From an optimization exercise on the open Yosys and OpenROAD flow, aimed at small area; shortcuts taken in it are not production practice. The RTL was checked by simulation tests, not by an equivalence proof against the original design. Not every run is shown, and edits may drop behaviour that the tests do not exercise.

<file path="flow/config.mk">
export PLATFORM = sky130hd
export DESIGN_NAME = AHBL_dwarfRV32
export DESIGN_NICKNAME = AHBL_dwarfRV32
export VERILOG_FILES = /design/flow/design.v
export SDC_FILE = /design/flow/constraint.sdc
export NUM_CORES = 4
export LEC_CHECK = 0
export CAP_MARGIN = 20
export CORE_MARGIN = 2
export CORE_UTILIZATION = 40
export SLEW_MARGIN = 20
</file>
<file path="flow/constraint.sdc">
create_clock -name core_clock -period 11.0 [get_ports {HCLK}]
set_input_delay 2.2000 -clock core_clock [delete_from_list [all_inputs] [get_ports {HCLK}]]
set_output_delay 2.2000 -clock core_clock [all_outputs]
set_load 0.01 [all_outputs]
</file>
<file path="flow/design.v">
module rv32_imm_gen (
    input [31:0] inst,
    output reg [31:0] imm
);
    always @(*) begin
        case (inst[6:2])
            5'b01_000  : imm = { {21{inst[31]}}, inst[30:25], inst[11:8], inst[7] };
            5'b01_101,
            5'b00_101  : imm = { inst[31:12], 12'b0 };
            5'b11_011    : imm = { {12{inst[31]}}, inst[19:12], inst[20], inst[30:21], 1'b0 };
            5'b11_000 : imm = { {20{inst[31]}}, inst[7], inst[30:25], inst[11:8], 1'b0 };
            default        : imm = { {21{inst[31]}}, inst[30:20] };
        endcase
    end
endmodule
module rv32_alu (
    input  [31:0] a, b,
    input  [4:0]  opcode,
    input  [2:0]  func3,
    input         f7_5,
    output [31:0] r,
    output        cf, zf, vf, sf
);
    wire I = (opcode == 5'b00_100);
    wire R = (opcode == 5'b01_100);
    wire IorR = I | R;
    wire instr_logic = IorR & ((func3 == 3'b100) | (func3 == 3'b111) | (func3 == 3'b110));
    wire instr_shift = IorR & ((func3 == 3'b001) | (func3 == 3'b101));
    wire instr_slt   = IorR & (func3 == 3'b010);
    wire instr_sltu  = IorR & (func3 == 3'b011);
    wire instr_sub   = R & (func3 == 3'b000) & f7_5;
    wire instr_branch = (opcode == 5'b11_000);
    wire sub = instr_branch | instr_sub | instr_slt | instr_sltu;
    wire [31:0] op_b = {32{sub}} ^ b;
    wire [31:0] add_sub;
    assign {cf, add_sub} = a + op_b + {31'b0, sub};
    wire [31:0] and_or_xor = (func3[1:0] == 2'b11) ? (a & b) :
                             (func3[1:0] == 2'b10) ? (a | b) : (a ^ b);
    wire [4:0] sha = b[4:0];
    wire [31:0] shift = func3[2] ? (f7_5 ? $signed($signed(a) >>> sha) : (a >> sha)) :
                                   (a << sha);
    assign zf = (add_sub == 32'b0);
    assign sf = add_sub[31];
    assign vf = a[31] ^ op_b[31] ^ add_sub[31] ^ cf;
    assign r = instr_slt  ? {31'b0, (sf != vf)} :
               instr_sltu ? {31'b0, ~cf} :
               instr_logic ? and_or_xor :
               instr_shift ? shift : add_sub;
endmodule
module rv32_core (
    input clk, rst,
    output [31:0] bdi, baddr,
    output bwr,
    output [1:0] bsz,
    input [31:0] bdo,
    input brdy,
    input [15:0] INT,
    output hold
);
    reg        cyc, rst_state;
    reg [31:0] IR;
    reg [31:0] IR1r;             
    reg        sq;               
    reg        ret2;             
    reg [31:0] R1, R2, PC1, PC, ePC;
    reg [1:0]  Rlo;
    reg        CF, ZF, VF, SF, TMRIF, ISRMode;
    reg [31:0] Cycle, Timer, Instret, UIE;
    reg [3:0]  UCause;
    wire [31:0] IR1 = sq ? 32'h13 : IR1r;
    wire [15:0] IRQenINT = INT & UIE[18:3];
    wire IRQ = |IRQenINT;
    reg [3:0] IRQnum;
    integer k;
    always @(*) begin
        IRQnum = 4'd0;
        for (k = 1; k < 16; k = k + 1)
            if (IRQenINT[k]) IRQnum = k;
    end
    wire gie = UIE[0], tie = UIE[1], eie = UIE[2];
    wire [4:0] op0 = IR[6:2];
    wire [4:0] op1 = IR1[6:2];
    wire br0 = op0 == 5'b11_000, jalr0 = op0 == 5'b11_001;
    wire alui0 = op0 == 5'b00_100, alur0 = op0 == 5'b01_100;
    wire load0 = op0 == 5'b00_000, store0 = op0 == 5'b01_000;
    wire cust0 = op0 == 5'b10_001, sys0 = op0 == 5'b11_100;
    wire br1 = op1 == 5'b11_000, jal1 = op1 == 5'b11_011, jalr1 = op1 == 5'b11_001;
    wire alui1 = op1 == 5'b00_100, alur1 = op1 == 5'b01_100;
    wire load1 = op1 == 5'b00_000, store1 = op1 == 5'b01_000;
    wire lui1 = op1 == 5'b01_101, auipc1 = op1 == 5'b00_101;
    wire cust1 = op1 == 5'b10_001, sys1 = op1 == 5'b11_100;
    wire alu1 = alui1 | alur1;
    wire [2:0] f3_1 = IR1[14:12];
    wire [4:0] rd1 = IR1[11:7];
    wire [4:0] rs1_0 = IR[19:15], rs2_0 = IR[24:20];
    wire ecall0  = IR == 32'h00000073;
    wire ebreak0 = IR == 32'h00100073;
    wire uret0   = IR == 32'h00200073;
    wire wfi1    = IR1 == 32'h10500073;
    wire ecall1  = IR1 == 32'h00000073;
    reg taken;
    always @(*)
        case (f3_1)
            3'b000: taken = ZF;
            3'b001: taken = ~ZF;
            3'b100: taken = SF != VF;
            3'b101: taken = SF == VF;
            3'b110: taken = ~CF;
            3'b111: taken = CF;
            default: taken = 1'b0;
        endcase
    wire pc_s1 = jalr1;
    wire pc_s2 = (br1 & taken) | jal1;
    wire reliable = ~(pc_s1 | pc_s2);
    wire intf = ~ISRMode & ((reliable & (ecall0 | ebreak0)) | (IRQ & eie) | (TMRIF & tie)) & gie;
    wire wfi_hold = ~intf & wfi1;
    assign hold = wfi_hold | ecall1 | ~brdy;
    wire r1_ld = cyc & (alui0 | alur0 | br0 | load0 | store0 | jalr0 | cust0 | sys0);
    wire r2_ld = cyc & (alui0 | alur0 | br0 | store0 | cust0);
    wire fwd_cls = alu1 | load1 | lui1 | auipc1 | cust1 | sys1;
    wire r1_src = (rd1 == rs1_0) & fwd_cls & (rs1_0 != 5'b0);
    wire r2_src = (rd1 == rs2_0) & fwd_cls & (rs2_0 != 5'b0);
    wire wr_cls = alu1 | jal1 | jalr1 | lui1 | load1 | auipc1 | sys1;
    wire [11:0] csr1 = IR1[31:20];
    wire csrrw1  = sys1 & (f3_1 == 3'b001);
    wire csrrci1 = sys1 & (f3_1 == 3'b111);
    wire ld_cycle = csrrw1 & (csr1 == 12'hc00);
    wire c_cycle  = csrrci1 & (csr1 == 12'hc00);
    wire ld_time  = csrrw1 & (csr1 == 12'hc01);
    wire c_time   = csrrci1 & (csr1 == 12'hc01);
    wire ld_uie   = csrrw1 & (csr1 == 12'h004);
    wire c_uie    = csrrci1 & (csr1 == 12'h004);
    wire [4:0] uimm = IR1[19:15];
    wire [31:0] I1;
    rv32_imm_gen IMMG (.inst(IR1r), .imm(I1));
    wire [31:0] alu_a = auipc1 ? PC1 : R1;
    wire [31:0] alu_b = (alui1 | load1 | store1 | jalr1 | auipc1 | lui1) ? I1 : R2;
    wire [31:0] alu_r;
    wire alu_cf, alu_zf, alu_vf, alu_sf;
    rv32_alu ALU (.a(alu_a), .b(alu_b), .opcode(op1), .func3(f3_1), .f7_5(IR1[30]),
                  .r(alu_r), .cf(alu_cf), .zf(alu_zf), .vf(alu_vf), .sf(alu_sf));
    reg [31:0] disi, ext_bdo;
    always @(*) begin
        case (Rlo)
            2'b00: disi = bdo;
            2'b01: disi = bdo >> 8;
            2'b10: disi = bdo >> 16;
            default: disi = bdo >> 24;
        endcase
        case (f3_1[1:0])
            2'b00: ext_bdo = {{24{~f3_1[2] & disi[7]}}, disi[7:0]};
            2'b01: ext_bdo = {{16{~f3_1[2] & disi[15]}}, disi[15:0]};
            default: ext_bdo = disi;
        endcase
    end
    wire [31:0] cntr = IR1[21] ? (IR1[26] ? {28'd0, UCause} : Instret) :
                                 (IR1[22] ? UIE : (IR1[20] ? Timer : Cycle));
    wire [31:0] RESMux = load1 ? ext_bdo :
                         lui1  ? I1 :
                         (jal1 | jalr1) ? PC :
                         sys1  ? cntr : alu_r;
    wire [31:0] RS1, RS2;
    wire rf_we = cyc & ~hold & wr_cls & (rd1 != 5'd0);
    regFile RF (.clk(clk), .rst(rst), .cyc(cyc),
                .we(rf_we), .wa(rd1), .wd(RESMux),
                .ra_pre(bdo[19:15]), .ra2(rs2_0),
                .rs1_q(RS1), .rs2_d(RS2));
    wire [4:0] vec = IRQ ? {1'b1, IRQnum} : TMRIF ? 5'd12 : ebreak0 ? 5'd8 : 5'd4;
    wire [31:0] pc_adder = (pc_s2 ? I1 : 32'd4) + (pc_s2 ? PC1 : PC);
    wire [31:0] nPC = pc_s1 ? alu_r : pc_adder;
    wire [31:0] PC_w = rst_state ? 32'd0 :
                       (uret0 & reliable) ? ePC :
                       intf ? {25'd0, vec, 2'd0} : nPC;
    wire ld_epc = intf & cyc & ~hold;
    always @(posedge clk or posedge rst)
        if (rst) PC <= 32'b0;
        else if (cyc & ~hold) PC <= PC_w;
    always @(posedge clk or posedge rst)
        if (rst) ePC <= 32'b0;
        else if (ld_epc) ePC <= ((ecall0 | ebreak0) | ~reliable) ? nPC : PC;
    always @(posedge clk or posedge rst)
        if (rst) cyc <= 1'b1;
        else if (~hold) cyc <= ~cyc;
    always @(posedge clk or posedge rst)
        if (rst) rst_state <= 1'b1;
        else rst_state <= 1'b0;
    always @(posedge clk or posedge rst)
        if (rst) TMRIF <= 1'b0;
        else if (Timer == 32'd1) TMRIF <= 1'b1;
        else if (ld_time & cyc) TMRIF <= 1'b0;
    always @(posedge clk or posedge rst)
        if (rst) ISRMode <= 1'b0;
        else if (intf & cyc) ISRMode <= 1'b1;
        else if (uret0) ISRMode <= 1'b0;
    always @(posedge clk or posedge rst)
        if (rst) IR <= 32'h13;
        else if (~cyc) IR <= hold ? 32'h13 : bdo;
    wire squash = ~reliable | (intf & ~ecall0);
    always @(posedge clk or posedge rst)
        if (rst) begin
            IR1r <= 32'h13;
            sq <= 1'b0;
        end else if (cyc) begin
            if (~hold) IR1r <= IR;
            if (squash) sq <= 1'b1;
            else if (~hold) sq <= 1'b0;
        end
    always @(posedge clk or posedge rst)
        if (rst) ret2 <= 1'b0;
        else if (cyc) ret2 <= IR1 != 32'h13;
    always @(posedge clk or posedge rst)
        if (rst) PC1 <= 32'b0;
        else if (cyc & ~hold) PC1 <= PC;
    always @(posedge clk or posedge rst)
        if (rst) R1 <= 32'b0;
        else if (r1_ld & ~hold) R1 <= r1_src ? RESMux : RS1;
    always @(posedge clk or posedge rst)
        if (rst) R2 <= 32'b0;
        else if (r2_ld & ~hold) R2 <= r2_src ? RESMux : RS2;
    always @(posedge clk or posedge rst)
        if (rst) Rlo <= 2'b0;
        else if (~cyc) Rlo <= alu_r[1:0];
    always @(posedge clk or posedge rst)
        if (rst) begin
            CF <= 1'b0; ZF <= 1'b0; VF <= 1'b0; SF <= 1'b0;
        end else if (~cyc & (alu1 | br1)) begin
            CF <= alu_cf; ZF <= alu_zf; VF <= alu_vf; SF <= alu_sf;
        end
    always @(posedge clk or posedge rst)
        if (rst) Timer <= 32'd0;
        else if (ld_time && cyc) Timer <= R1;
        else if (c_time && cyc) Timer <= Timer & {27'h7ffffff, ~uimm};
        else if (Timer != 32'b0) Timer <= Timer - 32'b1;
    always @(posedge clk or posedge rst)
        if (rst) Cycle <= 32'd0;
        else if (ld_cycle && cyc) Cycle <= R1;
        else if (c_cycle && cyc) Cycle <= Cycle & {27'h7ffffff, ~uimm};
        else Cycle <= Cycle + 32'b1;
    always @(posedge clk or posedge rst)
        if (rst) Instret <= 32'd0;
        else if (ret2 & ~cyc) Instret <= Instret + 32'b1;
    always @(posedge clk or posedge rst)
        if (rst) UIE <= 32'd0;
        else if (ld_uie && cyc) UIE <= R1;
        else if (c_uie && cyc) UIE <= UIE & {27'h7ffffff, ~uimm};
    always @(posedge clk or posedge rst)
        if (rst) UCause <= 4'd0;
        else UCause <= IRQnum;
    assign baddr = cyc ? PC_w : ((load1 | store1) ? alu_r : 32'h00440044);
    assign bsz = cyc ? 2'b10 : f3_1[1:0];
    assign bwr = ~cyc & store1;
    assign bdi = (Rlo == 2'b01) ? {R2[23:0],  8'd0} :
                 (Rlo == 2'b10) ? {R2[15:0], 16'd0} :
                 (Rlo == 2'b11) ? {R2[7:0],  24'd0} : R2;
endmodule
module regFile(
    input clk, rst,
    input cyc,
    input we,
    input [4:0] wa,
    input [31:0] wd,
    input [4:0] ra_pre,      
    input [4:0] ra2,         
    output reg [31:0] rs1_q,
    output [31:0] rs2_d
);
    reg [31:0] RF [1:31];
    reg [31:1] valid;
    wire [4:0] pa = cyc ? ra2 : ra_pre;
    reg [31:0] pout;
    integer i;
    always @(*) begin
        pout = 32'd0;
        for (i = 1; i < 32; i = i + 1)
            pout = pout | ({32{valid[i] & (pa == i)}} & RF[i]);
    end
    assign rs2_d = pout;
    genvar g;
    generate
        for (g = 1; g < 32; g = g + 1) begin : w
            wire sel = we && (wa == g);
            always @(posedge clk or posedge rst)
                if (rst) valid[g] <= 1'b0;
                else if (sel) valid[g] <= 1'b1;
            always @(posedge clk)
                if (sel) RF[g] <= wd;
        end
    endgenerate
    always @(posedge clk or posedge rst)
        if (rst) rs1_q <= 32'd0;
        else if (~cyc) rs1_q <= pout;
endmodule
module AHBL_dwarfRV32 (
    input HCLK,
    input HRESETn,
    input [31:0]    HRDATA,
    input           HREADY,
    input           HRESP,                 
    output [31:0]   HADDR,
    output [2:0]    HSIZE,
    output [2:0]    HBURST,
    output [3:0]    HPROT,
    output          HMASTLOCK,
    output [1:0]    HTRANS,
    output [31:0]   HWDATA,
    output          HWRITE,
    input  [15:0] INT,
    output simdone
);
    wire [1:0] bsz;
    rv32_core CPU (
        .clk(HCLK), .rst(~HRESETn),
        .bdi(HWDATA), .bdo(HRDATA), .baddr(HADDR), .bsz(bsz), .bwr(HWRITE),
        .brdy(HREADY),
        .INT(INT),
        .hold(simdone)
    );
    assign HTRANS = 2'b01;
    assign HSIZE = {1'b0, bsz};
    assign HBURST = 3'b000;
    assign HPROT = 4'b0000;
    assign HMASTLOCK = 1'b0;
endmodule
</file>
<file path="flow/run.sh">
#!/bin/bash
# synth_recipe.tcl (not shown) runs the flow's synth.tcl, then flattens the netlist and writes it again
# the make line also repeats each setting of config.mk as NAME=value (left out here)
make -C /OpenROAD-flow-scripts/flow DESIGN_CONFIG=/design/flow/config.mk WORK_HOME=/design/flow/orfs CLKGATE_MAP_FILE= SYNTH_SCRIPT=/design/flow/synth_recipe.tcl finish
</file>
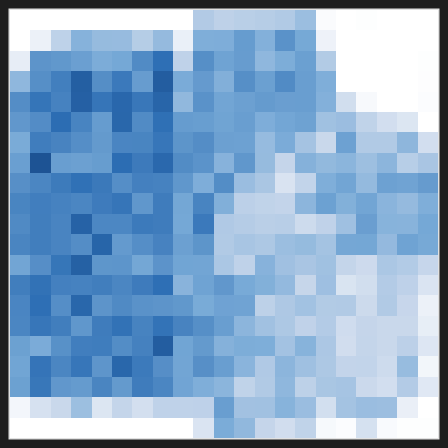
Figure 1: run 1, cell area per tile.
The die is cut into 21 by 21 equal tiles; white is low, dark blue is high, 0 to 100% covered.
tiles over 75% full: 3.6%
fullest tile: 86%
nearly empty tiles: 11%
mean over tiles: 43%

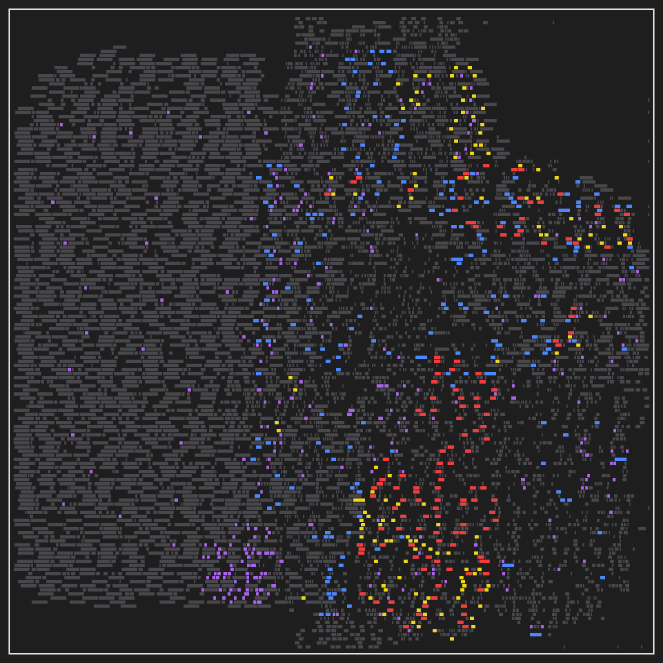
Figure 2: run 1, gate families picked out.
Scale: 1.5 px per um.
[AND and OR gates] purple | cells: 296
[multiplexers] blue | cells: 192
[XOR/XNOR gates] yellow | cells: 124
[adder and majority cells] red | cells: 133

==> run summary, run 1 <==
* Run status: timing/DRC/antenna clean
* Multi-input gate share of total cell area at between 30% and 40%
* Type of the worst setup path: flip-flop to output port
* Met3 Usage GRT at under 10%
* Number of gates resized after cts at 0
* Number of hold violations in the final report at 0
* Library cells used by synthesis at between 100 and 150
* Final RePlAce weighted congestion at 1.075
* Top cell type's share of synthesized area at 41.28%
* Vertical die dimension at about 430 um
* Register with the most flip-flops: CPU.RF.RF
* TNS Setup at 0 ns
* Top routing layer used: met5
* Insertion delay of the later-clocked pin in the worst-skew pair at 0.82 ns
* Count of antenna diodes in the layout at 12
* Final worst-path cycle share at roughly 96%
* Count of synthesis-stage warnings from yosys at 4
* Met2 demand-to-capacity share in global routing at approximately 56%
* Routed Wire Length at 344,700 um
* Worst slew slack as a fraction of its limit at between 10 and 15%
* Max clock buf depth at 3
* Max-capacitance violation count at 0
* Flip-flop count of the largest register, all copies and words added at ~1,000
* Global-route layer with the greatest usage: met2
* Area of the core at 0.1788 mm^2
* Source of the critical timing path: CPU.IR1r[2]$_DFFE_PN0P_
* Initial drt markers at between 9,000 and 10,000
* Data-path buffer share of cell area in the final layout at 3.938%
* Crit. path cell count at 18
* Largest net degree at the start of global routing at 131
* Highest-count cells in the layout ignoring fill and taps: edfxtp_1, nand2_1, o21ai_0
* GRT Overall Usage at a little over a third
* Peak fanout along the critical path at 29
* Top achievable clock speed at between 0.09 and 0.1 GHz
* Clock buffers and inverters, area share at around 5.7%
* Synthesized netlist cell count at between 6,000 and 7,000
* Post-synthesis area per instance at about 11 um^2
* Worst Clk Skew at 0.06515 ns
* Antenna violations before repair at 24
* Top FF cell, synth: edfxtp_1
* Initial core utilization at a little over 40%
* Non-clock inverter instance count of the final layout at 126
* Port bufs at 118
* Crit path arrival time at 8.34 ns
* Critical Path Max Stage Delay at between 0.8 and 0.9 ns
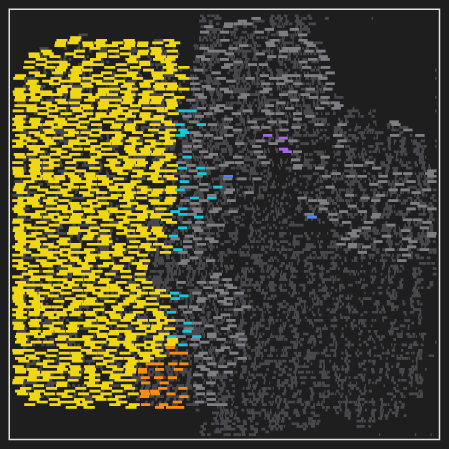
Figure 3: run 1, where the registers sit.
Scale: 1 px per um. Other sequential cells in the stronger grey, the rest of the logic in the fainter grey.
[CPU.UCause] purple | placed flops: 4
[CPU.Rlo] blue | placed flops: 2
[CPU.RF.valid] orange | placed flops: 31
[CPU.RF.rs1_q] cyan | placed flops: 32
[CPU.RF.RF] yellow | placed flops: 992

## run 1: cells in the mapped netlist, types with 39 or more instances
cell type	instances
mux2i_1	109
o31ai_1	49
clkbuf_1	400
mux2_2	74
nor3_1	169
inv_1	119
nand2_1	780
a222oi_1	39
nor2b_1	52
a21oi_1	391
a22o_1	103
buf_1	54
xnor2_1	71
a211oi_1	78
dfrtp_1	423
nand3_1	198
xor2_1	52
edfxtp_1	992
or2_2	43
a221oi_1	106
nand4_1	83
o21ai_0	429
a22oi_1	326
nor4_1	42
ha_1	131
o211ai_1	86
nor2_1	421
a31oi_1	63
and3_1	122
a21o_1	72
or3_1	40
## run 1: worst min path at each step
| stage | slack, ns | depth (start not counted) | end |
|---|---|---|---|
| floorplan | 0.42 | 1 | CPU.RF.valid[13]$_DFFE_PN0P_ |
| global placement | 0.44 | 1 | CPU.RF.valid[6]$_DFFE_PN0P_ |
| detailed placement | 0.45 | 1 | CPU.RF.valid[3]$_DFFE_PN0P_ |
| CTS | 0.46 | 1 | CPU.RF.valid[28]$_DFFE_PN0P_ |
| global route | 0.47 | 1 | CPU.RF.valid[3]$_DFFE_PN0P_ |
| finish | 0.46 | 1 | CPU.RF.valid[7]$_DFFE_PN0P_ |
## run 1: metrics by stage
stage               hold WS, ns  setup WS (ns)  util [%]  cell area [um^2]
floorplan                0.4243          3.319         -             72200
global placement         0.4375          1.657     42.97             76830
detailed placement       0.4458          1.644     42.98             76860
CTS                      0.4602         0.7756     45.61             81550
global route             0.4692        0.02718     45.63             81600
finish                   0.4572         0.4648     45.65             81630
## run 1: kinds of logic (layout without fill, tap and decap cells)
kind of cell / Yosys count / in the layout / share of synthesized area [%]
DFF: 1423 / 1423 / 56.25
other: 2 / 25 / 0.01041
and+or+nand+nor: 2117 / 2117 / 13.90
xor gates and xnor gates: 124 / 124 / 1.524
buffers and inverters: 619 / 776 / 3.394
adders and majority gates: 133 / 133 / 2.327
muxes: 192 / 192 / 2.911
AOI/OAI and AO/OA: 2076 / 2076 / 19.69
==> run 2: changes to the inputs <==
--- a/flow/design.v
+++ b/flow/design.v
@@ -18,6 +18,7 @@
     input  [4:0]  opcode,
     input  [2:0]  func3,
     input         f7_5,
+    input         tgt,           
     output [31:0] r,
     output        cf, zf, vf, sf
 );
@@ -30,15 +31,24 @@
     wire instr_sltu  = IorR & (func3 == 3'b011);
     wire instr_sub   = R & (func3 == 3'b000) & f7_5;
     wire instr_branch = (opcode == 5'b11_000);
-    wire sub = instr_branch | instr_sub | instr_slt | instr_sltu;
+    wire sub = (instr_branch & ~tgt) | instr_sub | instr_slt | instr_sltu;
     wire [31:0] op_b = {32{sub}} ^ b;
     wire [31:0] add_sub;
     assign {cf, add_sub} = a + op_b + {31'b0, sub};
     wire [31:0] and_or_xor = (func3[1:0] == 2'b11) ? (a & b) :
                              (func3[1:0] == 2'b10) ? (a | b) : (a ^ b);
     wire [4:0] sha = b[4:0];
-    wire [31:0] shift = func3[2] ? (f7_5 ? $signed($signed(a) >>> sha) : (a >> sha)) :
-                                   (a << sha);
+    reg  [31:0] a_rev, sr_rev;
+    integer j;
+    always @(*)
+        for (j = 0; j < 32; j = j + 1) a_rev[j] = a[31 - j];
+    wire [31:0] sh_in = func3[2] ? a : a_rev;
+    wire fill = func3[2] & f7_5 & a[31];
+    wire [63:0] sh_ext = {{32{fill}}, sh_in} >> sha;
+    wire [31:0] sr = sh_ext[31:0];
+    always @(*)
+        for (j = 0; j < 32; j = j + 1) sr_rev[j] = sr[31 - j];
+    wire [31:0] shift = func3[2] ? sr : sr_rev;
     assign zf = (add_sub == 32'b0);
     assign sf = add_sub[31];
     assign vf = a[31] ^ op_b[31] ^ add_sub[31] ^ cf;
@@ -133,11 +143,12 @@
     wire [4:0] uimm = IR1[19:15];
     wire [31:0] I1;
     rv32_imm_gen IMMG (.inst(IR1r), .imm(I1));
-    wire [31:0] alu_a = auipc1 ? PC1 : R1;
-    wire [31:0] alu_b = (alui1 | load1 | store1 | jalr1 | auipc1 | lui1) ? I1 : R2;
+    wire tgt = cyc & (br1 | jal1);
+    wire [31:0] alu_a = (auipc1 | tgt) ? PC1 : R1;
+    wire [31:0] alu_b = (alui1 | load1 | store1 | jalr1 | auipc1 | lui1 | tgt) ? I1 : R2;
     wire [31:0] alu_r;
     wire alu_cf, alu_zf, alu_vf, alu_sf;
-    rv32_alu ALU (.a(alu_a), .b(alu_b), .opcode(op1), .func3(f3_1), .f7_5(IR1[30]),
+    rv32_alu ALU (.a(alu_a), .b(alu_b), .opcode(op1), .func3(f3_1), .f7_5(IR1[30]), .tgt(tgt),
                   .r(alu_r), .cf(alu_cf), .zf(alu_zf), .vf(alu_vf), .sf(alu_sf));
     reg [31:0] disi, ext_bdo;
     always @(*) begin
@@ -166,8 +177,8 @@
                 .ra_pre(bdo[19:15]), .ra2(rs2_0),
                 .rs1_q(RS1), .rs2_d(RS2));
     wire [4:0] vec = IRQ ? {1'b1, IRQnum} : TMRIF ? 5'd12 : ebreak0 ? 5'd8 : 5'd4;
-    wire [31:0] pc_adder = (pc_s2 ? I1 : 32'd4) + (pc_s2 ? PC1 : PC);
-    wire [31:0] nPC = pc_s1 ? alu_r : pc_adder;
+    wire [31:0] pc_inc = {PC[31:2] + 30'd1, PC[1:0]};
+    wire [31:0] nPC = reliable ? pc_inc : alu_r;
     wire [31:0] PC_w = rst_state ? 32'd0 :
                        (uret0 & reliable) ? ePC :
                        intf ? {25'd0, vec, 2'd0} : nPC;
@@ -208,12 +219,10 @@
     always @(posedge clk or posedge rst)
         if (rst) ret2 <= 1'b0;
         else if (cyc) ret2 <= IR1 != 32'h13;
-    always @(posedge clk or posedge rst)
-        if (rst) PC1 <= 32'b0;
-        else if (cyc & ~hold) PC1 <= PC;
-    always @(posedge clk or posedge rst)
-        if (rst) R1 <= 32'b0;
-        else if (r1_ld & ~hold) R1 <= r1_src ? RESMux : RS1;
+    always @(posedge clk)
+        if (cyc & ~hold) PC1 <= PC;
+    always @(posedge clk)
+        if (r1_ld & ~hold) R1 <= r1_src ? RESMux : RS1;
     always @(posedge clk or posedge rst)
         if (rst) R2 <= 32'b0;
         else if (r2_ld & ~hold) R2 <= r2_src ? RESMux : RS2;
--- a/flow/config.mk
+++ b/flow/config.mk
@@ -5,7 +5,8 @@
 export SDC_FILE = /design/flow/constraint.sdc
 export NUM_CORES = 4
 export LEC_CHECK = 0
-export CAP_MARGIN = 20
+export CAP_MARGIN = 0
 export CORE_MARGIN = 2
-export CORE_UTILIZATION = 40
-export SLEW_MARGIN = 20
+export CORE_UTILIZATION = 55
+export CTS_BUF_LIST = sky130_fd_sc_hd__clkbuf_4 sky130_fd_sc_hd__clkbuf_8
+export SLEW_MARGIN = 0
==> run summary, run 2 <==
* Run status: stopped before the end
* Stage where the run ended: synthesis
* Run-stopping error: ERROR: ABC failed with status F
* Count of synthesis-stage warnings from yosys at 5
==> run 3: changes to the inputs <==
==> flow/config.mk (replaced) <==
export PLATFORM = sky130hd
export DESIGN_NAME = AHBL_dwarfRV32
export DESIGN_NICKNAME = AHBL_dwarfRV32
export VERILOG_FILES = /design/flow/design.v
export SDC_FILE = /design/flow/constraint.sdc
export NUM_CORES = 4
export LEC_CHECK = 0
export CAP_MARGIN = 20
export CORE_MARGIN = 2
export CORE_UTILIZATION = 40
export SLEW_MARGIN = 20
==> run summary, run 3 <==
* Run status: stopped before the end
* Stage where the run ended: synthesis
* Run-stopping error: ERROR: ABC failed with status F
* Count of synthesis-stage warnings from yosys at 5
==> run 4: changes to the inputs <==
--- a/flow/design.v
+++ b/flow/design.v
@@ -1,18 +1,3 @@
-module rv32_imm_gen (
-    input [31:0] inst,
-    output reg [31:0] imm
-);
-    always @(*) begin
-        case (inst[6:2])
-            5'b01_000  : imm = { {21{inst[31]}}, inst[30:25], inst[11:8], inst[7] };
-            5'b01_101,
-            5'b00_101  : imm = { inst[31:12], 12'b0 };
-            5'b11_011    : imm = { {12{inst[31]}}, inst[19:12], inst[20], inst[30:21], 1'b0 };
-            5'b11_000 : imm = { {20{inst[31]}}, inst[7], inst[30:25], inst[11:8], 1'b0 };
-            default        : imm = { {21{inst[31]}}, inst[30:20] };
-        endcase
-    end
-endmodule
 module rv32_alu (
     input  [31:0] a, b,
     input  [4:0]  opcode,
@@ -141,11 +126,30 @@
     wire ld_uie   = csrrw1 & (csr1 == 12'h004);
     wire c_uie    = csrrci1 & (csr1 == 12'h004);
     wire [4:0] uimm = IR1[19:15];
-    wire [31:0] I1;
-    rv32_imm_gen IMMG (.inst(IR1r), .imm(I1));
-    wire tgt = cyc & (br1 | jal1);
-    wire [31:0] alu_a = (auipc1 | tgt) ? PC1 : R1;
-    wire [31:0] alu_b = (alui1 | load1 | store1 | jalr1 | auipc1 | lui1 | tgt) ? I1 : R2;
+    reg fS, fU, fJ, fB;          
+    reg bsrc_r, asrc_r, brjal_r;
+    wire [4:0] opI = IR[6:2];
+    always @(posedge clk or posedge rst)
+        if (rst) begin
+            fS <= 1'b0; fU <= 1'b0; fJ <= 1'b0; fB <= 1'b0;
+            bsrc_r <= 1'b1; asrc_r <= 1'b0; brjal_r <= 1'b0;
+        end else if (cyc & ~hold) begin
+            fS <= opI == 5'b01_000;
+            fU <= (opI == 5'b01_101) | (opI == 5'b00_101);
+            fJ <= opI == 5'b11_011;
+            fB <= opI == 5'b11_000;
+            bsrc_r <= alui0 | load0 | store0 | jalr0 | (opI == 5'b00_101) | (opI == 5'b01_101);
+            asrc_r <= opI == 5'b00_101;
+            brjal_r <= br0 | (opI == 5'b11_011);
+        end
+    wire [31:0] I1 = fS ? { {21{IR1r[31]}}, IR1r[30:25], IR1r[11:8], IR1r[7] } :
+                     fU ? { IR1r[31:12], 12'b0 } :
+                     fJ ? { {12{IR1r[31]}}, IR1r[19:12], IR1r[20], IR1r[30:21], 1'b0 } :
+                     fB ? { {20{IR1r[31]}}, IR1r[7], IR1r[30:25], IR1r[11:8], 1'b0 } :
+                          { {21{IR1r[31]}}, IR1r[30:20] };
+    wire tgt = cyc & ~sq & brjal_r;
+    wire [31:0] alu_a = ((~sq & asrc_r) | tgt) ? PC1 : R1;
+    wire [31:0] alu_b = (sq | bsrc_r | tgt) ? I1 : R2;
     wire [31:0] alu_r;
     wire alu_cf, alu_zf, alu_vf, alu_sf;
     rv32_alu ALU (.a(alu_a), .b(alu_b), .opcode(op1), .func3(f3_1), .f7_5(IR1[30]), .tgt(tgt),
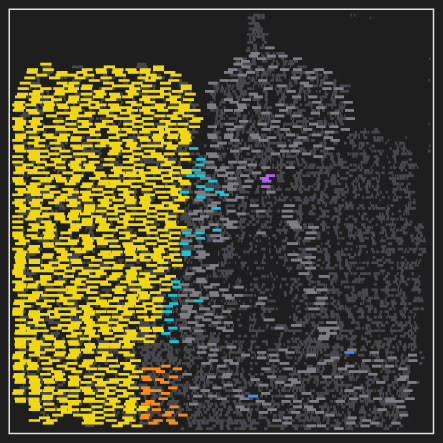
Figure 4: run 4, where the registers sit.
Scale: 1 px per um. Other sequential cells in the stronger grey, the rest of the logic in the fainter grey.
[CPU.Rlo] blue | placed flops: 2
[CPU.RF.RF] yellow | placed flops: 992
[CPU.RF.valid] orange | placed flops: 31
[CPU.RF.rs1_q] cyan | placed flops: 32 | where: middle
[CPU.UCause] purple | placed flops: 4 | where: middle
not coloured: 369

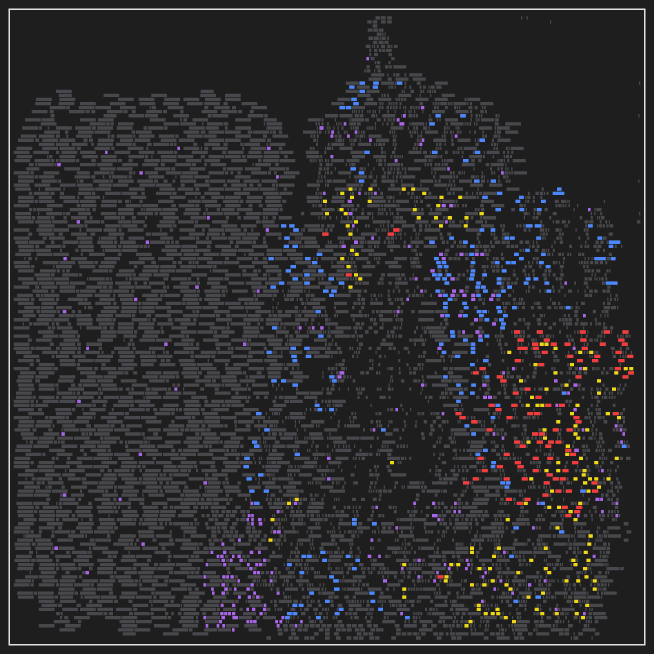
Figure 5: run 4, gate families picked out.
Scale: 1.5 px per um.
commonest non-fill, non-tap cell in the layout: edfxtp_1
number of non-filler instances in the completed layout: 8,709
multi-input gate share of total cell area: 34.18%

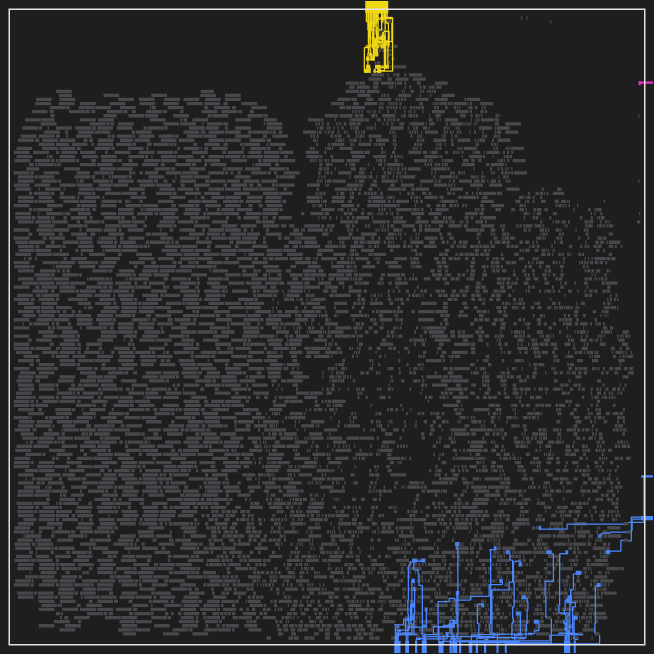
Figure 6: run 4, nets reached from selected ports.
Scale: 1.5 px per um.
[HMASTLOCK] magenta | bits: 1 | direction: output | edge: right | end cells: 1 | buffers: 0 | wire: 2.30 um
[INT] yellow | bits: 16 | direction: input | edge: top | end cells: 21 | buffers: 16 | wire: 647 um
[HADDR] blue | bits: 32 | direction: output | edge: 29 bottom, 3 right | end cells: 32 | buffers: 32 | wire: 1,920 um

==> run summary, run 4 <==
* Final RePlAce weighted congestion at between 1 and 1.5
* Synthesized netlist cell count at 6,236
* Initial core utilization at roughly two fifths
* Initial drt markers at roughly 8,600
* Post-synthesis area per instance at between 10 and 15 um^2
* WHS Endpoint: CPU.RF.valid[5]$_DFFE_PN0P_
* Max clock buf depth at 3
* Antenna violations before repair at 19
* Worst slew slack as a fraction of its limit at around 5.5%
* TNS Setup at 0 ns
* Cell with the most instances after synthesis: edfxtp_1
* Routed Wire Length at 310,600 um
* Area of the core at around 0.17 mm^2
* Number of hold violations in the final report at 0
* Worst Hold Depth at 1
* Run status: timing/DRC/antenna clean
* Type of the worst setup path: flip-flop to output port
* Largest net degree at the start of global routing at 88
* Top FF cell, synth: edfxtp_1
* Max-capacitance violation count at 0
* Peak fanout along the critical path at 40
* Worst Clk Skew at between 0.05 and 0.06 ns
* Insertion delay of the later-clocked pin in the worst-skew pair at roughly 0.8 ns
* Top achievable clock speed at about 0.096 GHz
* GRT Overall Usage at roughly 34%
* Crit path arrival time at approximately 8.2 ns
* Port bufs at approximately 120
* Critical Path Max Stage Delay at 1.00 ns
* Count of synthesis-stage warnings from yosys at 4
* Final worst-path cycle share at ~94%
* Vertical die dimension at approximately 420 um
* Highest-count cells in the layout ignoring fill and taps: edfxtp_1, nand2_1, nor2_1
## run 4: metrics by stage
step	area, um^2	instances	utilization (%)	worst slack, ns
floorplan	70180	6246	-	3.172
global placement	74540	8422	42.83	1.736
detailed placement	74550	8423	42.84	1.698
CTS	79730	8699	45.82	0.8258
global route	79790	8704	45.85	0.4150
finish	79800	8709	45.86	0.6068
## run 4: metal layers
| metal | share of wire [%] | wire (um) | track usage [%] |
|---|---|---|---|
| met1 | 37 | 116100 | 43.55 |
| met2 | 45 | 140900 | 52.81 |
| met3 | 9.8 | 30350 | 6.415 |
| met4 | 7.5 | 23230 | 20.75 |
| met5 | 0.038 | 119 | 0 |
## run 4: layout make-up
| class | instances | area (um^2) | share of cell area, % |
|---|---|---|---|
| multi-input cells | 4208 | 27280 | 34.18 |
| diodes | 8 | 20.02 | 0.02509 |
| well taps | 2325 | 2909 | 3.645 |
| repair buffers | 337 | 2845 | 3.565 |
| clock buffers | 200 | 4128 | 5.172 |
| clock inverters | 76 | 1055 | 1.322 |
| flip-flops and latches | 1430 | 41090 | 51.49 |
| inverters | 125 | 475.5 | 0.5958 |
## run 4: how the worst max path moves through the flow
stage / startpoint / endpoint / slack, ns / cells past startpoint
2_1_floorplan: CPU.cyc$_DFFE_PN1N_ / HADDR[24] / 3.17 / 23
3_3_place_gp: CPU.cyc$_DFFE_PN1N_ / HADDR[31] / 1.74 / 17
3_5_place_dp: CPU.cyc$_DFFE_PN1N_ / HADDR[31] / 1.70 / 17
4_1_cts: CPU.cyc$_DFFE_PN1N_ / HADDR[31] / 0.83 / 17
5_1_grt: CPU.cyc$_DFFE_PN1N_ / HADDR[31] / 0.41 / 17
6_report: CPU.cyc$_DFFE_PN1N_ / HADDR[31] / 0.61 / 17
## run 4: kinds of logic after synthesis
family          share of synthesized area, %
flops                                  58.57
other cells                          0.01071
compound gates                         18.20
simple gates                           12.49
buf+inv                                3.404
mux                                    3.593
xor+xnor                               1.923
fa+ha+maj                              1.812
==> run 5: changes to the inputs <==
--- a/flow/design.v
+++ b/flow/design.v
@@ -1,47 +1,3 @@
-module rv32_alu (
-    input  [31:0] a, b,
-    input  [4:0]  opcode,
-    input  [2:0]  func3,
-    input         f7_5,
-    input         tgt,           
-    output [31:0] r,
-    output        cf, zf, vf, sf
-);
-    wire I = (opcode == 5'b00_100);
-    wire R = (opcode == 5'b01_100);
-    wire IorR = I | R;
-    wire instr_logic = IorR & ((func3 == 3'b100) | (func3 == 3'b111) | (func3 == 3'b110));
-    wire instr_shift = IorR & ((func3 == 3'b001) | (func3 == 3'b101));
-    wire instr_slt   = IorR & (func3 == 3'b010);
-    wire instr_sltu  = IorR & (func3 == 3'b011);
-    wire instr_sub   = R & (func3 == 3'b000) & f7_5;
-    wire instr_branch = (opcode == 5'b11_000);
-    wire sub = (instr_branch & ~tgt) | instr_sub | instr_slt | instr_sltu;
-    wire [31:0] op_b = {32{sub}} ^ b;
-    wire [31:0] add_sub;
-    assign {cf, add_sub} = a + op_b + {31'b0, sub};
-    wire [31:0] and_or_xor = (func3[1:0] == 2'b11) ? (a & b) :
-                             (func3[1:0] == 2'b10) ? (a | b) : (a ^ b);
-    wire [4:0] sha = b[4:0];
-    reg  [31:0] a_rev, sr_rev;
-    integer j;
-    always @(*)
-        for (j = 0; j < 32; j = j + 1) a_rev[j] = a[31 - j];
-    wire [31:0] sh_in = func3[2] ? a : a_rev;
-    wire fill = func3[2] & f7_5 & a[31];
-    wire [63:0] sh_ext = {{32{fill}}, sh_in} >> sha;
-    wire [31:0] sr = sh_ext[31:0];
-    always @(*)
-        for (j = 0; j < 32; j = j + 1) sr_rev[j] = sr[31 - j];
-    wire [31:0] shift = func3[2] ? sr : sr_rev;
-    assign zf = (add_sub == 32'b0);
-    assign sf = add_sub[31];
-    assign vf = a[31] ^ op_b[31] ^ add_sub[31] ^ cf;
-    assign r = instr_slt  ? {31'b0, (sf != vf)} :
-               instr_sltu ? {31'b0, ~cf} :
-               instr_logic ? and_or_xor :
-               instr_shift ? shift : add_sub;
-endmodule
 module rv32_core (
     input clk, rst,
     output [31:0] bdi, baddr,
@@ -152,8 +108,38 @@
     wire [31:0] alu_b = (sq | bsrc_r | tgt) ? I1 : R2;
     wire [31:0] alu_r;
     wire alu_cf, alu_zf, alu_vf, alu_sf;
-    rv32_alu ALU (.a(alu_a), .b(alu_b), .opcode(op1), .func3(f3_1), .f7_5(IR1[30]), .tgt(tgt),
-                  .r(alu_r), .cf(alu_cf), .zf(alu_zf), .vf(alu_vf), .sf(alu_sf));
+    wire [2:0] func3 = f3_1;
+    wire f7_5 = IR1[30];
+    wire instr_logic = alu1 & ((func3 == 3'b100) | (func3 == 3'b111) | (func3 == 3'b110));
+    wire instr_shift = alu1 & ((func3 == 3'b001) | (func3 == 3'b101));
+    wire instr_slt   = alu1 & (func3 == 3'b010);
+    wire instr_sltu  = alu1 & (func3 == 3'b011);
+    wire instr_sub   = alur1 & (func3 == 3'b000) & f7_5;
+    wire sub = (br1 & ~tgt) | instr_sub | instr_slt | instr_sltu;
+    wire [31:0] op_b = {32{sub}} ^ alu_b;
+    wire [31:0] add_sub;
+    assign {alu_cf, add_sub} = alu_a + op_b + {31'b0, sub};
+    wire [31:0] and_or_xor = (func3[1:0] == 2'b11) ? (alu_a & alu_b) :
+                             (func3[1:0] == 2'b10) ? (alu_a | alu_b) : (alu_a ^ alu_b);
+    wire [4:0] sha = alu_b[4:0];
+    reg  [31:0] a_rev, sr_rev;
+    integer j;
+    always @(*)
+        for (j = 0; j < 32; j = j + 1) a_rev[j] = alu_a[31 - j];
+    wire [31:0] sh_in = func3[2] ? alu_a : a_rev;
+    wire fill = func3[2] & f7_5 & alu_a[31];
+    wire [63:0] sh_ext = {{32{fill}}, sh_in} >> sha;
+    wire [31:0] sr = sh_ext[31:0];
+    always @(*)
+        for (j = 0; j < 32; j = j + 1) sr_rev[j] = sr[31 - j];
+    wire [31:0] shift = func3[2] ? sr : sr_rev;
+    assign alu_zf = (add_sub == 32'b0);
+    assign alu_sf = add_sub[31];
+    assign alu_vf = alu_a[31] ^ op_b[31] ^ add_sub[31] ^ alu_cf;
+    assign alu_r = instr_slt  ? {31'b0, (alu_sf != alu_vf)} :
+                   instr_sltu ? {31'b0, ~alu_cf} :
+                   instr_logic ? and_or_xor :
+                   instr_shift ? shift : add_sub;
     reg [31:0] disi, ext_bdo;
     always @(*) begin
         case (Rlo)
@@ -266,6 +252,12 @@
                  (Rlo == 2'b10) ? {R2[15:0], 16'd0} :
                  (Rlo == 2'b11) ? {R2[7:0],  24'd0} : R2;
 endmodule
+module rf_aoi222 (
+    input a1, a2, b1, b2, c1, c2,
+    output y
+);
+    assign y = ~((a1 & a2) | (b1 & b2) | (c1 & c2));
+endmodule
 module regFile(
     input clk, rst,
     input cyc,
@@ -280,28 +272,34 @@
     reg [31:0] RF [1:31];
     reg [31:1] valid;
     wire [4:0] pa = cyc ? ra2 : ra_pre;
-    reg [31:0] pout;
-    integer i;
-    always @(*) begin
-        pout = 32'd0;
-        for (i = 1; i < 32; i = i + 1)
-            pout = pout | ({32{valid[i] & (pa == i)}} & RF[i]);
-    end
-    assign rs2_d = pout;
-    genvar g;
+    wire [31:0] sel;
+    assign sel[0] = 1'b0;
+    genvar g, b;
     generate
         for (g = 1; g < 32; g = g + 1) begin : w
-            wire sel = we && (wa == g);
+            assign sel[g] = valid[g] & (pa == g);
+            wire wsel = we && (wa == g);
             always @(posedge clk or posedge rst)
                 if (rst) valid[g] <= 1'b0;
-                else if (sel) valid[g] <= 1'b1;
+                else if (wsel) valid[g] <= 1'b1;
             always @(posedge clk)
-                if (sel) RF[g] <= wd;
+                if (wsel) RF[g] <= wd;
+        end
+        for (b = 0; b < 32; b = b + 1) begin : rd
+            wire [10:0] y;
+            for (g = 0; g < 10; g = g + 1) begin : grp
+                rf_aoi222 u (.a1(sel[3*g+1]), .a2(RF[3*g+1][b]),
+                             .b1(sel[3*g+2]), .b2(RF[3*g+2][b]),
+                             .c1(sel[3*g+3]), .c2(RF[3*g+3][b]),
+                             .y(y[g]));
+            end
+            assign y[10] = ~(sel[31] & RF[31][b]);
+            assign rs2_d[b] = ~&y;
         end
     endgenerate
     always @(posedge clk or posedge rst)
         if (rst) rs1_q <= 32'd0;
-        else if (~cyc) rs1_q <= pout;
+        else if (~cyc) rs1_q <= rs2_d;
 endmodule
 module AHBL_dwarfRV32 (
     input HCLK,
--- a/flow/config.mk
+++ b/flow/config.mk
@@ -5,7 +5,9 @@
 export SDC_FILE = /design/flow/constraint.sdc
 export NUM_CORES = 4
 export LEC_CHECK = 0
-export CAP_MARGIN = 20
+export CAP_MARGIN = 0
 export CORE_MARGIN = 2
-export CORE_UTILIZATION = 40
-export SLEW_MARGIN = 20
+export CORE_UTILIZATION = 55
+export CTS_BUF_LIST = sky130_fd_sc_hd__clkbuf_4 sky130_fd_sc_hd__clkbuf_8
+export SLEW_MARGIN = 0
+export SYNTH_HIERARCHICAL = 1
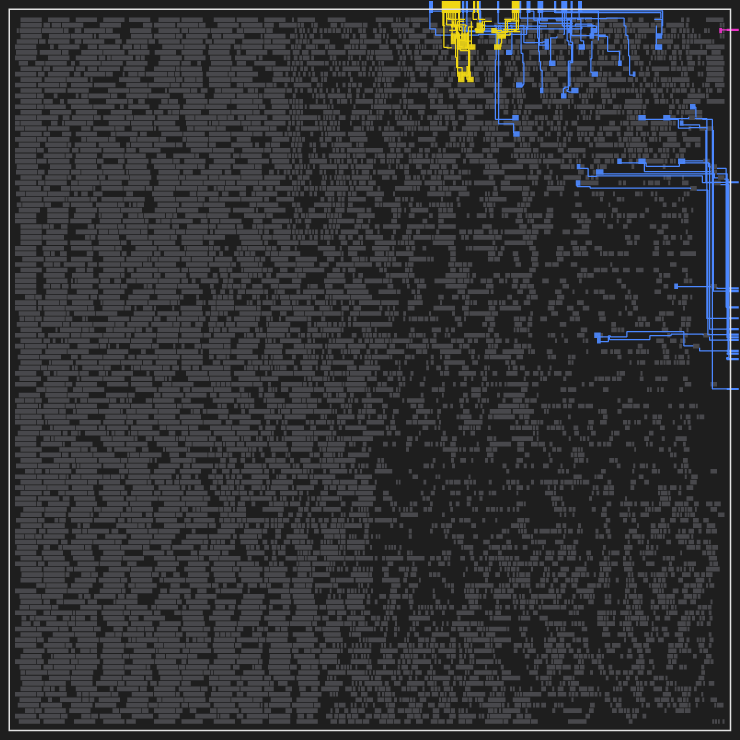
Figure 7: run 5, nets reached from selected ports.
Scale: 2 px per um.
[HADDR] blue | bits: 32 | direction: output | edge: 19 top, 13 right | end cells: 32 | buffers: 32 | wire: 2,570 um
[INT] yellow | bits: 16 | direction: input | edge: top | end cells: 22 | buffers: 16 | wire: 457 um
[HMASTLOCK] magenta | bits: 1 | direction: output | edge: right | end cells: 1 | buffers: 0 | wire: 3.60 um

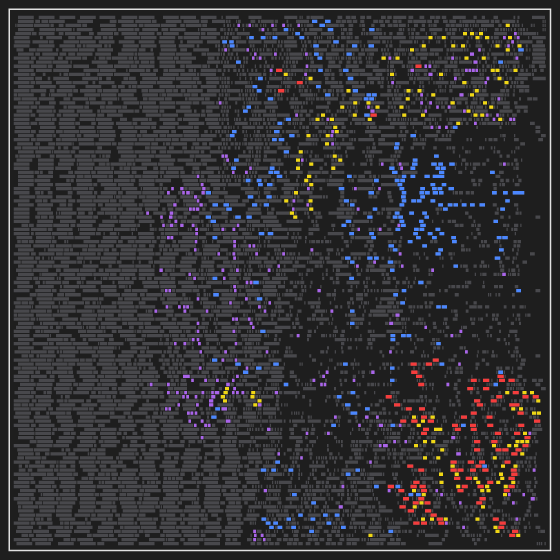
Figure 8: run 5, gate families picked out.
Scale: 1.5 px per um.
[AND and OR gates] purple | cells: 284
[multiplexers] blue | cells: 252
[adder and majority cells] red | cells: 105 | where: bottom right
[XOR/XNOR gates] yellow | cells: 145

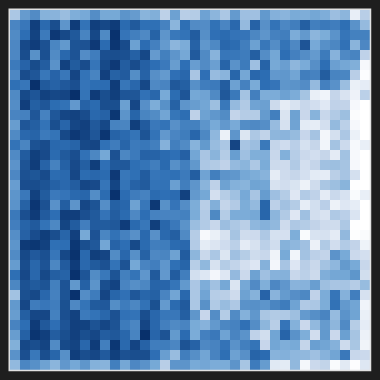
Figure 9: run 5, cell area per tile.
Scale: 1 px per um. The die is cut into 36 by 36 equal tiles; white is low, dark blue is high, 0 to 100% covered.
nearly empty tiles: 1.2%
tiles over 75% full: 30%
emptiest ninth of the die: right middle

==> run summary, run 5 <==
* Top class by area: sequential cells
* Comb_multi_in at approximately 4,100
* Max-capacitance violation count at 1
* Number of buffers other than clock buffers in the final layout at about 330
* Number of non-filler instances in the completed layout at ~8,000
* Worst Clk Skew at 0.1153 ns
* Top FF cell, synth: edfxtp_1
* Data-path buffer share of cell area in the final layout at roughly 3.5%
* Count of final max-slew check failures at 3
* Top achievable clock speed at 0.09236 GHz
* Routed Wire Length at ~290,000 um
* Clk_buf instances at between 300 and 400
* Top cell type's share of synthesized area at 45.54%
* Placement-stage cell area at 0.07338 mm^2
* Source of the critical timing path: CPU.cyc$_DFFE_PP1N_
* Initial core utilization at between 50% and 60%
* Run status: complete, but fails checks
* Area of the core at ~0.13 mm^2
* Post-synthesis area per instance at roughly 12 um^2
* Cell with the most instances after synthesis: edfxtp_1
* TNS Setup at 0 ns
* Final RePlAce weighted congestion at between 1 and 1.5
* Commonest non-fill, non-tap cell in the layout: edfxtp_1
* Peak fanout along the critical path at between 40 and 50
* Post-route core utilization at slightly above 60%
* Count of antenna diodes in the layout at 12
* Initial drt markers at about 9,400
* Layout Check Fail Reasons: capacitance limit, slew limit
* Type of the worst setup path: flip-flop to output port
* Flip-flop count of the largest register, all copies and words added at a little under 1,000
* Vertical die dimension at roughly 360 um
* Largest net degree at the start of global routing at approximately 160
* Total instance count after detailed placement at about 7,600
* Clock buffers and inverters, area share at 5.849%
* DR WL met3 at 29,880 um
* Post-layout worst setup margin at between 0.15 and 0.2 ns
* Multi-input gate area in the final layout at 0.02701 mm^2
* Crit path arrival time at around 8.6 ns
* Pre-CTS setup slack at between 1.5 and 2 ns
* Number of tap cells inserted at approximately 1,700
* Register with the most flip-flops: CPU.RF.RF
* Synthesized netlist cell count at 5,972
## run 5: cell count changes after synthesis, moves of 30 or more
cell / before / now
a31oi_1: 61 / 95
a22oi_1: 312 / 57
nand3_1: 179 / 113
o21ai_0: 319 / 383
a221oi_1: 122 / 30
o221ai_2: 0 / 30
and2_1: 32 / 71
nand2_1: 664 / 631
nor2_1: 432 / 397
a22o_1: 104 / 29
and3_1: 64 / 103
clkbuf_1: 374 / 251
a222oi_1: 33 / 322
## run 5: path summary, 6_finish.rpt
kind                                                    end  slack, ns  cells past startpoint
worst min-delay path            CPU.RF.valid[1]$_DFFE_PP0P_       0.46                      1
max in group asynchronous            CPU.PC[29]$_DFFE_PP0P_       7.74                      4
worst min register to register  CPU.RF.valid[1]$_DFFE_PP0P_       0.46                      1
min in group asynchronous            CPU.R2[25]$_DFFE_PP0P_       1.77                      3
worst max register to register  CPU.RF.RF[27][30]$_DFFE_PP_       2.44                     15
worst max-delay path                              HADDR[30]       0.17                     18
## run 5: cells by family (layout without fill, tap and decap cells)
family | Yosys count | in the layout | share of synthesized area (%)
AOI/OAI and AO/OA | 1779 | 1779 | 18.46
xor gates and xnor gates | 145 | 145 | 1.824
adders and majority gates | 105 | 105 | 1.897
buffers and inverters | 477 | 841 | 2.916
DFF | 1430 | 1430 | 58.99
muxes | 252 | 252 | 3.802
other | 3 | 24 | 0.01617
and+or+nand+nor | 1781 | 1781 | 12.10
## run 5: critical path: stages, from the launching register on
cell	delay (ns)
dfstp_4	0.62
buf_4	0.35
a21oi_2	0.67
nor2_2	0.37
a21boi_0	1.26
inv_1	0.37
ha_1	0.62
nand4_1	0.22
nor3_1	0.45
o211a_1	0.31
nor2_1	0.10
a31oi_1	0.30
xnor2_1	0.23
nor2_1	0.14
a211oi_1	0.07
buf_4	0.21
and2_1	0.18
o21ai_0	0.45
clkdlybuf4s50_1	0.71
## run 5: layer usage
| layer | track usage, % | up-vias |
|---|---|---|
| li1 | - | 23837 |
| met1 | 52.63 | 27900 |
| met2 | 67.24 | 3983 |
| met3 | 10.13 | 987 |
| met4 | 37.54 | 12 |
| met5 | 0 | - |
==> run 6: changes to the inputs <==
--- a/flow/design.v
+++ b/flow/design.v
@@ -1,13 +1,36 @@
-module rv32_core (
-    input clk, rst,
-    output [31:0] bdi, baddr,
-    output bwr,
-    output [1:0] bsz,
-    input [31:0] bdo,
-    input brdy,
-    input [15:0] INT,
-    output hold
+module AHBL_dwarfRV32 (
+    input HCLK,
+    input HRESETn,
+    input [31:0]    HRDATA,
+    input           HREADY,
+    input           HRESP,                 
+    output [31:0]   HADDR,
+    output [2:0]    HSIZE,
+    output [2:0]    HBURST,
+    output [3:0]    HPROT,
+    output          HMASTLOCK,
+    output [1:0]    HTRANS,
+    output [31:0]   HWDATA,
+    output          HWRITE,
+    input  [15:0] INT,
+    output simdone
 );
+    wire clk = HCLK;
+    wire rst = ~HRESETn;
+    wire [31:0] bdo = HRDATA;
+    wire brdy = HREADY;
+    wire [31:0] bdi, baddr;
+    wire bwr, hold;
+    wire [1:0] bsz;
+    assign HADDR = baddr;
+    assign HWDATA = bdi;
+    assign HWRITE = bwr;
+    assign simdone = hold;
+    assign HTRANS = 2'b01;
+    assign HSIZE = {1'b0, bsz};
+    assign HBURST = 3'b000;
+    assign HPROT = 4'b0000;
+    assign HMASTLOCK = 1'b0;
     reg        cyc, rst_state;
     reg [31:0] IR;
     reg [31:0] IR1r;             
@@ -160,12 +183,45 @@
                          lui1  ? I1 :
                          (jal1 | jalr1) ? PC :
                          sys1  ? cntr : alu_r;
-    wire [31:0] RS1, RS2;
+    reg [31:0] RS1;
+    wire [31:0] RS2;
     wire rf_we = cyc & ~hold & wr_cls & (rd1 != 5'd0);
-    regFile RF (.clk(clk), .rst(rst), .cyc(cyc),
-                .we(rf_we), .wa(rd1), .wd(RESMux),
-                .ra_pre(bdo[19:15]), .ra2(rs2_0),
-                .rs1_q(RS1), .rs2_d(RS2));
+    wire we = rf_we;
+    wire [4:0] wa = rd1;
+    wire [31:0] wd = RESMux;
+    wire [4:0] ra_pre = bdo[19:15];
+    wire [4:0] ra2 = rs2_0;
+    reg [31:0] RF [1:31];
+    reg [31:1] valid;
+    wire [4:0] pa = cyc ? ra2 : ra_pre;
+    wire [31:0] sel;
+    assign sel[0] = 1'b0;
+    genvar g, b;
+    generate
+        for (g = 1; g < 32; g = g + 1) begin : w
+            assign sel[g] = valid[g] & (pa == g);
+            wire wsel = we && (wa == g);
+            always @(posedge clk or posedge rst)
+                if (rst) valid[g] <= 1'b0;
+                else if (wsel) valid[g] <= 1'b1;
+            always @(posedge clk)
+                if (wsel) RF[g] <= wd;
+        end
+        for (b = 0; b < 32; b = b + 1) begin : rd
+            wire [10:0] y;
+            for (g = 0; g < 10; g = g + 1) begin : grp
+                rf_aoi222 u (.a1(sel[3*g+1]), .a2(RF[3*g+1][b]),
+                             .b1(sel[3*g+2]), .b2(RF[3*g+2][b]),
+                             .c1(sel[3*g+3]), .c2(RF[3*g+3][b]),
+                             .y(y[g]));
+            end
+            assign y[10] = ~(sel[31] & RF[31][b]);
+            assign RS2[b] = ~&y;
+        end
+    endgenerate
+    always @(posedge clk or posedge rst)
+        if (rst) RS1 <= 32'd0;
+        else if (~cyc) RS1 <= RS2;
     wire [4:0] vec = IRQ ? {1'b1, IRQnum} : TMRIF ? 5'd12 : ebreak0 ? 5'd8 : 5'd4;
     wire [31:0] pc_inc = {PC[31:2] + 30'd1, PC[1:0]};
     wire [31:0] nPC = reliable ? pc_inc : alu_r;
@@ -258,77 +314,3 @@
 );
     assign y = ~((a1 & a2) | (b1 & b2) | (c1 & c2));
 endmodule
-module regFile(
-    input clk, rst,
-    input cyc,
-    input we,
-    input [4:0] wa,
-    input [31:0] wd,
-    input [4:0] ra_pre,      
-    input [4:0] ra2,         
-    output reg [31:0] rs1_q,
-    output [31:0] rs2_d
-);
-    reg [31:0] RF [1:31];
-    reg [31:1] valid;
-    wire [4:0] pa = cyc ? ra2 : ra_pre;
-    wire [31:0] sel;
-    assign sel[0] = 1'b0;
-    genvar g, b;
-    generate
-        for (g = 1; g < 32; g = g + 1) begin : w
-            assign sel[g] = valid[g] & (pa == g);
-            wire wsel = we && (wa == g);
-            always @(posedge clk or posedge rst)
-                if (rst) valid[g] <= 1'b0;
-                else if (wsel) valid[g] <= 1'b1;
-            always @(posedge clk)
-                if (wsel) RF[g] <= wd;
-        end
-        for (b = 0; b < 32; b = b + 1) begin : rd
-            wire [10:0] y;
-            for (g = 0; g < 10; g = g + 1) begin : grp
-                rf_aoi222 u (.a1(sel[3*g+1]), .a2(RF[3*g+1][b]),
-                             .b1(sel[3*g+2]), .b2(RF[3*g+2][b]),
-                             .c1(sel[3*g+3]), .c2(RF[3*g+3][b]),
-                             .y(y[g]));
-            end
-            assign y[10] = ~(sel[31] & RF[31][b]);
-            assign rs2_d[b] = ~&y;
-        end
-    endgenerate
-    always @(posedge clk or posedge rst)
-        if (rst) rs1_q <= 32'd0;
-        else if (~cyc) rs1_q <= rs2_d;
-endmodule
-module AHBL_dwarfRV32 (
-    input HCLK,
-    input HRESETn,
-    input [31:0]    HRDATA,
-    input           HREADY,
-    input           HRESP,                 
-    output [31:0]   HADDR,
-    output [2:0]    HSIZE,
-    output [2:0]    HBURST,
-    output [3:0]    HPROT,
-    output          HMASTLOCK,
-    output [1:0]    HTRANS,
-    output [31:0]   HWDATA,
-    output          HWRITE,
-    input  [15:0] INT,
-    output simdone
-);
-    wire [1:0] bsz;
-    rv32_core CPU (
-        .clk(HCLK), .rst(~HRESETn),
-        .bdi(HWDATA), .bdo(HRDATA), .baddr(HADDR), .bsz(bsz), .bwr(HWRITE),
-        .brdy(HREADY),
-        .INT(INT),
-        .hold(simdone)
-    );
-    assign HTRANS = 2'b01;
-    assign HSIZE = {1'b0, bsz};
-    assign HBURST = 3'b000;
-    assign HPROT = 4'b0000;
-    assign HMASTLOCK = 1'b0;
-endmodule
==> flow/config.mk (replaced) <==
export PLATFORM = sky130hd
export DESIGN_NAME = AHBL_dwarfRV32
export DESIGN_NICKNAME = AHBL_dwarfRV32
export VERILOG_FILES = /design/flow/design.v
export SDC_FILE = /design/flow/constraint.sdc
export NUM_CORES = 4
export LEC_CHECK = 0
export CAP_MARGIN = 20
export CORE_MARGIN = 2
export CORE_UTILIZATION = 55
export CTS_CLUSTER_DIAMETER = 100
export CTS_CLUSTER_SIZE = 20
export SLEW_MARGIN = 20
export SYNTH_HIERARCHICAL = 1
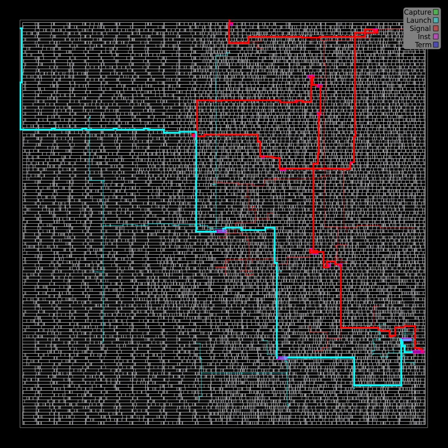
Figure 10: run 6, the worst timing path.
time the final worst path needs with I/O delays and setup: 10.45 ns
TNS Setup: 0 ns
post-route core utilization: 60.62%
post-layout worst setup margin: 0.5462 ns

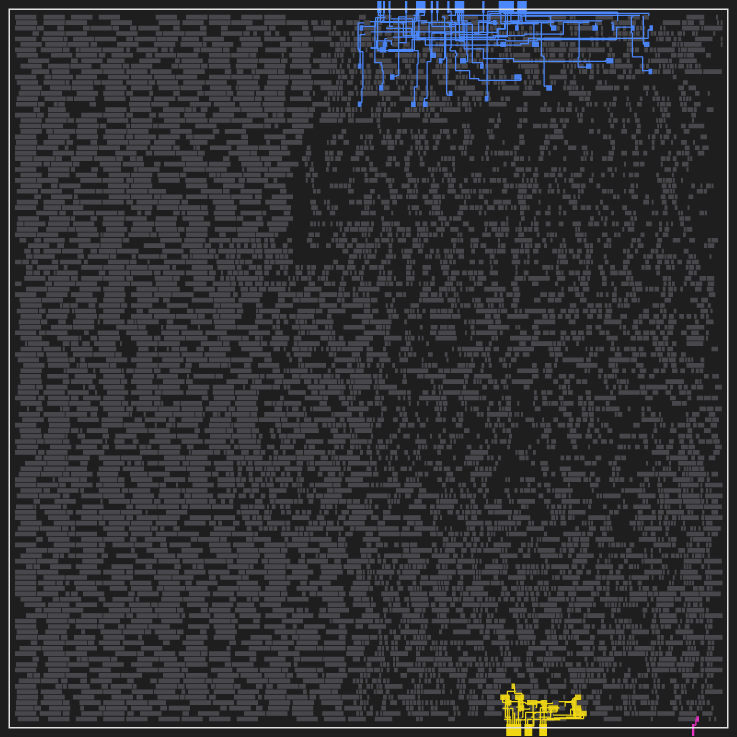
Figure 11: run 6, nets reached from selected ports.
Scale: 2 px per um.
[HMASTLOCK] magenta | bits: 1 | direction: output | edge: bottom | end cells: 1 | buffers: 0 | wire: 6.30 um
[HADDR] blue | bits: 32 | direction: output | edge: top | end cells: 32 | buffers: 32 | wire: 2,050 um
[INT] yellow | bits: 16 | direction: input | edge: bottom | end cells: 21 | buffers: 16 | wire: 404 um

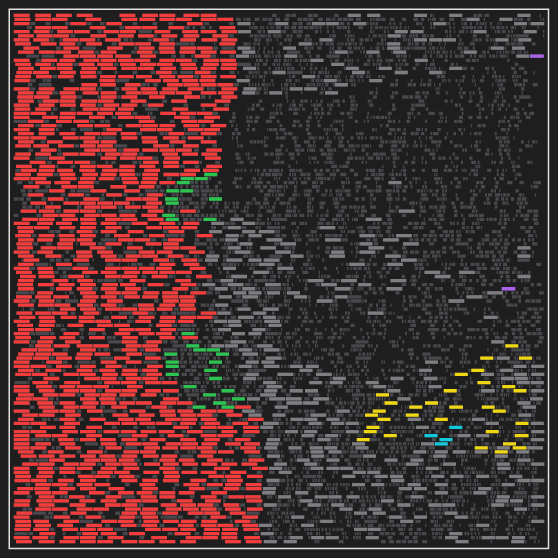
Figure 12: run 6, where the registers sit.
Scale: 1.5 px per um. Other sequential cells in the stronger grey, the rest of the logic in the fainter grey.
combined flip-flop and latch cell area: 0.04109 mm^2
Seq area share: 54.12%

==> run summary, run 6 <==
* Insertion delay of the later-clocked pin in the worst-skew pair at roughly 0.75 ns
* Synthesized netlist cell count at 5,924
* Arithmetic-cell share of the synthesized area counting full adders, half adders and majority gates at ~1.9%
* Count of final max-slew check failures at 0
* Multi-input gate area in the final layout at roughly 0.027 mm^2
* Post-synthesis share of cell area spent on xor and xnor gates at between 1.5 and 2%
* Global-route layer with the greatest usage: met2
* Commonest non-fill, non-tap cell in the layout: edfxtp_1
* CP bufs+invs at 3
* Number of non-filler instances in the completed layout at around 7,700
* Multiplexer fraction of the synthesized cell area at 3.884%
* Flip-flop count of the largest register, all copies and words added at slightly below 1,000
* GRT Overall Usage at between 40% and 50%
* Met2 demand-to-capacity share in global routing at roughly 64%
* Type of the worst setup path: flip-flop to output port
* Most used cell, CP: o21ai_0
* Worst Clk Skew at between 0.04 and 0.05 ns
* Total instance count after detailed placement at around 7,600
* Largest net degree at the start of global routing at between 90 and 100
* Antenna violations before repair at 15
* Highest-count cells in the layout ignoring fill and taps: edfxtp_1, nand2_1, a21oi_1
* Largest family of logic cells by synthesized area: compound AO/OA/AOI/OAI gates
* Cell breakdown of the critical path: a211o_1 -> buf_4 -> nor2_1 -> a31oi_2 -> inv_1 -> xnor2_1 -> ha_1 -> a21o_1 -> a22o_1 -> o21ai_1 -> o2111ai_1 -> nand2_1 -> o21ai_0 -> a2111oi_0 -> o21ai_0 -> nand2_1 -> a21oi_1 -> o21ai_0 -> clkdlybuf4s50_1
* Initial core utilization at a little under three fifths
* Run status: timing/DRC/antenna clean
* Peak fanout along the critical path at just over 40
* Worst slew slack as a fraction of its limit at 10.59%
* Port bufs at approximately 120
* Cell family with most CP delay: compound AO/OA/AOI/OAI gates
* Initial drt markers at 9,640
* Pre-CTS setup slack at 1.791 ns
* Simple-gate share of the synthesized area at between 10% and 20%
* Routed Wire Length at around 280,000 um
* Top achievable clock speed at ~0.096 GHz
* Worst hold margin at ~0.47 ns
* Area of the core at about 0.13 mm^2
* Compound-Gate Fraction of Synth Area at 18.15%
* Met3 Usage GRT at 11.24%
* Post-synthesis area per instance at approximately 12 um^2
* Library cells used by synthesis at 97
* Register with the most flip-flops: RF
* Max-capacitance violation count at 0
[run 6: cell types whose count changed in the layout (fill, tap and decap cells not counted), moves of 27 or more]
cell / previous run / this run
a21oi_1: 334 / 369
and2_1: 71 / 44
clkbuf_1: 0 / 38
clkbuf_16: 0 / 86
clkbuf_4: 70 / 0
clkbuf_8: 235 / 0
clkinv_1: 47 / 1
o21ai_0: 381 / 343
o221ai_2: 30 / 0
[run 6: cell type report]
| class | instances | area share, % |
|---|---|---|
| flip-flops and latches | 1430 | 54.12 |
| multi-input cells | 4023 | 35.24 |
| repair buffers | 339 | 3.932 |
| clock buffers | 124 | 3.023 |
| well taps | 1650 | 2.719 |
| inverters | 127 | 0.6312 |
| clock inverters | 13 | 0.2983 |
| diodes | 9 | 0.02967 |
[run 6: cells by family (layout without fill, tap and decap cells)]
logic type                 Yosys count  in the layout
AOI/OAI and AO/OA                 1754           1754
xor gates and xnor gates           148            148
adders and majority gates          104            104
buffers and inverters              481            603
DFF                               1430           1430
muxes                              256            256
other                                2             21
and+or+nand+nor                   1749           1749
[run 6: per-stage QoR]
step                      area [um^2]
after detailed placement        73200
after global placement          73100
after global routing            75900
final                           75920
after floorplan                 69180
after CTS                       75720
[run 6: worst paths after layout]
| path | start | end | slack, ns | cells after the start |
|---|---|---|---|---|
| hold / removal | valid[19]$_DFFE_PN0P_ | valid[19]$_DFFE_PN0P_ | 0.47 | 1 |
| min in group asynchronous | HRESETn | Cycle[11]$_DFFE_PN0P_ | 1.48 | 1 |
| setup / recovery | cyc$_DFFE_PN1N_ | HADDR[0] | 0.55 | 19 |
| max in group asynchronous | HRESETn | Rlo[0]$_DFFE_PN0N_ | 7.29 | 3 |
| hold reg to reg | valid[19]$_DFFE_PN0P_ | valid[19]$_DFFE_PN0P_ | 0.47 | 1 |
| setup reg to reg | IR[24]$_DFFE_PN0N_ | RF[19][1]$_DFFE_PP_ | 3.36 | 12 |
[run 6: metal layers]
metal / wire, um / up-vias / part of all wire (%)
met4: 25180 / 12 / 8.9
met3: 34640 / 800 / 12
met2: 121900 / 4031 / 43
li1: - / 23405 / -
met5: 69 / - / 0.024
met1: 100800 / 27760 / 36

port drivers added, routing unchanged:
The flow's constraints put no driver on any port. The routed layouts listed below were extracted and timed again, unchanged, in two steps. Step 1 sets driving cells, clkbuf_16 on the clock port and buf_2 on the other inputs (assumed; they add their load-dependent delay and slew). Step 2 adds t to the input delays and takes it off the output delays; t is the mean of the earliest and latest rising clock arrival at the registers after step 1. Input paths then give back, and output paths get back, about the clock's delay inside the block. Slacks: ideal ports / drivers / drivers and shift; pairs: ideal ports / drivers.
run	t, ns	slack for setup (ns)	slew at the worst register clock pin (ns)
run 1	0.869	0.465 / 0.380 / 1.249	0.07 / 0.07
run 4	0.859	0.607 / 0.523 / 1.382	0.07 / 0.07
run 5	1.017	0.173 / 0.093 / 1.110	0.08 / 0.08
run 6	0.807	0.546 / 0.463 / 1.270	0.10 / 0.10
